From an optimization exercise on the open Yosys and OpenROAD flow, aimed at small area; shortcuts taken in it are not production practice.
RTL that was checked went through simulation tests only; none was proved equivalent to the original.
Not every run is shown, and edits may drop behaviour that the tests do not exercise.
Function not checked in runs 4 to 6: the RTL went through the layout flow alone.
Power is estimated from default activity; no workload was simulated.

[design/flow/design.v]
module r_fifo(
    input clk, resetn, soft_reset, write_enb, read_enb, lfd_state,
    input [7:0] data_in,
    output full, empty,
    output reg [7:0] data_out);
    reg [4 : 0] write_ptr, read_ptr;
    reg [9-1 : 0] fifo_mem [16-1 : 0];
    reg [6 : 0]packet_len_count;
    reg lfd_temp;
always@(posedge clk) begin
    if(~resetn) begin
        lfd_temp <= 0;
    end
    else begin
        lfd_temp <= lfd_state;
    end
end
   always@(posedge clk) begin
        if(~resetn) begin
            for(int i=0; i< 16; i=i+1) begin
                fifo_mem[i] <= 0;
            end            
        end
        else if(soft_reset) begin
            for(int i=0; i< 16; i=i+1) begin
                fifo_mem[i] <= 0;
            end            
        end
        else if (write_enb && ~full) begin
            {fifo_mem[write_ptr[3:0]][8], fifo_mem[write_ptr[3:0]][7:0]} <= {lfd_temp, data_in};
        end
   end
   always@(posedge clk) begin
        if(~resetn) begin
            data_out <= 0;
        end
        else if(soft_reset || (packet_len_count==0)) begin
            data_out <= 0;
        end
        else if(read_enb && ~empty) begin
            data_out <= fifo_mem[read_ptr[3:0]];
        end
   end
   always @(posedge clk) begin
        if(~resetn) begin
            packet_len_count <= 0;
        end
        else if(read_enb && ~empty) begin
            if(fifo_mem[read_ptr[3:0]][8]) begin
                packet_len_count <= fifo_mem[read_ptr[3:0]][7:2];
            end
            else if(packet_len_count == 0) begin
                packet_len_count <= packet_len_count;
            end
            else 
                packet_len_count <= packet_len_count - 1;
        end
   end
   always@(posedge clk) begin
        if(~resetn) begin
            write_ptr <= 0;
            read_ptr <= 0;
        end
        else begin
            if(write_enb && ~full) begin
                write_ptr <= write_ptr + 1;
            end
            if(read_enb && ~empty) begin
                read_ptr <= read_ptr + 1;
            end
        end
   end
   assign full = ((write_ptr[4] != read_ptr[4]) && (write_ptr[3:0] == read_ptr[3:0]));
   assign empty = ((write_ptr == read_ptr));
endmodule
module r_fsm(clk, resetn, pkt_valid,   fifo_full, fifo_empty_0, fifo_empty_1, fifo_empty_2, fifo_empty_3, soft_reset_0, soft_reset_1, soft_reset_2, soft_reset_3, parity_done, low_packet_valid,
            write_enb_reg, detect_add, ld_state, laf_state, lfd_state, full_state, rst_int_reg, busy);
            input clk, resetn, pkt_valid;
            input fifo_full, fifo_empty_0, fifo_empty_1, fifo_empty_2, fifo_empty_3;
            input soft_reset_0, soft_reset_1, soft_reset_2, soft_reset_3, parity_done, low_packet_valid;
            output reg write_enb_reg, detect_add, ld_state, laf_state, lfd_state;
            output reg full_state, rst_int_reg, busy;
            typedef enum {DECODE_ADDRESS, LOAD_FIRST_DATA, LOAD_DATA, LOAD_PARITY, FIFO_FULL_STATE, LOAD_AFTER_FULL, WAIT_TILL_EMPTY, CHECK_PARITY_ERROR} r_state;
            r_state current_state, next_state;
            always @(posedge clk) begin
                if(~resetn) begin
                    current_state <= DECODE_ADDRESS; 
                end
                else if(soft_reset_0 || soft_reset_1 || soft_reset_2 || soft_reset_3)
                    current_state <= DECODE_ADDRESS;
                else begin
                    current_state <= next_state;
                end
            end
            always@(*) begin
                write_enb_reg = 0;
                detect_add = 0;
                ld_state = 0;
                laf_state = 0;
                lfd_state = 0;
                full_state = 0;
                rst_int_reg = 0;
                busy = 0;
                next_state = DECODE_ADDRESS;
                case(current_state)
                DECODE_ADDRESS: begin
                    detect_add = 'b1;
                    if(pkt_valid && (fifo_empty_0 || fifo_empty_1 || fifo_empty_2 || fifo_empty_3)) begin
                        next_state = LOAD_FIRST_DATA;
                    end
                    else if(pkt_valid && (~fifo_empty_0 || ~fifo_empty_1 || ~fifo_empty_2 || ~fifo_empty_3)) begin
                        next_state = WAIT_TILL_EMPTY;
                    end
                    else begin
                        next_state = DECODE_ADDRESS;
                    end
                end
                LOAD_FIRST_DATA: begin
                    lfd_state = 'b1;
                    busy = 'b1;
                    next_state = LOAD_DATA;
                end
                LOAD_DATA: begin
                    ld_state = 'b1;
                    busy = 'b0;
                    write_enb_reg = 'b1;
                    if(~pkt_valid && ~fifo_full) begin
                        next_state = LOAD_PARITY;
                    end
                    else if (fifo_full) begin
                        next_state = FIFO_FULL_STATE;
                    end
                    else begin
                        next_state = LOAD_DATA;
                    end
                end
                LOAD_PARITY: begin
                    busy = 'b1;
                    write_enb_reg = 'b1;
                    next_state = CHECK_PARITY_ERROR;
                end
                FIFO_FULL_STATE: begin
                    busy = 'b1;
                    write_enb_reg = 'b0;
                    if(~fifo_full) begin
                        next_state = LOAD_AFTER_FULL;
                    end
                    else begin
                        next_state = FIFO_FULL_STATE;
                    end 
                end
                LOAD_AFTER_FULL: begin
                    laf_state = 'b1;
                    busy = 'b1;
                    write_enb_reg = 'b1;
                    if(parity_done) begin
                        next_state = DECODE_ADDRESS;
                    end
                    else if (~parity_done && low_packet_valid) begin
                        next_state = LOAD_PARITY;
                    end
                    else if (~parity_done && ~low_packet_valid) begin
                        next_state = LOAD_DATA;
                    end
                    else
                        next_state = LOAD_AFTER_FULL;
                end
                WAIT_TILL_EMPTY: begin
                    busy = 'b1;
                    write_enb_reg = 'b0;
                    if (fifo_empty_0||fifo_empty_1||fifo_empty_2||fifo_empty_3) begin
                        next_state = LOAD_FIRST_DATA;
                    end    
                    else if (~fifo_empty_0||~fifo_empty_1||~fifo_empty_2||~fifo_empty_3) begin
                        next_state = WAIT_TILL_EMPTY;
                    end    
                    else
                        next_state = WAIT_TILL_EMPTY;
                end
                CHECK_PARITY_ERROR : begin
                    rst_int_reg = 'b1;
                    busy = 'b1;
                    if(fifo_full)
                        next_state = FIFO_FULL_STATE;
                    else 
                        next_state = DECODE_ADDRESS;
                end
            endcase
        end
endmodule
module r_reg(clk, resetn, pkt_valid, data_in, fifo_full,
		  detect_add, ld_state, laf_state,full_state, lfd_state, rst_int_reg,
		  err, parity_done, low_packet_valid, dout);
    input clk, resetn, pkt_valid, fifo_full, detect_add,
        ld_state, laf_state,full_state, lfd_state, rst_int_reg;
    input [7:0] data_in;
    output reg err, parity_done, low_packet_valid;
    output reg [7:0] dout;
    reg [7:0] header_reg, full_reg, parity_reg, packet_parity;
    always@(posedge clk)    
    begin
        if(~resetn)
            begin
            parity_done<= 1'd0;
            end
        else
            begin
            if((ld_state && ~fifo_full && ~pkt_valid) || (laf_state && low_packet_valid && ~parity_done))
            parity_done<=1'd1;
                else if(detect_add)
            parity_done<= 1'd0;
            end
    end
    always@(posedge clk)
    begin
        if(~resetn)
            low_packet_valid<= 1'd0;
        else if(~pkt_valid && ld_state)
            low_packet_valid<= 1'd1;
        else if(rst_int_reg)
            low_packet_valid<= 1'd0;
    end
    always@(posedge clk)
    begin
        if(~resetn)
            begin
            dout<= 0;
            header_reg<= 8'd0;
            full_reg<= 8'd0;
            end
        else if(detect_add && pkt_valid)
            header_reg<= data_in;
        else if(lfd_state)
            dout<= header_reg;
        else if(ld_state && (~fifo_full))
            dout<= data_in;
        else if(ld_state && fifo_full)
            full_reg<= data_in;
        else if(laf_state)
            dout<= full_reg;
    end
    always@(posedge clk)
    begin
        if(~resetn)
            parity_reg<= 8'd0;
        else if(detect_add)
        parity_reg<=0;
        else if(lfd_state && pkt_valid)
            parity_reg<= parity_reg ^ header_reg;
        else if(full_state==0 && ld_state && pkt_valid)
            parity_reg<= parity_reg ^ data_in; 
    end
    always@(posedge clk)
    begin
        if(~resetn)
            err<=1'd0;
        else
            if(parity_done)
            begin
                if(packet_parity == parity_reg)
                err<= 1'd0;
                else 
                err<= 1'd1;
            end
            else 
            err<=1'd0;
    end
    always@(posedge clk)
    begin
        if(~resetn)
            packet_parity<= 8'd0;
        else if(detect_add)
        packet_parity<=0;
        else if((~fifo_full && ~pkt_valid) || (~parity_done && low_packet_valid))
            packet_parity<= data_in;
    end
endmodule
 module r_sync (clk, resetn, data_in, detect_add, full_0, full_1, full_2, full_3, empty_0, empty_1, empty_2, empty_3, write_enb_reg, read_enb_0, read_enb_1, read_enb_2, read_enb_3,
                write_enb, fifo_full, vld_out_0, vld_out_1, vld_out_2, vld_out_3, soft_reset_0, soft_reset_1, soft_reset_2, soft_reset_3);
            input [1:0] data_in;
            input clk, resetn, detect_add;
            input full_0, full_1, full_2, full_3, empty_0, empty_1, empty_2, empty_3;
            input write_enb_reg, read_enb_0, read_enb_1, read_enb_2, read_enb_3;
            output reg [3:0] write_enb;
            output reg fifo_full;
            output vld_out_0, vld_out_1, vld_out_2, vld_out_3;
            output reg soft_reset_0, soft_reset_1, soft_reset_2, soft_reset_3;
            reg [1:0] data_temp;
            reg [4:0] soft_rst_count_0, soft_rst_count_1, soft_rst_count_2, soft_rst_count_3;
            always@(posedge clk) begin
                if(~resetn) begin
                    data_temp <= 'b0;
                end
                else if(detect_add)begin
                    data_temp <= data_in;
                end
            end
        always@(*) begin
                        case(data_temp)
                            2'b00: begin
                                fifo_full = full_0;
                                if(write_enb_reg) begin
                                    write_enb = 4'b0001;
                                end                      
                                else begin
                                    write_enb = 'b0;
                                end      
                            end 
                            2'b01: begin
                                fifo_full = full_1;
                                if(write_enb_reg) begin
                                    write_enb = 4'b0010;
                                end                      
                                else begin
                                    write_enb = 'b0;
                                end      
                            end
                            2'b10: begin
                                fifo_full = full_2;
                                if(write_enb_reg) begin
                                    write_enb = 4'b0100;
                                end                      
                                else begin
                                    write_enb = 'b0;
                                end      
                            end
                            2'b11: begin
                                fifo_full = full_3;
                                if(write_enb_reg) begin
                                    write_enb = 4'b1000;
                                end                      
                                else begin
                                    write_enb = 'b0;
                                end      
                            end
                        endcase
        end
            always@(posedge clk) begin
                if(~resetn) begin
                    soft_reset_0 <= 1'b0;
                    soft_rst_count_0 <= 'd0;
                end
                else if(vld_out_0) begin
                        if(~read_enb_0) begin
                            if(soft_rst_count_0 == 29) begin
                                soft_reset_0 <= 1'b1;
                                soft_rst_count_0 <= 'd0;
                            end
                            else begin
                                soft_reset_0 <= 1'b0;
                                soft_rst_count_0 <= soft_rst_count_0 + 1;
                            end
                        end
                        else begin
                                soft_reset_0 <= 1'b0;
                                soft_rst_count_0 <= 'd0;
                        end
                end 
            end
            always@(posedge clk) begin
                if(~resetn) begin
                    soft_reset_1 <= 1'b0;
                    soft_rst_count_1 <= 'd0;
                end
                else if(vld_out_1) begin
                        if(~read_enb_1) begin
                            if(soft_rst_count_1 == 29) begin
                                soft_reset_1 <= 1'b1;
                                soft_rst_count_1 <= 'd0;
                            end
                            else begin
                                soft_reset_1 <= 1'b0;
                                soft_rst_count_1 <= soft_rst_count_1 + 1;
                            end
                        end
                        else begin
                                soft_reset_1 <= 1'b0;
                                soft_rst_count_1 <= 'd0;
                        end
                end 
            end
            always@(posedge clk) begin
                if(~resetn) begin
                    soft_reset_2 <= 1'b0;
                    soft_rst_count_2 <= 'd0;
                end
                else if(vld_out_2) begin
                        if(~read_enb_2) begin
                            if(soft_rst_count_2 == 29) begin
                                soft_reset_2 <= 1'b1;
                                soft_rst_count_2 <= 'd0;
                            end
                            else begin
                                soft_reset_2 <= 1'b0;
                                soft_rst_count_2 <= soft_rst_count_2 + 1;
                            end
                        end
                        else begin
                                soft_reset_2 <= 1'b0;
                                soft_rst_count_2 <= 'd0;
                        end
                end 
            end
            always@(posedge clk) begin
                if(~resetn) begin
                    soft_reset_3 <= 1'b0;
                    soft_rst_count_3 <= 'd0;
                end
                else if(vld_out_3) begin
                        if(~read_enb_3) begin
                            if(soft_rst_count_3 == 29) begin
                                soft_reset_3 <= 1'b1;
                                soft_rst_count_3 <= 'd0;
                            end
                            else begin
                                soft_reset_3 <= 1'b0;
                                soft_rst_count_3 <= soft_rst_count_3 + 1;
                            end
                        end
                        else begin
                                soft_reset_3 <= 1'b0;
                                soft_rst_count_3 <= 'd0;
                        end
                end 
            end
            assign vld_out_0 = ~empty_0;
            assign vld_out_1 = ~empty_1;
            assign vld_out_2 = ~empty_2;
            assign vld_out_3 = ~empty_3;
endmodule
 module r_top(clk, data_in, pkt_valid, resetn, read_enb,
             data_out_0, data_out_1, data_out_2, data_out_3, vld_out, err, busy);
    input clk, pkt_valid, resetn;
    input [3:0] read_enb;
    input [7:0] data_in;
    output [7:0] data_out_0, data_out_1, data_out_2, data_out_3;
    wire [7:0] data_out[4];
    assign data_out_0 = data_out[0];
    assign data_out_1 = data_out[1];
    assign data_out_2 = data_out[2];
    assign data_out_3 = data_out[3];
    output [3:0] vld_out;
    output err, busy;
    wire [3:0]soft_rst, wrt_enb;
    wire lfd_st;
    wire[7:0] din;
    wire [3:0] full_temp, empty_temp;
    wire fifo_full_temp;
    wire parity_done_temp, low_pkt_valid_temp;
    wire write_enb_reg_temp, detect_addr_temp, ld_state_temp, laf_state_temp, lfd_state_temp, full_state_temp, rst_int_reg_temp, busy_temp;
    genvar i;
    generate
        for(i=0; i<4; i=i+1) begin
            r_fifo fifo(
                .clk(clk), .resetn(resetn), .soft_reset(soft_rst[i]), .write_enb(wrt_enb[i]), .read_enb(read_enb[i]),
                .lfd_state(lfd_st), .data_in(din), .full(full_temp[i]), .empty(empty_temp[i]), .data_out(data_out[i])
            );
        end
    endgenerate
    r_fsm fsm(
            .clk(clk), .resetn(resetn), .pkt_valid(pkt_valid), .fifo_full(fifo_full_temp), .fifo_empty_0(empty_temp[0]), .fifo_empty_1(empty_temp[1]), .fifo_empty_2(empty_temp[2]), .fifo_empty_3(empty_temp[3]), 
            .soft_reset_0(soft_rst[0]), .soft_reset_1(soft_rst[1]), .soft_reset_2(soft_rst[2]), .soft_reset_3(soft_rst[3]), .parity_done(parity_done_temp), .low_packet_valid(low_pkt_valid_temp),
            .write_enb_reg(write_enb_reg_temp), .detect_add(detect_addr_temp), .ld_state(ld_state_temp), .laf_state(laf_state_temp), .lfd_state(lfd_st), .full_state(full_state_temp), .rst_int_reg(rst_int_reg_temp), .busy(busy)  
        );
    r_reg regg(
            .clk(clk), .resetn(resetn), .pkt_valid(pkt_valid), .data_in(data_in), .fifo_full(fifo_full_temp),
            .detect_add(detect_addr_temp), .ld_state(ld_state_temp), .laf_state(laf_state_temp),.full_state(full_state_temp), .lfd_state(lfd_st), .rst_int_reg(rst_int_reg_temp),
            .err(err), .parity_done(parity_done_temp), .low_packet_valid(low_pkt_valid_temp), .dout(din)
        );
    r_sync sync (
            .clk(clk), .resetn(resetn), .data_in(data_in[1:0]), .detect_add(detect_addr_temp), .full_0(full_temp[0]), .full_1(full_temp[1]), .full_2(full_temp[2]), .full_3(full_temp[3]), 
            .empty_0(empty_temp[0]), .empty_1(empty_temp[1]), .empty_2(empty_temp[2]), .empty_3(empty_temp[3]), .write_enb_reg(write_enb_reg_temp), 
            .read_enb_0(read_enb[0]), .read_enb_1(read_enb[1]), .read_enb_2(read_enb[2]), .read_enb_3(read_enb[3]),
            .write_enb(wrt_enb), .fifo_full(fifo_full_temp), .vld_out_0(vld_out[0]), .vld_out_1(vld_out[1]), .vld_out_2(vld_out[2]), .vld_out_3(vld_out[3]), 
            .soft_reset_0(soft_rst[0]), .soft_reset_1(soft_rst[1]), .soft_reset_2(soft_rst[2]), .soft_reset_3(soft_rst[3])
        );
 endmodule
[design/flow/config.mk]
export PLATFORM = sky130hd
export DESIGN_NAME = r_top
export DESIGN_NICKNAME = r_top
export VERILOG_FILES = /design/flow/design.v
export SDC_FILE = /design/flow/constraint.sdc
export NUM_CORES = 4
export LEC_CHECK = 0
export CAP_MARGIN = 20
export CORE_MARGIN = 2
export CORE_UTILIZATION = 40
export SLEW_MARGIN = 20
[design/flow/run.sh]
#!/bin/bash
# synth_recipe.tcl (not shown) runs the flow's synth.tcl, then flattens the netlist and writes it again
# the make line also repeats each setting of config.mk as NAME=value (left out here)
make -C /OpenROAD-flow-scripts/flow DESIGN_CONFIG=/design/flow/config.mk WORK_HOME=/design/flow/orfs CLKGATE_MAP_FILE= SYNTH_SCRIPT=/design/flow/synth_recipe.tcl finish
[design/flow/constraint.sdc]
create_clock -name core_clock -period 5.0 [get_ports {clk}]
set_input_delay 1.0000 -clock core_clock [delete_from_list [all_inputs] [get_ports {clk}]]
set_output_delay 1.0000 -clock core_clock [all_outputs]
set_load 0.01 [all_outputs]
run_1/m3.png
Bar = 100 microns.
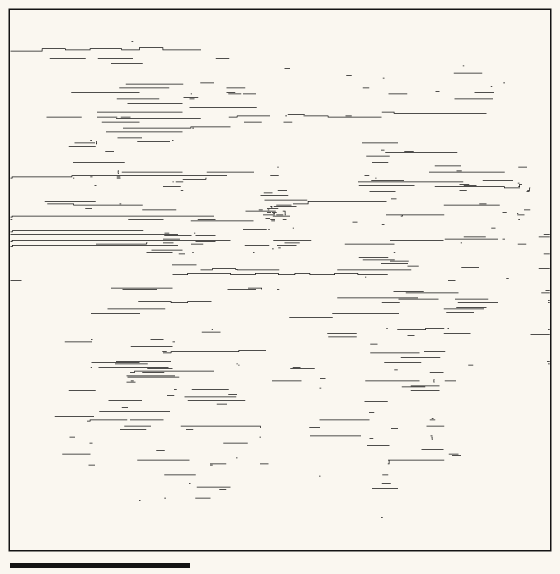
nets with wire on the layer: 187
main direction: horizontal

run_1/placed.png
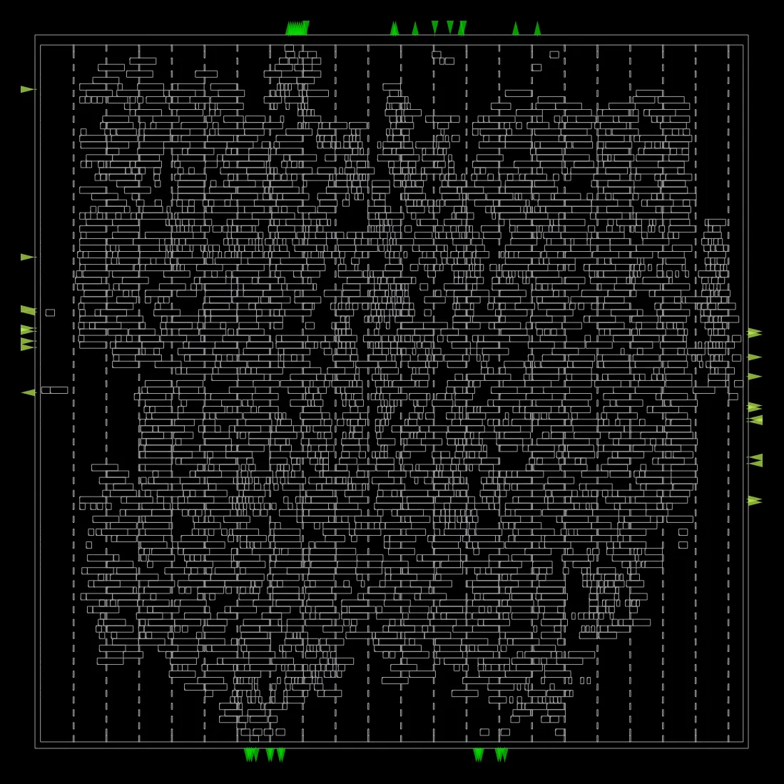
final std cells w/o fill: 3938
sequential cells: 765
Seq/total area: 53.1%
core area: 87000 sq um
tapcell count: 1155

==> summary.md, run 1 <==
| Metric | Value |
|---|---|
| Outcome | timing/DRC/antenna clean |
| WP data required | around 4.0 ns |
| DRT iter0 DRCs | 2050 |
| Clock Skew | 0.0303 ns |
| Final Hold Viols | 0 |
| Max-slew violations | 0 |
| First-pass GRT wire length | between 100000 and 150000 microns |
| Count of max-cap constraint violations | 0 |
| Final setup fails | 0 |
| Avg Vias per Cell | 5.45 |
| Crit-path cells | xor2_1 > nor4_4 > and2_0 > clkinv_1 > clkdlybuf4s50_1 |
| NetSw | around 3.5 mW |
| Initial antenna violation count | 9 |
| Worst setup path category | reg2out |
| VDD IR max | 235 uV |
| Worst r2r src | fsm.current_state[2] |
| Clock net power | roughly 6.1 mW |
| Top pwr grp | sequential cells |
| Final hold slack | between 0.4 and 0.5 ns |
| Clock Pin Slew Worst Setup and Hold Paths | 0.06 ns |
| H-tree Lvls | 3 |
| IO buf count | 52 |
| IO Count | 53 |
| Comb power frac | 8.4% |
| Biggest regs | genblk1.fifo.fifo_mem x576, genblk1.fifo.data_out x32, genblk1.fifo.packet_len_count x28 |
| Drt first pass iters | 5 |
| Mapped Avg Cell Area | approximately 13 sq um |
| Setup_tns | 0 ns |
| Combinational power | 1.23 mW |
| Die width | ~300 microns |
| Worst-path fanout max | 11 |
| Hold Crit Depth | 2 |
| Worst setup path start | genblk1[1].fifo.write_ptr[2] |
| Min-delay src | genblk1[2].fifo.data_out[5] |
| Final min period | 4.30 ns |
| Cell count after synthesis | 2696 |
| Gpl congestion | about 0.83 |
| Ys async rst share | 0% |
| Worst slew margin | 26.2% |
| Layout fillers | between 7000 and 8000 |
| Cell Area, Synth | 35200 sq um |
| Worst setup SP type | flip-flop |
| CTS tree | built |
| Vias in the first global route | 21800 |
| Routed WL per cell | 22.2 microns |
| FP Rows | about 110 |
| Total CTS buffers | 84 |
| Crit path max-delay family | simple AND/OR/NAND/NOR gates |
| Crit path depth | 5 |
| # Post-CTS Setup Buffers | 0 |
| Routed vias | 21400 |
| Slowest-stage cell, CP | dfxtp_1 |
| Post-DRT Antenna Nets | 0 |
| DPL Wire Length | 56400 microns |
| Synth unique cells | 70 |
| CP bufs+invs | 2 |
| Largest register FFs | 576 |
| Die area | 90400 sq um |
| GR Util All Layers | a little under 20% |
| Clk sink count | 765 |
| Pin count of the biggest net entering global routing | 66 |
| Internal | roughly 11 mW |
| Clock network power share | 41.9% |
| Largest Register | genblk1.fifo.fifo_mem |
| Clock root cell | clkbuf_16 |
| Seq cells post-synth | 765 |
| Share of power burned in registers | 49.7% |
| Worst setup EP type | output port |
| Hold WC Path Type | reg2reg |
| Unrepaired setup endpoints after global routing | no |
| Gates resized, CTS repair | 0 |
| Starting Density | approximately 40% |
| Maximum clock path buffer count | 3 |
| Arr. time, crit path | 3.30 ns |
| Most frequent cells after synthesis | edfxtp_1, and2_1, nand2_1 |
| Die Y | 301 microns |
| Share of post-route cells with drive strength above 1 | 15.1% |
| Post-synth EDFFs | 576 |
| Post-synth top area share | a little under 50% |
| Max Clock Freq | 232 MHz |
| Top-count cell post-synth | edfxtp_1 |
| Net Count, Synth | 2747 |
| Worst-margin pin slew | 1.11 ns |
| Switching Share | 24.0% |
| Power density cells | 369 nW/um^2 |
| Synth area leader | edfxtp_1 |
| Yosys warnings | 5 |
| Worst Reg-to-Reg Cells | 5 |
| Crit path largest cell delay | 0.69 ns |
| Seq/Total Area, Yosys | 59.9% |
| Top cells by area, synth | edfxtp_1, dfxtp_1, mux4_2 |
| Fin crit share | 86.1% |
| Area growth, synth to finish | 12.8% |
| Overflow after GRT | 0 |
| Leak | 14.5 nW |
| Fin nets | about 2800 |
| Seq power | 7.28 mW |
| Hold_buf cts | 0 |
| Clock Latency Late Sink | 0.62 ns |
| Drt drc | 0 |
| Top FF cell, synth | edfxtp_1 |
| Post-Route WL | 87200 microns |
run_1/clock_wires.png
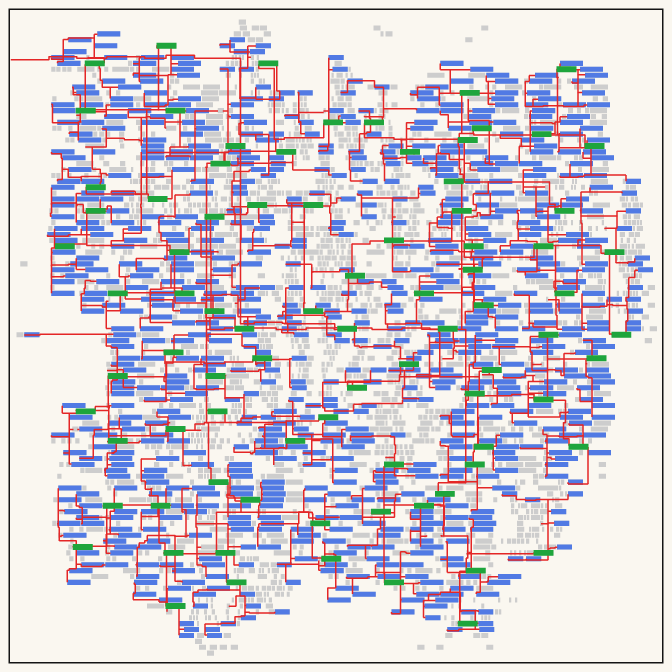
[green] clock-net drivers | count: 84
[blue] flip-flops | count: 765
[red] clock wires | length: 9640 microns
flops lie: spread over the die
routed clock nets: 85

-- run 1: final cells by class --
type | count | area, sq um | share of cell area [%]
Tap cell | 1155 | 1450 | 3.64
Multi-Input combinational cell | 1705 | 13300 | 33.4
Timing Repair Buffer | 124 | 1060 | 2.66
Clock buffer | 111 | 2360 | 5.94
Sequential cell | 765 | 21100 | 53.1
Clock inverter | 42 | 370 | 0.932
Antenna cell | 3 | 7.51 | 0.0189
Inverter | 33 | 125 | 0.315
-- run 1: cell families (layout without fill, tap and decap cells) --
family	Yosys count	count (layout)	share of synthesized area (%)
muxes	193	193	11.1
buffers and inverters	226	310	2.60
other	0	3	0
AOI/OAI and AO/OA	271	271	5.23
DFF	765	765	59.9
and+or+nand+nor	1117	1117	17.7
xor gates and xnor gates	88	88	2.19
adders and majority gates	36	36	1.28
-- run 1: stage by stage --
step / setup slack [ns] / total power, mW / utilization [%] / std cells / instance area [sq um]
after floorplan: 1.64 / 8.17 / - / 2696 / 35200
after global placement: 1.26 / 8.60 / 42.5 / 3782 / 37000
after detailed placement: 1.22 / 8.64 / 42.5 / 3782 / 37000
after CTS: 0.585 / 14.8 / 45.6 / 3935 / 39700
after global routing: 0.471 / 15.1 / 45.6 / 3935 / 39700
final: 0.696 / 14.6 / 45.7 / 3938 / 39700
-- run 1: worst min-delay path, delay by kind of cell, from the launching register on --
kind / cells / cell delay, ns
AO/OA/AOI/OAI: 1 / 0.05
flip-flops: 1 / 0.30
AND/OR/NAND/NOR: 1 / 0.05
-- run 1: final timing paths --
kind                                          to  slack, ns
hold / removal       genblk1[2].fifo.data_out[5]       0.45
hold reg to reg      genblk1[2].fifo.data_out[5]       0.45
setup reg to reg  genblk1[1].fifo.fifo_mem[0][8]       1.20
setup / recovery                      vld_out[1]       0.70
-- run 1: placed cells by master, fill, tap and decap left out, types with 33 or more instances in the layout --
master,count
nor2_1,155
xor2_1,55
xnor2_1,33
nand2_1,203
clkbuf_16,88
a22oi_1,41
dfxtp_1,176
clkdlybuf4s50_1,51
a21oi_1,77
and3_1,146
and2_1,440
buf_4,72
mux2i_1,35
ha_1,33
mux4_2,158
o21ai_0,67
edfxtp_1,576
-- run 1: layer usage --
layer	wire [microns]	vias up	track usage [%]
met3	4890	134	2.99
met4	1940	6	5.03
met5	32	-	0
li1	-	9878	-
met2	43400	578	32.5
met1	37000	10800	26.2
## Run 2: files that changed since run 1, shown whole
==> design/flow/design.v <==
module r_fifo(
    input clk, resetn, soft_reset, write_enb, read_enb,
    input [8:0] wdata,           
    input clr,                   
    output full, empty,
    output reg [7:0] data_out);
    reg [4:0] write_ptr, read_ptr;
    reg [8:0] fifo_mem [0:15];
    reg [5:0] packet_len_count;
    wire wr = write_enb & ~full;
    wire rd = read_enb & ~empty;
    genvar r;
    generate
        for (r = 0; r < 16; r = r + 1) begin : row
            always @(posedge clk)
                if (clr || (wr && write_ptr[3:0] == r))
                    fifo_mem[r] <= wdata;
        end
    endgenerate
    wire [8:0] rdata = fifo_mem[read_ptr[3:0]];
    wire plc_zero = (packet_len_count == 6'd0);
    always @(posedge clk) begin
        if (~resetn || soft_reset || plc_zero)
            data_out <= 8'd0;
        else if (rd)
            data_out <= rdata[7:0];
    end
    always @(posedge clk) begin
        if (~resetn)
            packet_len_count <= 6'd0;
        else if (rd) begin
            if (rdata[8])
                packet_len_count <= rdata[7:2];
            else if (!plc_zero)
                packet_len_count <= packet_len_count - 6'd1;
        end
    end
    always @(posedge clk) begin
        if (~resetn) begin
            write_ptr <= 5'd0;
            read_ptr <= 5'd0;
        end else begin
            if (wr) write_ptr <= write_ptr + 5'd1;
            if (rd) read_ptr <= read_ptr + 5'd1;
        end
    end
    assign full = (write_ptr[4] != read_ptr[4]) && (write_ptr[3:0] == read_ptr[3:0]);
    assign empty = (write_ptr == read_ptr);
endmodule
module r_fsm(
    input clk, resetn, pkt_valid, fifo_full, any_empty, any_soft_reset,
    input parity_done, low_packet_valid,
    output write_enb_reg, detect_add, ld_state, laf_state, lfd_state,
    output rst_int_reg, busy);
    localparam [2:0] DECODE_ADDRESS     = 3'd0,
                     LOAD_FIRST_DATA    = 3'd1,
                     LOAD_DATA          = 3'd2,
                     LOAD_PARITY        = 3'd3,
                     FIFO_FULL_STATE    = 3'd4,
                     LOAD_AFTER_FULL    = 3'd5,
                     WAIT_TILL_EMPTY    = 3'd6,
                     CHECK_PARITY_ERROR = 3'd7;
    reg [2:0] state, next_state;
    always @(posedge clk) begin
        if (~resetn || any_soft_reset)
            state <= DECODE_ADDRESS;
        else
            state <= next_state;
    end
    always @(*) begin
        next_state = DECODE_ADDRESS;
        case (state)
            DECODE_ADDRESS:
                if (pkt_valid) next_state = any_empty ? LOAD_FIRST_DATA : WAIT_TILL_EMPTY;
                else           next_state = DECODE_ADDRESS;
            LOAD_FIRST_DATA:   next_state = LOAD_DATA;
            LOAD_DATA:
                if (fifo_full)       next_state = FIFO_FULL_STATE;
                else if (~pkt_valid) next_state = LOAD_PARITY;
                else                 next_state = LOAD_DATA;
            LOAD_PARITY:       next_state = CHECK_PARITY_ERROR;
            FIFO_FULL_STATE:   next_state = fifo_full ? FIFO_FULL_STATE : LOAD_AFTER_FULL;
            LOAD_AFTER_FULL:
                if (parity_done)           next_state = DECODE_ADDRESS;
                else if (low_packet_valid) next_state = LOAD_PARITY;
                else                       next_state = LOAD_DATA;
            WAIT_TILL_EMPTY:   next_state = any_empty ? LOAD_FIRST_DATA : WAIT_TILL_EMPTY;
            CHECK_PARITY_ERROR: next_state = fifo_full ? FIFO_FULL_STATE : DECODE_ADDRESS;
        endcase
    end
    assign detect_add    = (state == DECODE_ADDRESS);
    assign lfd_state     = (state == LOAD_FIRST_DATA);
    assign ld_state      = (state == LOAD_DATA);
    assign laf_state     = (state == LOAD_AFTER_FULL);
    assign rst_int_reg   = (state == CHECK_PARITY_ERROR);
    assign write_enb_reg = ld_state | laf_state | (state == LOAD_PARITY);
    assign busy          = ~(detect_add | ld_state);
endmodule
module r_reg(
    input clk, resetn, pkt_valid, fifo_full,
    input detect_add, ld_state, laf_state, lfd_state, rst_int_reg,
    input [7:0] data_in,
    output reg err, parity_done, low_packet_valid,
    output reg [7:0] dout);
    reg [7:0] header_reg, full_reg, parity_reg, packet_parity;
    always @(posedge clk) begin
        if (~resetn)
            parity_done <= 1'b0;
        else if ((ld_state && ~fifo_full && ~pkt_valid) || (laf_state && low_packet_valid && ~parity_done))
            parity_done <= 1'b1;
        else if (detect_add)
            parity_done <= 1'b0;
    end
    always @(posedge clk) begin
        if (~resetn)
            low_packet_valid <= 1'b0;
        else if (~pkt_valid && ld_state)
            low_packet_valid <= 1'b1;
        else if (rst_int_reg)
            low_packet_valid <= 1'b0;
    end
    always @(posedge clk) begin
        if (~resetn)
            header_reg <= 8'd0;
        else if (detect_add && pkt_valid)
            header_reg <= data_in;
    end
    always @(posedge clk) begin
        if (~resetn)
            full_reg <= 8'd0;
        else if (ld_state && fifo_full)
            full_reg <= data_in;
    end
    always @(posedge clk) begin
        if (~resetn)
            dout <= 8'd0;
        else if (lfd_state)
            dout <= header_reg;
        else if (ld_state && ~fifo_full)
            dout <= data_in;
        else if (laf_state)
            dout <= full_reg;
    end
    always @(posedge clk) begin
        if (~resetn || detect_add)
            parity_reg <= 8'd0;
        else if (lfd_state && pkt_valid)
            parity_reg <= parity_reg ^ header_reg;
        else if (ld_state && pkt_valid)
            parity_reg <= parity_reg ^ data_in;
    end
    always @(posedge clk) begin
        if (~resetn)
            err <= 1'b0;
        else
            err <= parity_done && (packet_parity != parity_reg);
    end
    always @(posedge clk) begin
        if (~resetn || detect_add)
            packet_parity <= 8'd0;
        else if ((~fifo_full && ~pkt_valid) || (~parity_done && low_packet_valid))
            packet_parity <= data_in;
    end
endmodule
module r_sync(
    input clk, resetn, detect_add, write_enb_reg,
    input [1:0] data_in,
    input [3:0] full, empty, read_enb,
    output [3:0] write_enb,
    output fifo_full,
    output [3:0] vld_out,
    output reg [3:0] soft_reset);
    reg [1:0] data_temp;
    always @(posedge clk) begin
        if (~resetn)
            data_temp <= 2'b0;
        else if (detect_add)
            data_temp <= data_in;
    end
    assign fifo_full = full[data_temp];
    assign write_enb = {4{write_enb_reg}} & (4'b0001 << data_temp);
    assign vld_out = ~empty;
    genvar i;
    generate
        for (i = 0; i < 4; i = i + 1) begin : tmr
            reg [4:0] cnt;
            always @(posedge clk) begin
                if (~resetn) begin
                    soft_reset[i] <= 1'b0;
                    cnt <= 5'd0;
                end else if (vld_out[i]) begin
                    if (read_enb[i]) begin
                        soft_reset[i] <= 1'b0;
                        cnt <= 5'd0;
                    end else if (cnt == 5'd29) begin
                        soft_reset[i] <= 1'b1;
                        cnt <= 5'd0;
                    end else begin
                        soft_reset[i] <= 1'b0;
                        cnt <= cnt + 5'd1;
                    end
                end
            end
        end
    endgenerate
endmodule
module r_top(clk, data_in, pkt_valid, resetn, read_enb,
             data_out_0, data_out_1, data_out_2, data_out_3, vld_out, err, busy);
    input clk, pkt_valid, resetn;
    input [3:0] read_enb;
    input [7:0] data_in;
    output [7:0] data_out_0, data_out_1, data_out_2, data_out_3;
    output [3:0] vld_out;
    output err, busy;
    wire [3:0] soft_rst, wrt_enb, full, empty;
    wire fifo_full, parity_done, low_pkt_valid;
    wire write_enb_reg, detect_add, ld_state, laf_state, lfd_state, rst_int_reg;
    wire [7:0] din;
    wire [7:0] data_out [0:3];
    assign data_out_0 = data_out[0];
    assign data_out_1 = data_out[1];
    assign data_out_2 = data_out[2];
    assign data_out_3 = data_out[3];
    reg lfd_temp;
    always @(posedge clk) begin
        if (~resetn) lfd_temp <= 1'b0;
        else         lfd_temp <= lfd_state;
    end
    genvar i;
    generate
        for (i = 0; i < 4; i = i + 1) begin : fifo
            wire clr = ~resetn | soft_rst[i];
            wire [8:0] wdata = {lfd_temp, din} & {9{~clr}};
            r_fifo u (
                .clk(clk), .resetn(resetn), .soft_reset(soft_rst[i]), .write_enb(wrt_enb[i]),
                .read_enb(read_enb[i]), .wdata(wdata), .clr(clr),
                .full(full[i]), .empty(empty[i]), .data_out(data_out[i]));
        end
    endgenerate
    r_fsm fsm(
        .clk(clk), .resetn(resetn), .pkt_valid(pkt_valid), .fifo_full(fifo_full),
        .any_empty(|empty), .any_soft_reset(|soft_rst),
        .parity_done(parity_done), .low_packet_valid(low_pkt_valid),
        .write_enb_reg(write_enb_reg), .detect_add(detect_add), .ld_state(ld_state),
        .laf_state(laf_state), .lfd_state(lfd_state), .rst_int_reg(rst_int_reg), .busy(busy));
    r_reg regg(
        .clk(clk), .resetn(resetn), .pkt_valid(pkt_valid), .fifo_full(fifo_full),
        .detect_add(detect_add), .ld_state(ld_state), .laf_state(laf_state),
        .lfd_state(lfd_state), .rst_int_reg(rst_int_reg), .data_in(data_in),
        .err(err), .parity_done(parity_done), .low_packet_valid(low_pkt_valid), .dout(din));
    r_sync sync(
        .clk(clk), .resetn(resetn), .detect_add(detect_add), .write_enb_reg(write_enb_reg),
        .data_in(data_in[1:0]), .full(full), .empty(empty), .read_enb(read_enb),
        .write_enb(wrt_enb), .fifo_full(fifo_full), .vld_out(vld_out), .soft_reset(soft_rst));
endmodule
==> design/flow/config.mk <==
export PLATFORM = sky130hd
export DESIGN_NAME = r_top
export DESIGN_NICKNAME = r_top
export VERILOG_FILES = /design/flow/design.v
export SDC_FILE = /design/flow/constraint.sdc
export NUM_CORES = 4
export LEC_CHECK = 0
export CAP_MARGIN = 20
export CORE_MARGIN = 2
export CORE_UTILIZATION = 70
export SLEW_MARGIN = 20
==> run 2 against run 1 <==
  * Still clean
  * First-iteration DRC count up 54%
  * Worst setup slack gained 0.55 ns
  * Critical path depth stayed put
  * Hold slack gained 0.0049 ns
  * Total power up 7.1%
  * Via count down 3.5%
  * Largest power group unchanged
==> summary.md, run 2 <==
| Metric | Value |
|---|---|
| Gates resized, CTS repair | 0 (unchanged) |
| Largest register FFs | 576 (unchanged) |
| Largest Register | fifo.u.fifo_mem |
| Seq/Total Area, Yosys | 66.8% (+7.0 points) |
| DP Worst Slack | 1.41 ns (+0.192 ns) |
| Die Y | 214 microns (-29%) |
| Post-synth EDFFs | 576 (unchanged) |
| Most frequent cells after synthesis | edfxtp_1, nand2_1, nor2_1 |
| DPL Wire Length | 46000 microns (-18%) |
| Cell Area, Synth | 30900 sq um (-12%) |
| Reg-to-reg endpoint | fifo[1].u.packet_len_count[0] |
| Biggest regs | fifo.u.fifo_mem x576, fifo.u.data_out x32, fifo.u.packet_len_count x24 |
| Clock Latency Late Sink | 0.61 ns (about the same) |
| Worst setup SP type | flip-flop |
| Setup_tns | 0 ns (unchanged) |
| Clock root cell | clkbuf_16 |
| Gpl congestion | 0.901 (+9.1%) |
| Post-Route WL | 75300 microns (-14%) |
| Switching Share | 26.2% (+2.3 points) |
| Final setup fails | 0 (unchanged) |
| Reg2reg setup slack | 1.32 ns (+0.12 ns) |
| Total CTS buffers | 74 (-12%) |
| Top cells by area, synth | edfxtp_1, dfxtp_1, nand2_1 |
| DRT iter0 DRCs | 3156 (+54%) |
| IO Count | 53 (unchanged) |
| Crit-path cells | xor2_1 > nor4_4 > nand2b_1 > buf_4 > clkdlybuf4s50_1 |
| Mapped Avg Cell Area | 13.0 sq um (-0.56%) |
| Drt drc | 0 (unchanged) |
| Die width | 214 microns (-29%) |
| Worst Reg-to-Reg Cells | 9 (+4) |
| Die area | 45900 sq um (-49%) |
| IO buf count | 52 (unchanged) |
| Area growth, synth to finish | 12.5% |
| Cell count after synthesis | 2382 (-12%) |
| Worst setup EP type | output port |
| Unrepaired setup endpoints after global routing | no |
| Largest family of logic cells by synthesized area | compound AO/OA/AOI/OAI gates |
| Vias in the first global route | 19800 (-9.1%) |
| Worst r2r src | fifo[1].u.read_ptr[0] |
| Synth area leader | edfxtp_1 |
| Most common cell after layout, fill and taps aside | edfxtp_1 |
| Worst setup path category | reg2out |
| Hold WC Path Type | reg2reg |
| Setup ws final | 1.25 ns (+0.554 ns) |
| Crit path largest cell delay | 0.76 ns (+0.07 ns) |
| Arr. time, crit path | 2.75 ns (-0.55 ns) |
| Slowest-stage cell, CP | dfxtp_1 |
| Power density cells | 451 nW/um^2 (+22%) |
| Maximum clock path buffer count | 3 (unchanged) |
| Max Clock Freq | 267 MHz (+15%) |
| CP bufs+invs | 2 (unchanged) |
| Core area | 43900 sq um (-50%) |
| Yosys warnings | 6 (+1) |
| Clk sink count | 745 (-2.6%) |
| Pwr Total | 15.7 mW (+7.1%) |
| Post-synthesis mux area share | 3.16% (-7.9 points) |
| Crit path to | vld_out[3] |
| Clock Pin Slew Worst Setup and Hold Paths | 0.06 ns (about the same) |
| Ys async rst share | 0% (unchanged) |
| Crit path depth | 5 (unchanged) |
| Final Hold Viols | 0 (unchanged) |
| Placed instance area | 32300 sq um (-13%) |
| Synth unique cells | 88 (+26%) |
| FP Rows | 77 (-29%) |
| Synth Area in XOR/XNOR | 2.38% (+0.19 points) |
| Worst slew margin | 31.1% (+4.9 points) |
| H-tree Lvls | 3 (unchanged) |
| Outcome | timing/DRC/antenna clean |
| Seq cells post-synth | 745 (-2.6%) |
| Overflow after GRT | 0 (unchanged) |
| WP data required | 4.00 ns (about the same) |
| Clock network power share | 36.2% (-5.7 points) |
| Final min period | 3.75 ns (-0.554 ns) |
| Post-DRT Antenna Nets | 0 (unchanged) |
| Fin crit share | 75.0% (-11 points) |
| Routed WL per cell | 24.2 microns (+9.2%) |
| Drt first pass iters | 10 (+5) |
| GR Util All Layers | 32.9% (+14 points) |
| Worst-path fanout max | 17 (+6) |
| Commonest non-fill, non-tap cells in the layout | edfxtp_1, nand2_1, nor2_1 |
| Hold_buf cts | 0 (unchanged) |
| Post-synth top area share | 55.9% (+6.8 points) |
| Internal | 11.6 mW (+3.9%) |
| Synth Area in Compound Gates | 13.0% (+7.8 points) |
| Starting Density | 70.4% (+30 points) |
| First-pass GRT wire length | 116000 microns (-13%) |
| Synth Area in Simple Gates | 10.1% (-7.7 points) |
| Leak | 12.4 nW (-14%) |
| VDD IR max | 452 uV (+93%) |
| Max-slew violations | 0 (unchanged) |
| Net Count, Synth | 2445 (-11%) |
| CTS tree | built |
| Worst setup path start | fifo[3].u.read_ptr[2] |
| Count of max-cap constraint violations | 0 (unchanged) |
| Clock Skew | 0.0175 ns (-0.0129 ns) |
| Share of post-route cells with drive strength above 1 | 11.1% (-4.0 points) |
| Final instance area | 34800 sq um (-12%) |
| Crit path max-delay family | flip-flops |
| Routed vias | 20700 (-3.5%) |
| Initial antenna violation count | 0 (-9) |
| Worst-margin pin slew | 1.03 ns (-0.0715 ns) |
| Top FF cell, synth | edfxtp_1 |
| # Post-CTS Setup Buffers | 0 (unchanged) |
| Comb power frac | 13.9% (+5.5 points) |
| Top-count cell post-synth | edfxtp_1 |
| Avg Vias per Cell | 6.66 (+22%) |
| Fin nets | 2522 (-8.8%) |
| NetSw | 4.11 mW (+17%) |
| Number of diodes | 0 (-3) |
| Share of power burned in registers | 49.9% (+0.2 points) |
| Pin count of the biggest net entering global routing | 53 (-20%) |
| Post-Synth Adder-Cell Area | 1.94% (+0.66 points) |
-- run 2: cell types whose count changed in the layout (fill, tap and decap cells not counted), sizes merged, moves of 34 or more --
cell | before | now
nand3 | 22 | 56
a222oi | 0 | 52
a21oi | 78 | 124
and3 | 146 | 18
and2 | 442 | 40
a221oi | 7 | 48
o21ai | 69 | 137
mux4 | 158 | 10
-- run 2: stage by stage --
stage | std cells | utilization, % | hold slack [ns]
finish | 3110 | 79.2 | 0.456
global route | 3110 | 79.2 | 0.476
CTS | 3110 | 79.2 | 0.458
detailed placement | 2975 | 73.5 | 0.449
global placement | 2975 | 73.5 | 0.442
floorplan | 2382 | - | 0.445
-- run 2: how the worst min path moves through the flow --
stage          cells after the start                   from               endpoint  slack, ns
5_1_grt                            2  fifo[0].u.data_out[0]  fifo[0].u.data_out[0]       0.48
2_1_floorplan                      2     sync.soft_reset[1]     sync.soft_reset[1]       0.45
3_3_place_gp                       2  fifo[2].u.data_out[0]  fifo[2].u.data_out[0]       0.44
3_5_place_dp                       2  fifo[2].u.data_out[0]  fifo[2].u.data_out[0]       0.45
4_1_cts                            2  fifo[3].u.data_out[4]  fifo[3].u.data_out[4]       0.46
6_report                           2  fifo[3].u.data_out[4]  fifo[3].u.data_out[4]       0.46
-- run 2: power by group through the flow --
stage | sequential (mW) | clock [mW] | combinational, mW
detailed placement | 7.93 | 0 | 2.13
global placement | 7.90 | 0 | 2.07
CTS | 7.81 | 5.73 | 2.15
finish | 7.82 | 5.69 | 2.18
floorplan | 7.78 | 0 | 1.49
global route | 7.88 | 5.96 | 2.37
-- run 2: kinds of logic (layout without fill, tap and decap cells) --
group | after synthesis | count (layout)
AO/OA/AOI/OAI | 580 | 580
XOR/XNOR | 84 | 84
adder cells (fa/ha/maj) | 48 | 48
buffers and inverters | 191 | 327
flip-flops | 745 | 745
multiplexers | 82 | 82
AND/OR/NAND/NOR | 652 | 652
-- run 2: layer usage --
metal  GRT usage [%]  wire, microns  vias to the layer above
met1            46.7          29900                    10100
met5               0              0                        -
li1                -              -                     9237
met3            5.76           7230                      183
met2            52.3          35700                     1157
met4            11.4           2410                        0
-- run 2: area by class of cell --
cell class	instances	area (sq um)
clock buffer	102	2130
clock inverter	33	384
fill	2645	9120
inverter	43	161
multi-input combinational	1446	9470
sequential	745	20700
tap	592	741
timing repair buffer	149	1250
run_2/class_map.png
Bar = 50 microns.
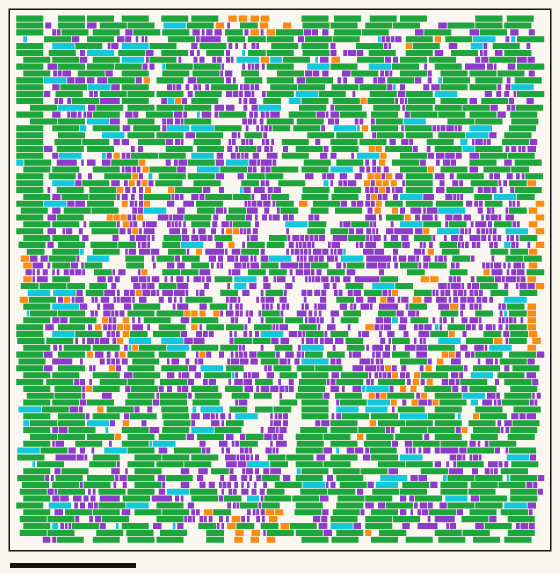
[green] registers | cells: 745 | share of their area: 61%
[cyan] clock drivers and dummy loads | cells: 135 | share of their area: 7.4%
[purple] remaining logic cells | cells: 1489 | share of their area: 28%
[orange] remaining buffers and delay cells | cells: 149 | share of their area: 3.7%

run_2/ff_map.png
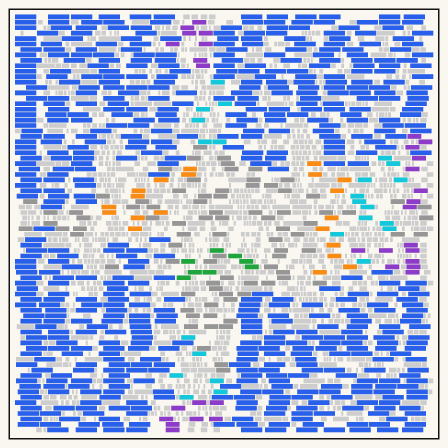
[green] regg.header_reg | flops: 8 | where: center
[cyan] fifo.u.packet_len_count | flops: 24
[purple] fifo.u.data_out | flops: 32
[blue] fifo.u.fifo_mem | flops: 576 | where: spread over the die
[orange] fifo.u.read_ptr | flops: 20
not colored: 85

run_2/placed.png
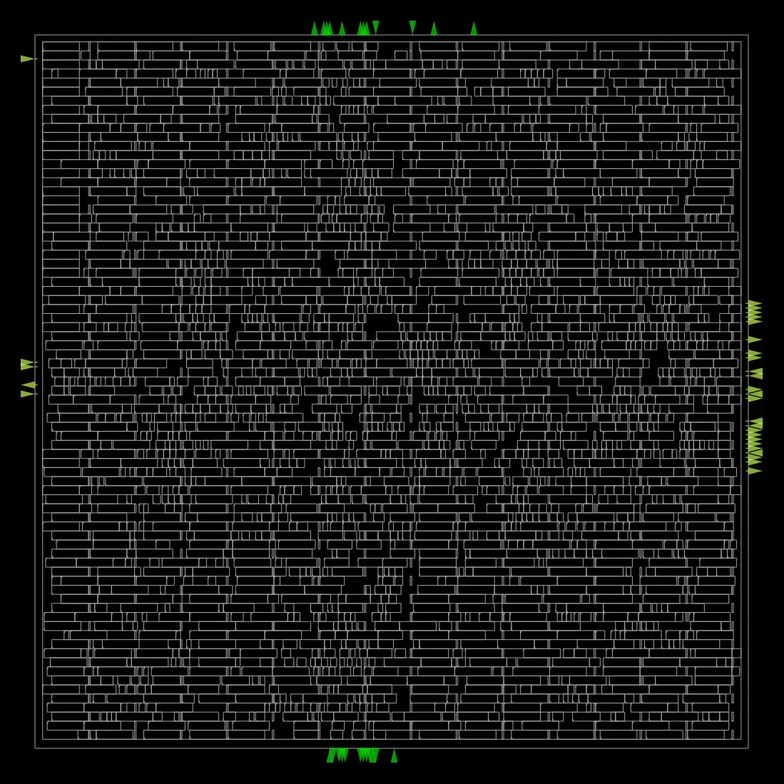
fin util: 79.2%
tapcell count: 592

==> run 3, diff against run 2 <==
--- a/design/flow/config.mk
+++ b/design/flow/config.mk
@@ -7,5 +7,5 @@
 export LEC_CHECK = 0
 export CAP_MARGIN = 20
 export CORE_MARGIN = 2
-export CORE_UTILIZATION = 70
+export CORE_UTILIZATION = 40
 export SLEW_MARGIN = 20
==> run 3 against run 2 <==
  * Critical path depth did not move
  * Register-to-register slack improved by 0.05 ns
  * Total power shrank 0.61%
  * Flip-flop and latch count unchanged
  * Critical endpoint is now vld_out[1]
==> summary.md, run 3 <==
| Metric | Value |
|---|---|
| Hold_buf cts | 0 (unchanged) |
| Area growth, synth to finish | 14.0% |
| Clock Pin Slew Worst Setup and Hold Paths | 0.06 ns (about the same) |
| Final instance area | 35300 sq um (+1.3%) |
| Overflow after GRT | 0 (unchanged) |
| Drt drc | 0 (unchanged) |
| Setup_tns | 0 ns (unchanged) |
| Unrepaired setup endpoints after global routing | no |
| Seq cells post-synth | 745 (unchanged) |
| GR Util All Layers | 19.9% (-13 points) |
| Vias in the first global route | 19600 (-1.0%) |
| Cell Area, Synth | 30900 sq um (unchanged) |
| Power density cells | 442 nW/um^2 (-1.9%) |
| Final min period | 4.02 ns (+0.266 ns) |
| Final setup fails | 0 (unchanged) |
| Biggest regs | fifo.u.fifo_mem x576, fifo.u.data_out x32, fifo.u.packet_len_count x24 |
| Reg2reg setup slack | 1.37 ns (+0.05 ns) |
| Area occupied by multi-input gates | 9470 sq um (unchanged) |
| Worst r2r src | fifo[1].u.read_ptr[0] |
| Avg Vias per Cell | 5.68 (-15%) |
| Seq/Total Area, Yosys | 66.8% (unchanged) |
| Worst setup SP type | flip-flop |
| Count of max-cap constraint violations | 0 (unchanged) |
| Gates resized, CTS repair | 0 (unchanged) |
| H-tree Lvls | 3 (unchanged) |
| Total CTS buffers | 77 (+4.1%) |
| Arr. time, crit path | 3.02 ns (+0.27 ns) |
| WP data required | 4.00 ns (about the same) |
| Starting Density | 40.6% (-30 points) |
| Die Y | 282 microns (+32%) |
| Die area | 79600 sq um (+73%) |
| Most common cell after layout, fill and taps aside | edfxtp_1 |
| IO Count | 53 (unchanged) |
| Leak | 12.4 nW (-0.34%) |
| Clock root cell | clkbuf_16 |
| Top cells by area, synth | edfxtp_1, dfxtp_1, nand2_1 |
| Worst setup path category | reg2out |
| Placed instance area | 32800 sq um (+1.6%) |
| Max-slew violations | 0 (unchanged) |
| Outcome | timing/DRC/antenna clean |
| Most frequent cells after synthesis | edfxtp_1, nand2_1, nor2_1 |
| Worst setup EP type | output port |
| Hold Crit Depth | 2 (unchanged) |
| Routed WL per cell | 22.4 microns (-7.3%) |
| Worst slew margin | 27.1% (-4.0 points) |
| Worst-margin pin slew | 1.09 ns (+0.0522 ns) |
| Clock Skew | 0.0172 ns (-0.000220 ns) |
| Hold WC Path Type | reg2reg |
| Initial antenna violation count | 6 (+6) |
| Setup ws final | 0.984 ns (-0.266 ns) |
| Top-count cell post-synth | edfxtp_1 |
| IO buf count | 52 (unchanged) |
| Pwr Total | 15.6 mW (-0.61%) |
| CTS tree | built |
| Maximum clock path buffer count | 3 (unchanged) |
| Worst-path fanout max | 49 (+32) |
| Post-DRT Antenna Nets | 0 (unchanged) |
| DPL Wire Length | 49400 microns (+7.4%) |
| Cell count after synthesis | 2382 (unchanged) |
| Max Clock Freq | 249 MHz (-6.6%) |
| Largest Register | fifo.u.fifo_mem |
| Post-synth top area share | 55.9% (unchanged) |
| Post-synth EDFFs | 576 (unchanged) |
| Post-Route WL | 79800 microns (+6.0%) |
| Yosys warnings | 6 (unchanged) |
| VDD IR max | 203 uV (-55%) |
| Drt first pass iters | 6 (-4) |
| Ys async rst share | 0% (unchanged) |
| Largest register FFs | 576 (unchanged) |
| Commonest non-fill, non-tap cells in the layout | edfxtp_1, nand2_1, nor2_1 |
| Clock Latency Late Sink | 0.61 ns (about the same) |
| Gpl congestion | 0.867 (-3.7%) |
| Reg-to-reg endpoint | fifo[1].u.packet_len_count[0] |
| Mapped Avg Cell Area | 13.0 sq um (unchanged) |
| # Post-CTS Setup Buffers | 0 (unchanged) |
| DP Worst Slack | 1.45 ns (+0.0373 ns) |
| Routed vias | 20200 (-2.5%) |
| Net Count, Synth | 2445 (unchanged) |
| Reg area | 20700 sq um (unchanged) |
| Final hold slack | 0.452 ns (-0.00474 ns) |
| Synth area leader | edfxtp_1 |
| Pin count of the biggest net entering global routing | 53 (unchanged) |
| Share of post-route cells with drive strength above 1 | 10.7% (-0.44 points) |
| DRT iter0 DRCs | 2063 (-35%) |
| Hold EP | fifo[2].u.data_out[3] |
| Layout fillers | 6769 (+160%) |
| Fin nets | 2522 (unchanged) |
| Top FF cell, synth | edfxtp_1 |
| First-pass GRT wire length | 120000 microns (+3.1%) |
| Fin crit share | 80.3% (+5.3 points) |
| Worst Reg-to-Reg Cells | 9 (unchanged) |
| Synth unique cells | 88 (unchanged) |
| Min-delay src | fifo[2].u.data_out[3] |
| Clk sink count | 745 (unchanged) |
| Die width | 282 microns (+32%) |
| Final Hold Viols | 0 (unchanged) |
## run 3: cell count changes in the layout (fill, tap and decap cells not counted), sizes merged
cell	previous run	this run
inv	45	43
diode	0	6
clkdlybuf4s50	52	51
clkbuf	102	98
clkinvlp	5	2
bufinv	8	6
buf	97	95
clkinv	18	33
## run 3: stage by stage
stage | cells | utilization, %
after floorplan | 2382 | -
after global placement | 3410 | 43.1
after detailed placement | 3410 | 43.1
after CTS | 3549 | 46.3
after global routing | 3550 | 46.3
final | 3555 | 46.3
## run 3: area by class of cell
type	instances	area share, %
Timing Repair Buffer	146	3.46
Multi-Input combinational cell	1446	26.8
Antenna cell	6	0.0426
Clock buffer	98	5.95
Tap cell	1030	3.65
Clock inverter	41	0.972
Inverter	43	0.457
Sequential cell	745	58.6
## run 3: report_power, final
group          total, mW  switching (mW)  internal (mW)  leakage [nW]
clock               5.58            2.31           3.27          1.20
sequential          7.81           0.346           7.47          7.31
combinational       2.20            1.49          0.708          3.84
total               15.6            4.14           11.4          12.4
## run 3: worst max path at each step
stage | from | endpoint | slack (ns)
detailed placement | fifo[1].u.read_ptr[0] | fifo[1].u.packet_len_count[0] | 1.45
CTS | fifo[1].u.read_ptr[3] | vld_out[1] | 0.93
floorplan | fifo[0].u.write_ptr[2] | fifo[0].u.fifo_mem[11][0] | 2.34
finish | fifo[1].u.read_ptr[3] | vld_out[1] | 0.98
global route | fifo[1].u.read_ptr[3] | vld_out[1] | 0.80
global placement | fifo[1].u.read_ptr[0] | fifo[1].u.packet_len_count[0] | 1.62
## run 3: worst max-delay path, cell delays in order, from the launching register on
cell and delay (ns):
dfxtp_2 1.03, xnor2_1 0.20, nand4_1 0.17, nor2_1 0.27, inv_2 0.17, clkdlybuf4s50_1 0.57
## run 3: cells by family (layout without fill, tap and decap cells)
logic type | Yosys count | after routing | share of synthesized area, %
xor gates and xnor gates | 84 | 84 | 2.38
other | 0 | 6 | 0
buffers and inverters | 191 | 328 | 2.56
and+or+nand+nor | 652 | 652 | 10.1
muxes | 82 | 82 | 3.16
adders and majority gates | 48 | 48 | 1.94
AOI/OAI and AO/OA | 580 | 580 | 13.0
DFF | 745 | 745 | 66.8
## run 3: per-layer routing
metal	global-route usage, %	vias to the layer above	part of all wire (%)
li1	-	9264	-
met1	26.5	9986	42
met2	32.1	756	47
met3	4.18	165	7.6
met4	7.71	6	3.3
met5	0	-	0.055
run_3/class_map.png
Bar = 100 microns.
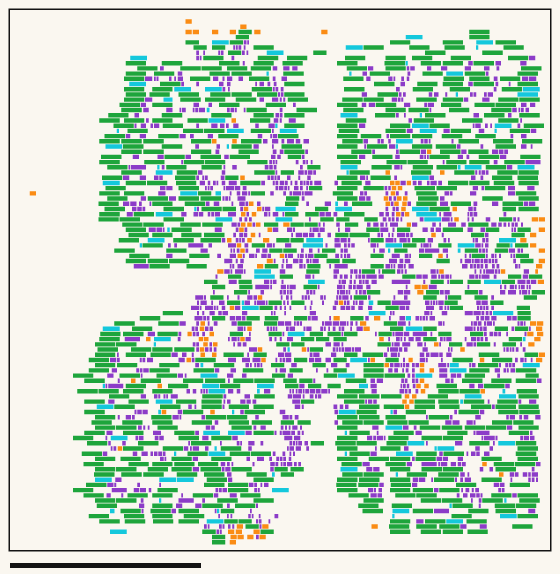
[green] registers | cells: 745 | share of their area: 61%
[purple] remaining logic cells | cells: 1489 | share of their area: 28%
[cyan] clock drivers and dummy loads | cells: 139 | share of their area: 7.2%
[orange] remaining buffers and delay cells | cells: 146 | share of their area: 3.6%

run_3/placed.png
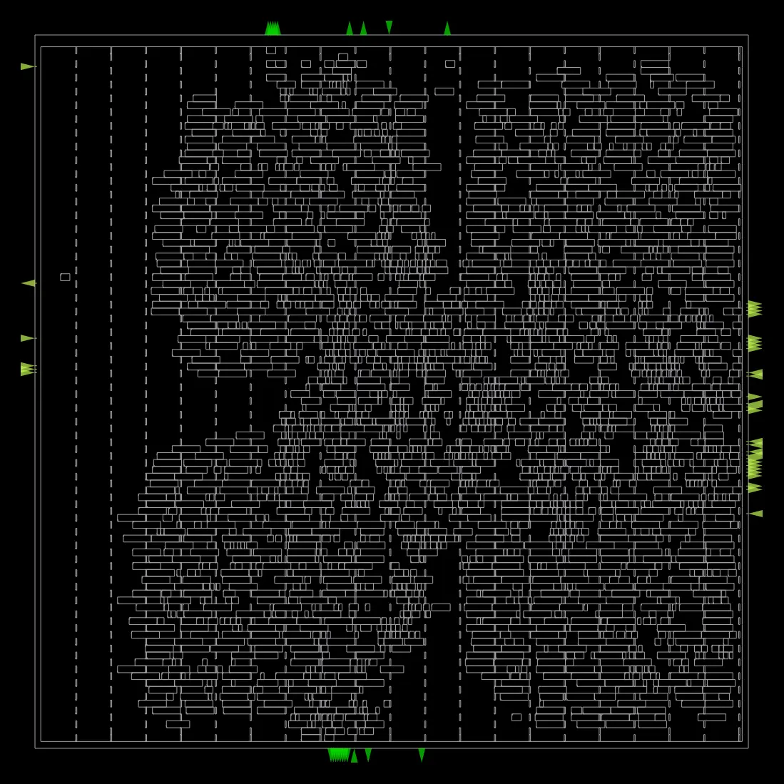
FP Rows: 101
core area: 76200 sq um
Seq/total area: 58.6%

run_3/m3.png
Bar = 100 microns.
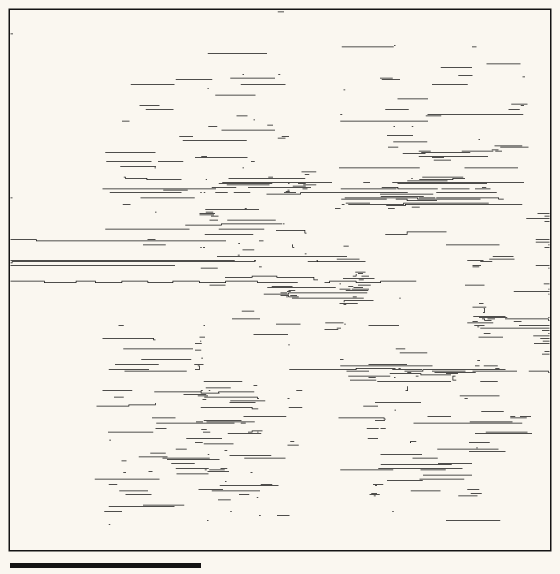
wire length on this layer: 6060 microns
longest straight run: 127 microns
nets with wire on the layer: 244
main direction: horizontal

==> run 4, diff against run 3 <==
--- a/design/flow/design.v
+++ b/design/flow/design.v
@@ -17,7 +17,12 @@
                     fifo_mem[r] <= wdata;
         end
     endgenerate
-    wire [8:0] rdata = fifo_mem[read_ptr[3:0]];
+    reg [8:0] rdata;
+    always @(*) begin
+        rdata = 9'd0;
+        for (int k = 0; k < 16; k = k + 1)
+            rdata = rdata | (fifo_mem[k] & {9{read_ptr[3:0] == k}});
+    end
     wire plc_zero = (packet_len_count == 6'd0);
     always @(posedge clk) begin
         if (~resetn || soft_reset || plc_zero)
@@ -102,7 +107,7 @@
     input [7:0] data_in,
     output reg err, parity_done, low_packet_valid,
     output reg [7:0] dout);
-    reg [7:0] header_reg, full_reg, parity_reg, packet_parity;
+    reg [7:0] full_reg, parity_reg, packet_parity;
     always @(posedge clk) begin
         if (~resetn)
             parity_done <= 1'b0;
@@ -121,22 +126,12 @@
     end
     always @(posedge clk) begin
         if (~resetn)
-            header_reg <= 8'd0;
-        else if (detect_add && pkt_valid)
-            header_reg <= data_in;
-    end
-    always @(posedge clk) begin
-        if (~resetn)
             full_reg <= 8'd0;
         else if (ld_state && fifo_full)
             full_reg <= data_in;
     end
     always @(posedge clk) begin
-        if (~resetn)
-            dout <= 8'd0;
-        else if (lfd_state)
-            dout <= header_reg;
-        else if (ld_state && ~fifo_full)
+        if ((detect_add && pkt_valid) || (ld_state && ~fifo_full))
             dout <= data_in;
         else if (laf_state)
             dout <= full_reg;
@@ -145,7 +140,7 @@
         if (~resetn || detect_add)
             parity_reg <= 8'd0;
         else if (lfd_state && pkt_valid)
-            parity_reg <= parity_reg ^ header_reg;
+            parity_reg <= parity_reg ^ dout;
         else if (ld_state && pkt_valid)
             parity_reg <= parity_reg ^ data_in;
     end
@@ -184,6 +179,7 @@
     generate
         for (i = 0; i < 4; i = i + 1) begin : tmr
             reg [4:0] cnt;
+            wire last = cnt[4] & ~cnt[2] & ~cnt[1] & ~cnt[0];
             always @(posedge clk) begin
                 if (~resetn) begin
                     soft_reset[i] <= 1'b0;
@@ -192,12 +188,12 @@
                     if (read_enb[i]) begin
                         soft_reset[i] <= 1'b0;
                         cnt <= 5'd0;
-                    end else if (cnt == 5'd29) begin
+                    end else if (last) begin
                         soft_reset[i] <= 1'b1;
                         cnt <= 5'd0;
                     end else begin
                         soft_reset[i] <= 1'b0;
-                        cnt <= cnt + 5'd1;
+                        cnt <= {cnt[3:0], ~(cnt[4] ^ cnt[2])};
                     end
                 end
             end
--- a/design/flow/config.mk
+++ b/design/flow/config.mk
@@ -8,4 +8,7 @@
 export CAP_MARGIN = 20
 export CORE_MARGIN = 2
 export CORE_UTILIZATION = 40
+export CTS_BUF_LIST = sky130_fd_sc_hd__clkbuf_16
+export CTS_CLUSTER_DIAMETER = 80
+export CTS_CLUSTER_SIZE = 30
 export SLEW_MARGIN = 20
==> run 4 against run 3 <==
  * Largest power group unchanged
  * Worst setup slack lost 0.10 ns
  * Critical path depth is the same
  * Non-clock buffer count grew 3
  * Design area shrank 5.2%
  * Routed wire length shrank 4.4%
  * Cell count shrank 6.5%
  * Critical endpoint is now vld_out[3]
  * Die area shrank 1.8%
  * Clock skew grew 0.0080 ns
  * Global-route usage shrank 0.72 points
  * Synthesized area shrank 1.8%
  * Synthesized cell count shrank 4.4%
  * Sequential power shrank 4.2%
==> summary.md, run 4 <==
| Metric | Value |
|---|---|
| Pin count of the biggest net entering global routing | 51 (-3.8%) |
| Synth Area in XOR/XNOR | 1.76% (-0.62 points) |
| Synth Area in Compound Gates | 13.6% (+0.54 points) |
| Overflow after GRT | 0 (unchanged) |
| Post-synthesis mux area share | 3.40% (+0.24 points) |
| Final hold slack | 0.456 ns (+0.00474 ns) |
| Outcome | timing/DRC/antenna clean |
| Power density cells | 368 nW/um^2 (-17%) |
| Post-synth EDFFs | 584 (+1.4%) |
| Clock Latency Late Sink | 0.60 ns (about the same) |
| Dpl cells | 3257 (-4.5%) |
| Drt drc | 0 (unchanged) |
| Share of power burned in registers | 60.8% (+11 points) |
| Seq cells post-synth | 737 (-1.1%) |
| Gates resized, CTS repair | 0 (unchanged) |
| Maximum clock path buffer count | 3 (unchanged) |
| Final min period | 4.12 ns (+0.101 ns) |
| IO Count | 53 (unchanged) |
| Clock Skew | 0.0253 ns (+0.00802 ns) |
| Top FF cell, synth | edfxtp_1 |
| IO buf count | 52 (unchanged) |
| Arr. time, crit path | 3.12 ns (+0.10 ns) |
| Clock root cell | clkbuf_16 |
| Pwr Total | 12.3 mW (-21%) |
| Die area | 78200 sq um (-1.8%) |
| Final std cells w/o fill | 3323 (-6.5%) |
| Post-Synth Adder-Cell Area | 1.81% (-0.13 points) |
| Fin nets | 2375 (-5.8%) |
| Commonest non-fill, non-tap cells in the layout | edfxtp_1, nand2_1, dfxtp_1 |
| Setup ws final | 0.883 ns (-0.101 ns) |
| Worst-path fanout max | 9 (-82%) |
| Routed vias | 19300 (-4.5%) |
| Crit-path cells | xor2_1 > nor4_2 > and2_1 > clkinv_1 > clkdlybuf4s50_1 |
| Ys async rst share | 0% (unchanged) |
| Largest register FFs | 576 (unchanged) |
| H-tree Lvls | 2 (-1) |
| Cell Area, Synth | 30400 sq um (-1.8%) |
| Seq/Total Area, Yosys | 67.8% (+0.96 points) |
| Cell count after synthesis | 2277 (-4.4%) |
| Count of max-cap constraint violations | 0 (unchanged) |
| Share of post-route cells with drive strength above 1 | 9.31% (-1.4 points) |
| Starting Density | 40.2% (-0.40 points) |
| Clk sink count | 737 (-1.1%) |
| Worst setup SP type | flip-flop |
| Initial antenna violation count | 4 (-2) |
| Biggest regs | fifo.u.fifo_mem x576, fifo.u.data_out x32, fifo.u.packet_len_count x24 |
| Most common cell after layout, fill and taps aside | edfxtp_1 |
| Post-synth top area share | 57.7% (+1.8 points) |
| Die Y | 280 microns (-0.89%) |
| Leak | 11.4 nW (-8.1%) |
| Hold_buf cts | 0 (unchanged) |
| Top cells by area, synth | edfxtp_1, dfxtp_1, nand2_1 |
| Total CTS buffers | 35 (-55%) |
| Most frequent cells after synthesis | edfxtp_1, nand2_1, dfxtp_1 |
| Clock network power share | 28.4% (-7.4 points) |
| Vias in the first global route | 18600 (-5.0%) |
| Avg Vias per Cell | 5.80 (+2.2%) |
| Internal | 9.18 mW (-20%) |
| GR Util All Layers | 19.2% (-0.72 points) |
| Unrepaired setup endpoints after global routing | no |
| Gpl congestion | 0.840 (-3.1%) |
| Post-DRT Antenna Nets | 0 (unchanged) |
| VDD IR max | 189 uV (-6.9%) |
| Largest Register | fifo.u.fifo_mem |
| Switching Share | 25.5% (-1.1 points) |
| Comb power frac | 10.8% (-3.3 points) |
| DPL Wire Length | 47600 microns (-3.7%) |
| Yosys warnings | 6 (unchanged) |
| # Post-CTS Setup Buffers | 0 (unchanged) |
| Final instance area | 33500 sq um (-5.2%) |
| Core area | 75600 sq um (-0.83%) |
| Worst-margin pin slew | 1.08 ns (-0.00242 ns) |
| Synth unique cells | 83 (-5.7%) |
| Clock Pin Slew Worst Setup and Hold Paths | 0.10 ns (+0.04 ns) |
| Setup_tns | 0 ns (unchanged) |
| First-pass GRT wire length | 115000 microns (-4.2%) |
| Drt first pass iters | 7 (+1) |
| Final setup fails | 0 (unchanged) |
| NetSw | 3.13 mW (-24%) |
| Crit path largest cell delay | 0.67 ns (-0.36 ns) |
| DP Worst Slack | 1.39 ns (-0.0584 ns) |
| CP bufs+invs | 2 (unchanged) |
| Fin util | 44.3% (-2.0 points) |
| Worst setup path category | reg2out |
| Top-count cell post-synth | edfxtp_1 |
| Synth Area in Simple Gates | 9.11% (-0.96 points) |
| Die width | 280 microns (-0.89%) |
| FP Rows | 101 (unchanged) |
| Reg2reg setup slack | 1.79 ns (+0.42 ns) |
| Routed WL per cell | 23.0 microns (+2.3%) |
| Synth area leader | edfxtp_1 |
| WP data required | 4.00 ns (about the same) |
| Mapped Avg Cell Area | 13.3 sq um (+2.7%) |
| Max Clock Freq | 243 MHz (-2.5%) |
| DRT iter0 DRCs | 2038 (-1.2%) |
| Worst slew margin | 27.3% (+0.22 points) |
| Hold WC Path Type | reg2reg |
| Crit path max-delay family | simple AND/OR/NAND/NOR gates |
| Area growth, synth to finish | 10.1% |
| Slowest-stage cell, CP | clkdlybuf4s50_1 |
| Largest family of logic cells by synthesized area | compound AO/OA/AOI/OAI gates |
[run 4: cell count changes in the layout (fill, tap and decap cells not counted), sizes merged, moves of 16 or more]
| cell | before | now |
|---|---|---|
| a21oi | 124 | 106 |
| a31oi | 34 | 18 |
| a22oi | 61 | 86 |
| clkbuf | 98 | 37 |
| o21ai | 137 | 115 |
| nor2 | 173 | 134 |
| dfxtp | 169 | 153 |
| clkinv | 33 | 9 |
| nand2 | 222 | 178 |
[run 4: layer usage]
layer | vias up | global-route usage [%] | part of all wire [%]
met1 | 9782 | 26.9 | 44
li1 | 8834 | - | -
met4 | 2 | 4.92 | 2.1
met5 | - | 0 | 0.014
met2 | 560 | 31.6 | 48
met3 | 92 | 2.52 | 5.9
[run 4: final cells by class]
class	instances	area, sq um
Fill cell	6741	42100
Sequential cell	737	20600
Multi-Input combinational cell	1350	9050
Timing Repair Buffer	149	1250
Tap cell	978	1220
Clock buffer	37	926
Clock inverter	26	246
Inverter	43	163
Antenna cell	3	7.51
[run 4: cells by family (layout without fill, tap and decap cells)]
kind of cell | after synthesis | after routing
flops | 737 | 737
mux | 91 | 91
other cells | 0 | 3
xor+xnor | 61 | 61
compound gates | 582 | 582
fa+ha+maj | 44 | 44
buf+inv | 190 | 255
simple gates | 572 | 572
[run 4: worst reg2reg max path: cells and delay by family (launching register included)]
family	cells	cell delay, ns
buffers and inverters	1	0.30
AO/OA/AOI/OAI	2	1.34
AND/OR/NAND/NOR	3	0.71
flip-flops	1	0.58
[run 4: worst paths after layout]
kind,startpoint,end,cells after the start
worst min-delay path,fifo[2].u.data_out[5],fifo[2].u.data_out[5],2
worst max register to register,fsm.state[1],fifo[0].u.fifo_mem[1][0],6
worst min register to register,fifo[2].u.data_out[5],fifo[2].u.data_out[5],2
worst max-delay path,fifo[3].u.read_ptr[0],vld_out[3],5
[run 4: power groups by stage]
stage / clock, mW / sequential, mW / combinational, mW
floorplan: 0 / 7.50 / 0.869
finish: 3.50 / 7.48 / 1.34
global placement: 0 / 7.60 / 1.30
detailed placement: 0 / 7.63 / 1.33
global route: 3.79 / 7.53 / 1.46
CTS: 3.59 / 7.48 / 1.34
run_4/clock_wires.png
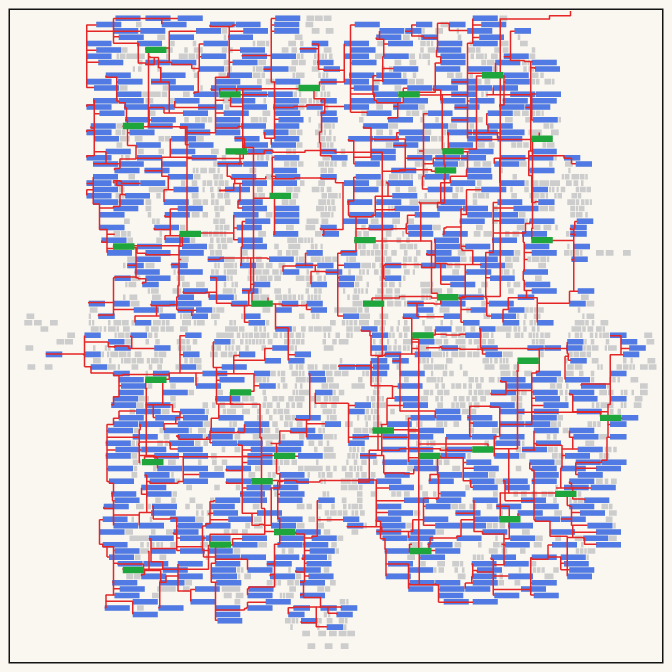
[blue] flip-flops | count: 737
[red] clock wires | length: 7620 microns
[green] clock-net drivers | count: 35
routed clock nets: 36
flops lie: spread over the die

run_4/ff_map.png
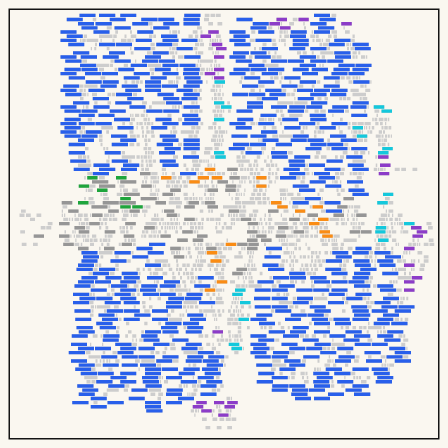
[green] regg.full_reg | flops: 8 | where: west
[purple] fifo.u.data_out | flops: 32
[cyan] fifo.u.packet_len_count | flops: 24
[blue] fifo.u.fifo_mem | flops: 576 | where: spread over the die
[orange] fifo.u.read_ptr | flops: 20 | where: center

run_4/routed.png
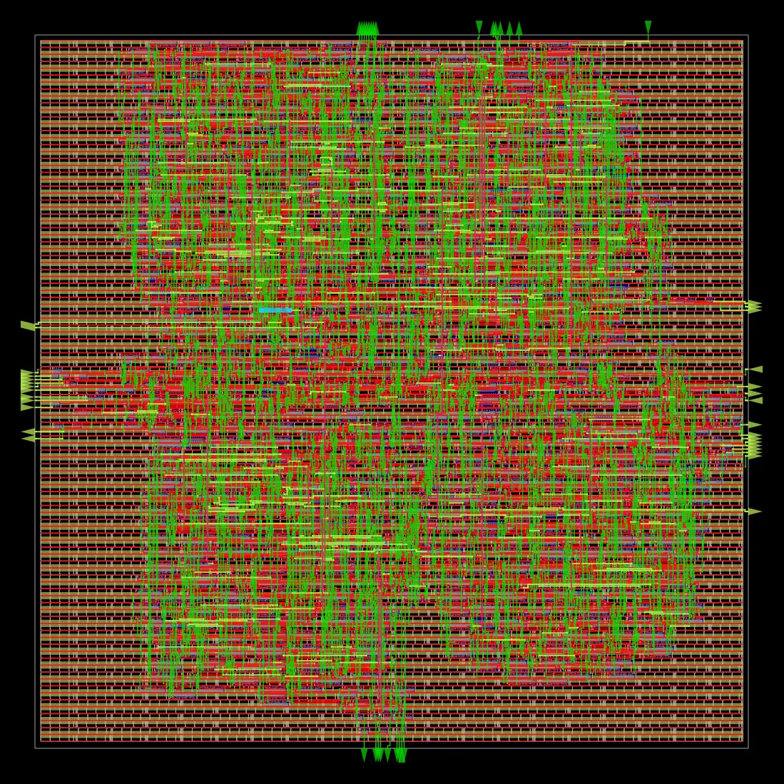
met2 wire len: 36800 microns
highest signal layer in the routed design: met5
Post-Route WL: 76300 microns

==> run 5, diff against run 4 <==
--- a/design/flow/config.mk
+++ b/design/flow/config.mk
@@ -10,5 +10,5 @@
 export CORE_UTILIZATION = 40
 export CTS_BUF_LIST = sky130_fd_sc_hd__clkbuf_16
 export CTS_CLUSTER_DIAMETER = 80
-export CTS_CLUSTER_SIZE = 30
+export CTS_CLUSTER_SIZE = 22
 export SLEW_MARGIN = 20
==> run 5 against run 4 <==
  * Still clean
  * Via count is 0.42% higher
  * First-iteration DRC count is 10% lower
  * Clock skew is 0.0017 ns higher
  * Largest cell class unchanged
  * Largest power group unchanged
==> summary.md, run 5 <==
| Metric | Value |
|---|---|
| Outcome | timing/DRC/antenna clean |
| Cell Area, Synth | 30400 sq um (unchanged) |
| Die Y | 280 microns (unchanged) |
| IO buf count | 52 (unchanged) |
| Seq/Total Area, Yosys | 67.8% (unchanged) |
| Final Hold Viols | 0 |
| DRT iter0 DRCs | 1833 (-10%) |
| Worst setup SP type | flip-flop |
| Hold_buf cts | 0 (unchanged) |
| Reg-to-reg endpoint | fifo[0].u.fifo_mem[1][1] |
| Drt first pass iters | 6 (-1) |
| Avg Vias per Cell | 5.80 (about the same) |
| Post-Route WL | 76900 microns (+0.87%) |
| Cell count after synthesis | 2277 (unchanged) |
| Arr. time, crit path | 3.09 ns (-0.03 ns) |
| Clock Pin Slew Worst Setup and Hold Paths | 0.09 ns (about the same) |
| Clk sink count | 737 (unchanged) |
| VDD IR max | 238 uV (+26%) |
| Setup_tns | 0 ns (unchanged) |
| IO Count | 53 (unchanged) |
| Mapped Avg Cell Area | 13.3 sq um (unchanged) |
| Pin count of the biggest net entering global routing | 51 (unchanged) |
| FP Rows | 101 (unchanged) |
| Drt drc | 0 (unchanged) |
| Die width | 280 microns (unchanged) |
| Top cells by area, synth | edfxtp_1, dfxtp_1, nand2_1 |
| Unrepaired setup endpoints after global routing | no |
| Worst-path fanout max | 9 (unchanged) |
| WP data required | 4.00 ns (about the same) |
| Synth area leader | edfxtp_1 |
| Worst setup path start | fifo[3].u.read_ptr[0] |
| Post-synth EDFFs | 584 (unchanged) |
| Max Clock Freq | 245 MHz (+0.66%) |
| GR Util All Layers | 19.3% (+0.11 points) |
| Routed WL per cell | 23.1 microns (+0.44%) |
| Reg2reg setup slack | 1.71 ns (-0.08 ns) |
| Share of post-route cells with drive strength above 1 | 9.09% (-0.22 points) |
| Worst setup path category | reg2out |
| Crit path to | vld_out[3] |
| Leak | 11.4 nW (+0.84%) |
| Power density cells | 370 nW/um^2 (+0.58%) |
| Core area | 75600 sq um (unchanged) |
| # Post-CTS Setup Buffers | 0 (unchanged) |
| Fin crit share | 81.8% |
| Worst slew margin | 26.5% (-0.82 points) |
| Commonest non-fill, non-tap cells in the layout | edfxtp_1, nand2_1, dfxtp_1 |
| Max-slew violations | 0 |
| Overflow after GRT | 0 (unchanged) |
| Ys async rst share | 0% (unchanged) |
| Min-delay src | fifo[2].u.data_out[5] |
| Fin util | 44.4% (+0.096 points) |
| Fin nets | 2381 (+0.25%) |
| Post-DRT Antenna Nets | 0 (unchanged) |
| Net Count, Synth | between 2000 and 2500 |
| Die area | 78200 sq um (unchanged) |
| DPL Wire Length | 47600 microns (unchanged) |
| Clock Latency Late Sink | 0.61 ns (about the same) |
| Layout fillers | 6750 (+0.13%) |
| Post-synth top area share | 57.7% (unchanged) |
| Vias in the first global route | 18700 (+0.38%) |
| Worst-margin pin slew | 1.10 ns (+0.0122 ns) |
| Final setup fails | 0 (unchanged) |
| Gates resized, CTS repair | 0 (unchanged) |
| Area growth, synth to finish | 10.4% |
| Top-count cell post-synth | edfxtp_1 |
| Yosys warnings | 6 (unchanged) |
| H-tree Lvls | 2 (unchanged) |
| Hold WC Path Type | reg2reg |
| Count of max-cap constraint violations | 0 (unchanged) |
| Maximum clock path buffer count | 3 (unchanged) |
| Worst Reg-to-Reg Cells | 6 (unchanged) |
| First-pass GRT wire length | 115000 microns (+0.48%) |
| Most common cell after layout, fill and taps aside | edfxtp_1 |
| Synth unique cells | 83 (unchanged) |
| Seq cells post-synth | 737 (unchanged) |
| Routed vias | 19400 (+0.42%) |
| Clock root cell | clkbuf_16 |
| Largest register FFs | 576 (unchanged) |
| Most frequent cells after synthesis | edfxtp_1, nand2_1, dfxtp_1 |
| Gpl congestion | 0.840 (unchanged) |
| Clock Skew | 0.0270 ns (+0.00171 ns) |
| Worst r2r src | fsm.state[1] |
| Biggest regs | fifo.u.fifo_mem x576, fifo.u.data_out x32, fifo.u.packet_len_count x24 |
| Dpl cells | 3257 (unchanged) |
| Final std cells w/o fill | 3337 (+0.42%) |
| Initial antenna violation count | 4 (unchanged) |
| Total CTS buffers | 41 (+17%) |
| Largest Register | fifo.u.fifo_mem |
| Worst setup EP type | output port |
| Top FF cell, synth | edfxtp_1 |
| Final min period | 4.09 ns (-0.0271 ns) |
| CTS tree | built |
| Starting Density | 40.2% (unchanged) |
[run 5: cell counts after synthesis]
Identical to the previous run, type by type.
[run 5: metrics by stage]
step | worst slack [ns] | power (mW) | area, sq um | hold slack (ns)
after floorplan | 2.46 | 8.37 | 30400 | 0.432
after global placement | 1.40 | 8.90 | 32300 | 0.441
after detailed placement | 1.39 | 8.96 | 32300 | 0.448
after CTS | 0.858 | 12.5 | 33500 | 0.460
after global routing | 0.686 | 12.9 | 33500 | 0.474
final | 0.910 | 12.4 | 33500 | 0.456
[run 5: cells by family after synthesis]
logic type	Yosys count	share of synthesized area, %
DFF	737	67.8
AOI/OAI and AO/OA	582	13.6
and+or+nand+nor	572	9.11
buffers and inverters	190	2.55
muxes	91	3.40
xor gates and xnor gates	61	1.76
adders and majority gates	44	1.81
[run 5: routing by layer]
metal  global-route usage [%]  routed length, microns  up-vias
li1                         -                       -     8851
met1                     26.9                   33700     9806
met2                     31.5                   36600      597
met3                     2.89                    4800       95
met4                     5.47                    1810        2
met5                        0                      12        -
[run 5: final cells by class]
| class | count | area [sq um] | area share [%] |
|---|---|---|---|
| Antenna cell | 4 | 10.0 | 0.0298 |
| Clock buffer | 43 | 1080 | 3.21 |
| Clock inverter | 33 | 166 | 0.496 |
| Inverter | 43 | 163 | 0.485 |
| Multi-Input combinational cell | 1350 | 9050 | 27.0 |
| Sequential cell | 737 | 20600 | 61.4 |
| Tap cell | 978 | 1220 | 3.65 |
| Timing Repair Buffer | 149 | 1250 | 3.72 |
[run 5: report_power, final]
| group | switching, mW | total, mW | leakage, nW | internal (mW) |
|---|---|---|---|---|
| clock | 2.00 | 3.59 | 0.690 | 1.59 |
| sequential | 0.236 | 7.48 | 7.21 | 7.25 |
| combinational | 0.894 | 1.34 | 3.55 | 0.445 |
[run 5: how the worst min path moves through the flow]
stage,slack [ns],depth (start not counted),to
floorplan,0.43,2,sync.tmr[0].cnt[3]
CTS,0.46,2,fifo[2].u.data_out[5]
global placement,0.44,2,sync.tmr[3].cnt[3]
global route,0.47,2,fifo[2].u.data_out[5]
finish,0.46,2,fifo[2].u.data_out[5]
detailed placement,0.45,2,fifo[2].u.data_out[5]
[run 5: worst max-delay path: stages (launching register included)]
cell and delay (ns):
dfxtp_1 0.47, xor2_1 0.12, nor4_2 0.56, and2_1 0.37, clkinv_1 0.30, clkdlybuf4s50_1 0.66
run_5/placed.png
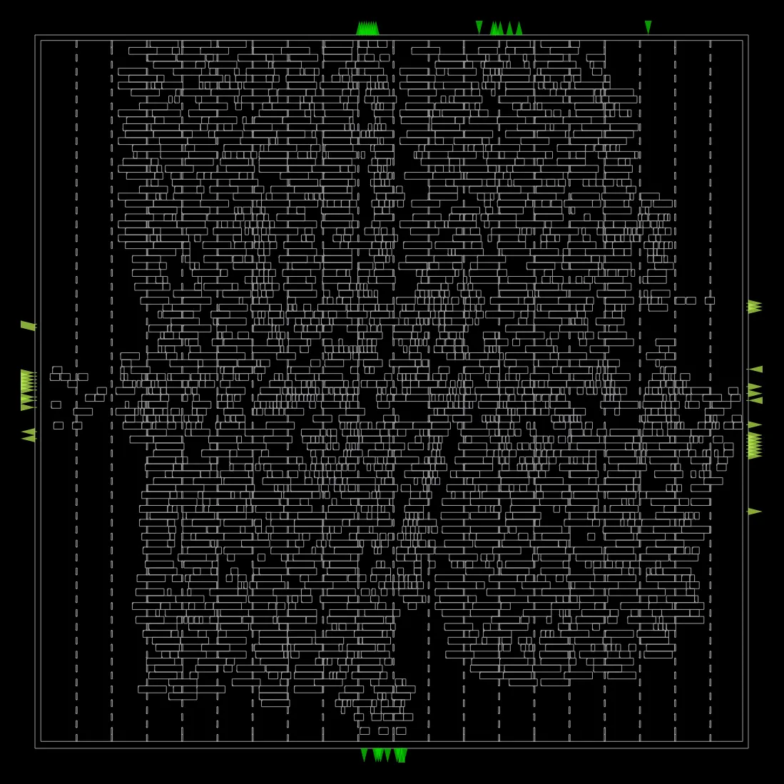
Seq/total area: 61.4%
tapcell count: 978

run_5/clock_wires.png
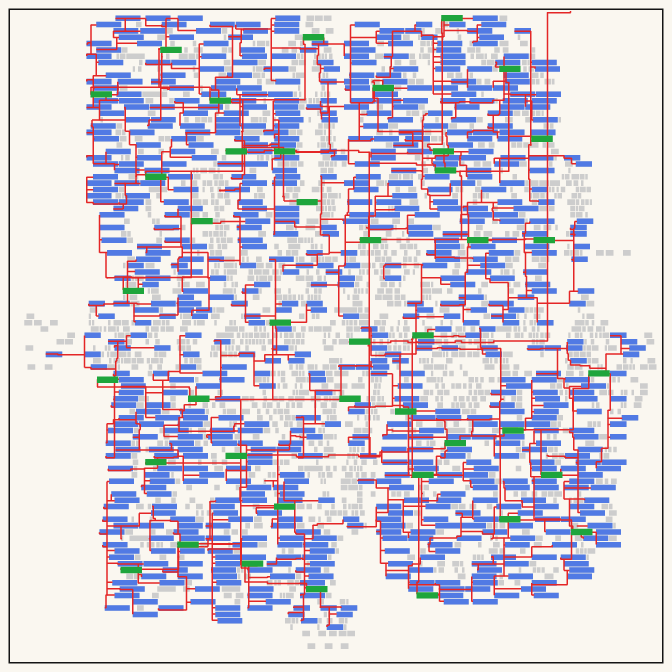
[red] clock wires | length: 8030 microns
[green] clock-net drivers | count: 41
[blue] flip-flops | count: 737
flops lie: spread over the die
routed clock nets: 42

run_5/ff_map.png
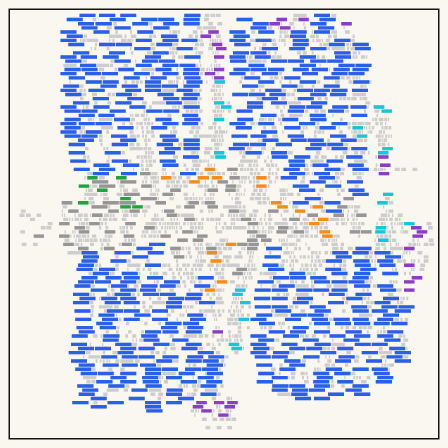
[green] regg.full_reg | flops: 8 | where: west
[purple] fifo.u.data_out | flops: 32
[blue] fifo.u.fifo_mem | flops: 576 | where: spread over the die
[orange] fifo.u.read_ptr | flops: 20 | where: center
[cyan] fifo.u.packet_len_count | flops: 24
not colored: 77

==> run 6, diff against run 5 <==
--- a/design/flow/config.mk
+++ b/design/flow/config.mk
@@ -7,8 +7,8 @@
 export LEC_CHECK = 0
 export CAP_MARGIN = 20
 export CORE_MARGIN = 2
-export CORE_UTILIZATION = 40
+export CORE_UTILIZATION = 70
 export CTS_BUF_LIST = sky130_fd_sc_hd__clkbuf_16
-export CTS_CLUSTER_DIAMETER = 80
-export CTS_CLUSTER_SIZE = 22
+export CTS_CLUSTER_DIAMETER = 60
+export CTS_CLUSTER_SIZE = 30
 export SLEW_MARGIN = 20
==> run 6 against run 5 <==
  * Still clean
  * Routed wire length shrank 6.2%
  * Non-clock buffer count shrank 1
  * Hold slack gained 0.013 ns
  * Combinational power is essentially flat
  * Register-to-register slack is essentially flat
  * Total power grew 2.6%
  * Sequential share of layout area grew 0.56 points
  * Global-route usage grew 13 points
  * Critical path depth grew 1
  * Design area shrank 0.90%
  * Synthesized area is the same
  * Critical path type unchanged
  * Critical endpoint is now vld_out[2]
  * Largest cell class unchanged
==> summary.md, run 6 <==
| Metric | Value |
|---|---|
| Placed instance area | 31800 sq um (-1.5%) |
| Net Count, Synth | 2336 (unchanged) |
| Comb power frac | 10.4% (-0.4 points) |
| Max Clock Freq | 242 MHz (-1.1%) |
| H-tree Lvls | 2 (unchanged) |
| Dpl cells | 2863 (-12%) |
| DPL Wire Length | 43800 microns (-7.9%) |
| Outcome | timing/DRC/antenna clean |
| Internal | 9.48 mW (+2.1%) |
| Seq cells post-synth | 737 (unchanged) |
| Final instance area | 33200 sq um (-0.90%) |
| CTS tree | built |
| Count of max-cap constraint violations | 0 (unchanged) |
| Hold EP | sync.soft_reset[2] |
| Unrepaired setup endpoints after global routing | no |
| Worst setup path start | fifo[2].u.read_ptr[3] |
| Maximum clock path buffer count | 3 (unchanged) |
| Leak | 11.5 nW (+0.14%) |
| Cell Area, Synth | 30400 sq um (unchanged) |
| Drt first pass iters | 8 (+2) |
| Fin crit share | 82.7% (+0.88 points) |
| Routed vias | 19800 (+2.1%) |
| Crit-path cells | buf_4 > xor2_1 > nor4_2 > and2_0 > inv_2 > clkdlybuf4s50_1 |
| Worst r2r src | fifo[1].u.read_ptr[0] |
| Reg2reg setup slack | 1.71 ns (about the same) |
| Crit path largest cell delay | 0.53 ns (-0.13 ns) |
| Post-Route WL | 72200 microns (-6.2%) |
| Top FF cell, synth | edfxtp_1 |
| Worst setup SP type | flip-flop |
| NetSw | 3.26 mW (+4.1%) |
| Hold Crit Depth | 2 (unchanged) |
| Post-synth top area share | 57.7% (unchanged) |
| WP data required | 4.00 ns (about the same) |
| Share of post-route cells with drive strength above 1 | 9.74% (+0.66 points) |
| Power density cells | 383 nW/um^2 (+3.5%) |
| FP Rows | 76 (-25%) |
| Hold WC Path Type | reg2reg |
| Most common cell after layout, fill and taps aside | edfxtp_1 |
| Gates resized, CTS repair | 0 (unchanged) |
| IO Count | 53 (unchanged) |
| IO buf count | 52 (unchanged) |
| Yosys warnings | 6 (unchanged) |
| Die area | 45100 sq um (-42%) |
| Slowest-stage cell, CP | clkdlybuf4s50_1 |
| Synth area leader | edfxtp_1 |
| First-pass GRT wire length | 110000 microns (-5.0%) |
| Share of power burned in registers | 58.8% (-1.5 points) |
| Die Y | 212 microns (-24%) |
| Reg-to-reg endpoint | fifo[1].u.packet_len_count[0] |
| Top cells by area, synth | edfxtp_1, dfxtp_1, nand2_1 |
| Worst slew margin | 27.8% (+1.3 points) |
| Clock Latency Late Sink | 0.61 ns (about the same) |
| Initial antenna violation count | 2 (-2) |
| VDD IR max | 338 uV (+42%) |
| DRT iter0 DRCs | 2569 (+40%) |
| Clock Skew | 0.0256 ns (-0.00137 ns) |
| Fin nets | 2379 (-0.084%) |
| Largest Register | fifo.u.fifo_mem |
| Mapped Avg Cell Area | 13.3 sq um (unchanged) |
| Synth unique cells | 83 (unchanged) |
| Cell count after synthesis | 2277 (unchanged) |
| # Post-CTS Setup Buffers | 0 (unchanged) |
| Final setup fails | 0 (unchanged) |
| Worst-margin pin slew | 1.08 ns (-0.0197 ns) |
| Arr. time, crit path | 3.13 ns (+0.04 ns) |
| Starting Density | 70.7% (+30 points) |
| Ys async rst share | 0% (unchanged) |
| Seq/Total Area, Yosys | 67.8% (unchanged) |
| Area growth, synth to finish | 9.39% |
| Clock network power share | 30.8% (+1.9 points) |
| Final min period | 4.13 ns (+0.0442 ns) |
| Gpl congestion | 0.839 (-0.11%) |
| Min-delay src | sync.soft_reset[2] |
| Overflow after GRT | 0 (unchanged) |
| Switching Share | 25.6% (+0.37 points) |
| Post-DRT Antenna Nets | 0 (unchanged) |
| Total CTS buffers | 40 (-2.4%) |
| Commonest non-fill, non-tap cells in the layout | edfxtp_1, nand2_1, dfxtp_1 |
| Worst setup path category | reg2out |
| Worst setup EP type | output port |
| Worst-path fanout max | 44 (+35) |
| Die width | 212 microns (-24%) |
| Hold_buf cts | 0 (unchanged) |
| Final Hold Viols | 0 (unchanged) |
| Avg Vias per Cell | 6.73 (+16%) |
| Vias in the first global route | 19100 (+2.5%) |
| Setup_tns | 0 ns (unchanged) |
| Largest register FFs | 576 (unchanged) |
| Drt drc | 0 (unchanged) |
| Pin count of the biggest net entering global routing | 75 (+47%) |
| Biggest regs | fifo.u.fifo_mem x576, fifo.u.data_out x32, fifo.u.packet_len_count x24 |
| Post-synth EDFFs | 584 (unchanged) |
| Most frequent cells after synthesis | edfxtp_1, nand2_1, dfxtp_1 |
| Top-count cell post-synth | edfxtp_1 |
| Worst Reg-to-Reg Cells | 9 (+3) |
| Max-slew violations | 0 (unchanged) |
| Clock Pin Slew Worst Setup and Hold Paths | 0.10 ns (about the same) |
| Clock root cell | clkbuf_16 |
| Clk sink count | 737 (unchanged) |
==> run 6: cell counts after synthesis <==
No cell type changed its count.
==> run 6: layout make-up <==
| class | count | area, sq um |
|---|---|---|
| Antenna cell | 1 | 2.50 |
| Clock buffer | 41 | 1030 |
| Clock inverter | 31 | 422 |
| Fill cell | 2663 | 9750 |
| Inverter | 43 | 161 |
| Multi-Input combinational cell | 1350 | 9040 |
| Sequential cell | 737 | 20600 |
| Tap cell | 585 | 732 |
| Timing Repair Buffer | 148 | 1250 |
==> run 6: critical path: cells and delay by family, from the launching register on <==
family,cells,cell delay (ns)
buf+inv,3,1.14
simple gates,2,0.92
flops,1,0.33
xor+xnor,1,0.14
==> run 6: through the flow <==
| step | power, mW | utilization [%] | hold slack (ns) | setup WS (ns) |
|---|---|---|---|---|
| floorplan | 8.37 | - | 0.432 | 2.46 |
| global placement | 8.85 | 73.9 | 0.439 | 1.56 |
| detailed placement | 8.93 | 73.9 | 0.451 | 1.51 |
| CTS | 12.8 | 77.3 | 0.466 | 0.859 |
| global route | 13.1 | 77.3 | 0.493 | 0.672 |
| finish | 12.7 | 77.3 | 0.469 | 0.866 |
==> run 6: logic make-up (layout without fill, tap and decap cells) <==
kind of cell / after synthesis / count (layout) / share of synthesized area (%)
other cells: 0 / 1 / 0
xor+xnor: 61 / 61 / 1.76
mux: 91 / 91 / 3.40
fa+ha+maj: 44 / 44 / 1.81
simple gates: 572 / 572 / 9.11
buf+inv: 190 / 263 / 2.55
flops: 737 / 737 / 67.8
compound gates: 582 / 582 / 13.6
==> run 6: routing by layer <==
layer | track usage, % | share of wire [%] | wire, microns
met4 | 11.7 | 3.2 | 2310
met3 | 4.95 | 10 | 7350
met2 | 51.1 | 47 | 33900
met5 | 0 | 0 | 0
met1 | 46.8 | 40 | 28600
==> run 6: power by group through the flow <==
stage	logic, mW	clock network, mW	registers, mW
2_1_floorplan	0.869	0	7.50
3_3_place_gp	1.25	0	7.60
3_5_place_dp	1.30	0	7.62
4_1_cts	1.31	3.97	7.49
5_1_grt	1.43	4.17	7.54
6_report	1.33	3.92	7.49
==> run 6: worst max path at each step <==
stage | end | slack (ns)
floorplan | fifo[2].u.fifo_mem[0][0] | 2.46
global placement | vld_out[2] | 1.56
detailed placement | vld_out[2] | 1.51
CTS | vld_out[2] | 0.86
global route | vld_out[2] | 0.67
finish | vld_out[2] | 0.87
run_6/routed.png
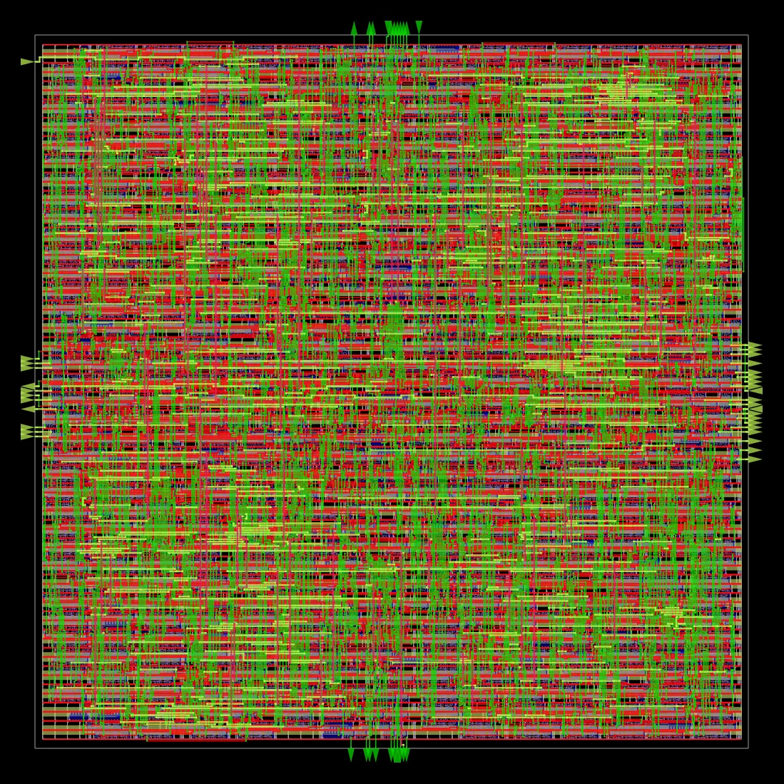
GR Util All Layers: 32.5%
Routed WL per cell: 24.6 microns

run_6/class_map.png
Bar = 50 microns.
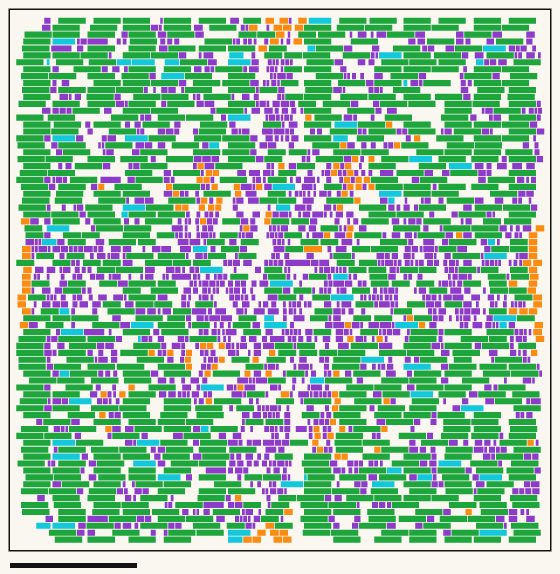
[purple] remaining logic cells | cells: 1393 | share of their area: 28%
[green] registers | cells: 737 | share of their area: 63%
[orange] remaining buffers and delay cells | cells: 148 | share of their area: 3.9%
[cyan] clock drivers and dummy loads | cells: 72 | share of their area: 4.5%

run_6/placed.png
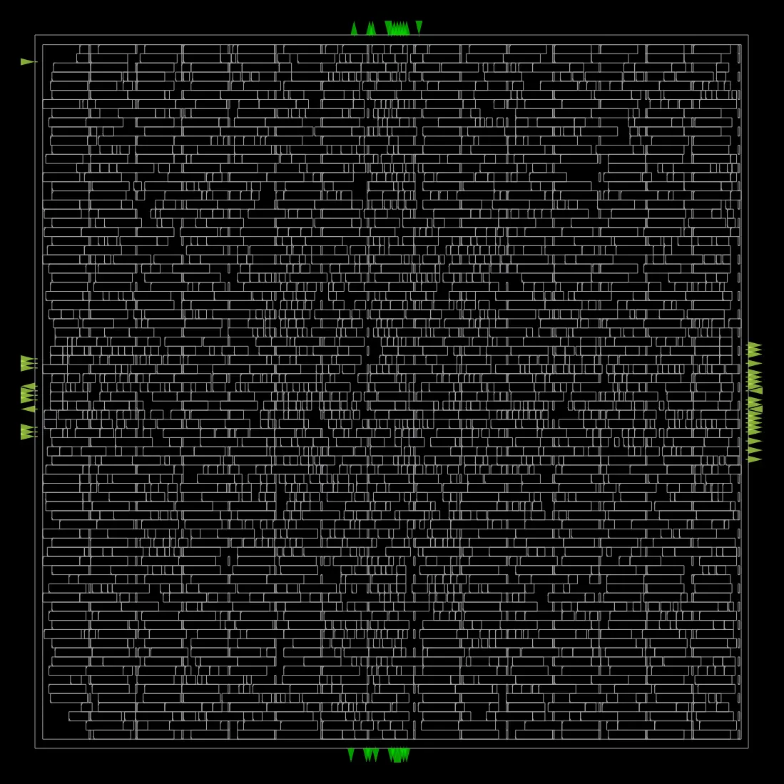
final std cells w/o fill: 2936
core area: 43000 sq um
Layout fillers: 2663


## Gallery

Sequential cells grouped by signal name.
image #1
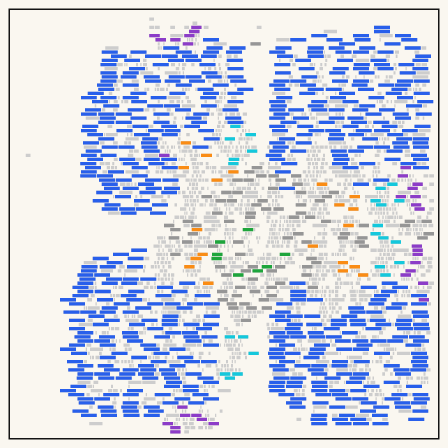
image #2
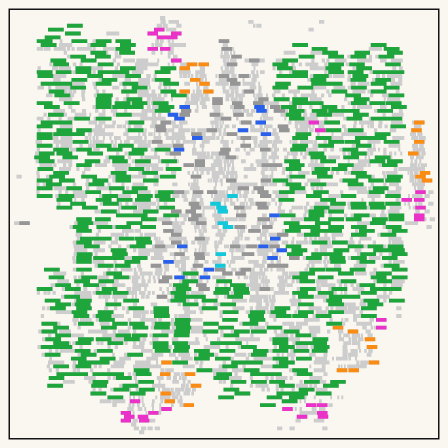
image #3
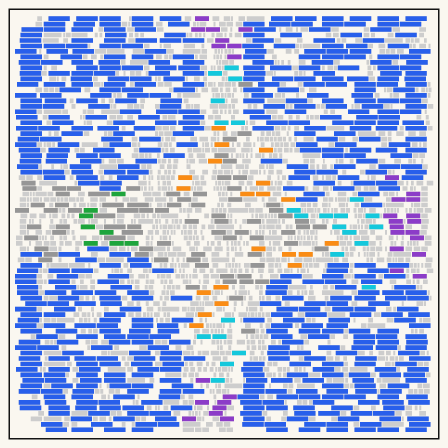
Image #2 comes from run 1.
Image #3 comes from run 6.
Image #1 comes from run 3.

Key to image #3:
[purple] fifo.u.data_out | flops: 32
[green] regg.full_reg | flops: 8 | where: west
[blue] fifo.u.fifo_mem | flops: 576 | where: spread over the die
[cyan] fifo.u.packet_len_count | flops: 24
[orange] fifo.u.read_ptr | flops: 20 | where: center
not colored: 77


==> gallery <==
Metal 3.
panel A
Bar = 50 microns.
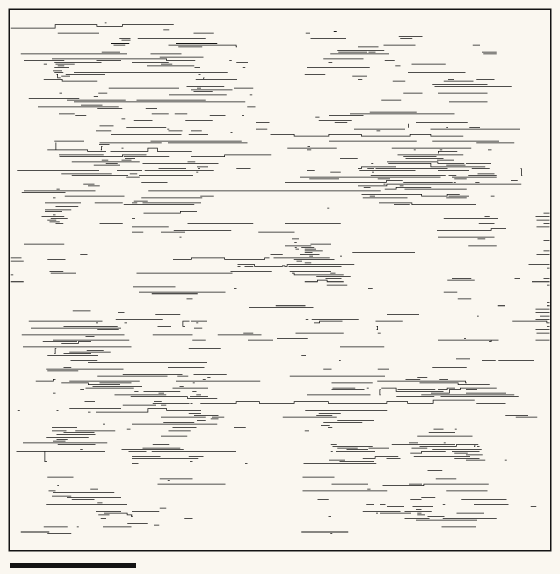
panel B
Bar = 50 microns.
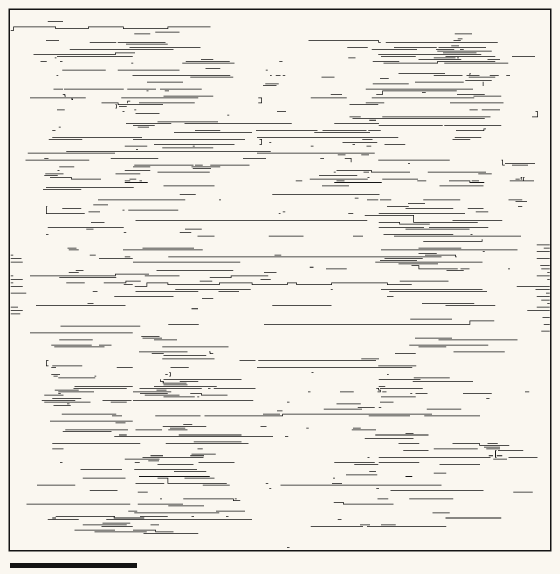
panel C
Bar = 100 microns.
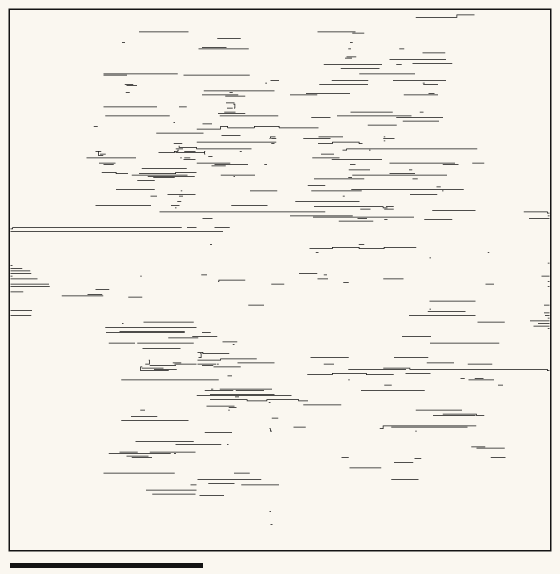
The one with the largest die is panel C.
- panel C = run 4
- panel A = run 2
- panel B = run 6

-- afterwards: timing with drivers on the ports --
How much do the figures lean on ideal ports? The routed layouts below were timed once more, with nothing changed but the port constraints.
Step 1, drivers: a clkbuf_16 drives clk and a buf_2 each remaining input, both assumed.
Step 2 moves the port delays by t, midway between the first and last clock arrival at a register: inputs arrive t later, outputs are due t later. That takes back most of the time a late clock gives input paths.
Three values: ideal ports, drivers, drivers and shift; two values: the first two.
| run | t (ns) | setup slack, ns | slew at the worst register clock pin (ns) |
|---|---|---|---|
| run 1 | 0.677 | 0.696 / 0.628 / 1.200 | 0.06 / 0.06 |
| run 2 | 0.659 | 1.250 / 1.191 / 1.321 | 0.07 / 0.07 |
| run 3 | 0.659 | 0.984 / 0.927 / 1.373 | 0.06 / 0.06 |
| run 4 | 0.649 | 0.883 / 0.821 / 1.289 | 0.11 / 0.11 |
| run 5 | 0.663 | 0.910 / 0.849 / 1.325 | 0.10 / 0.10 |
| run 6 | 0.657 | 0.866 / 0.805 / 1.462 | 0.11 / 0.11 |
After both steps every run listed still meets setup and hold.
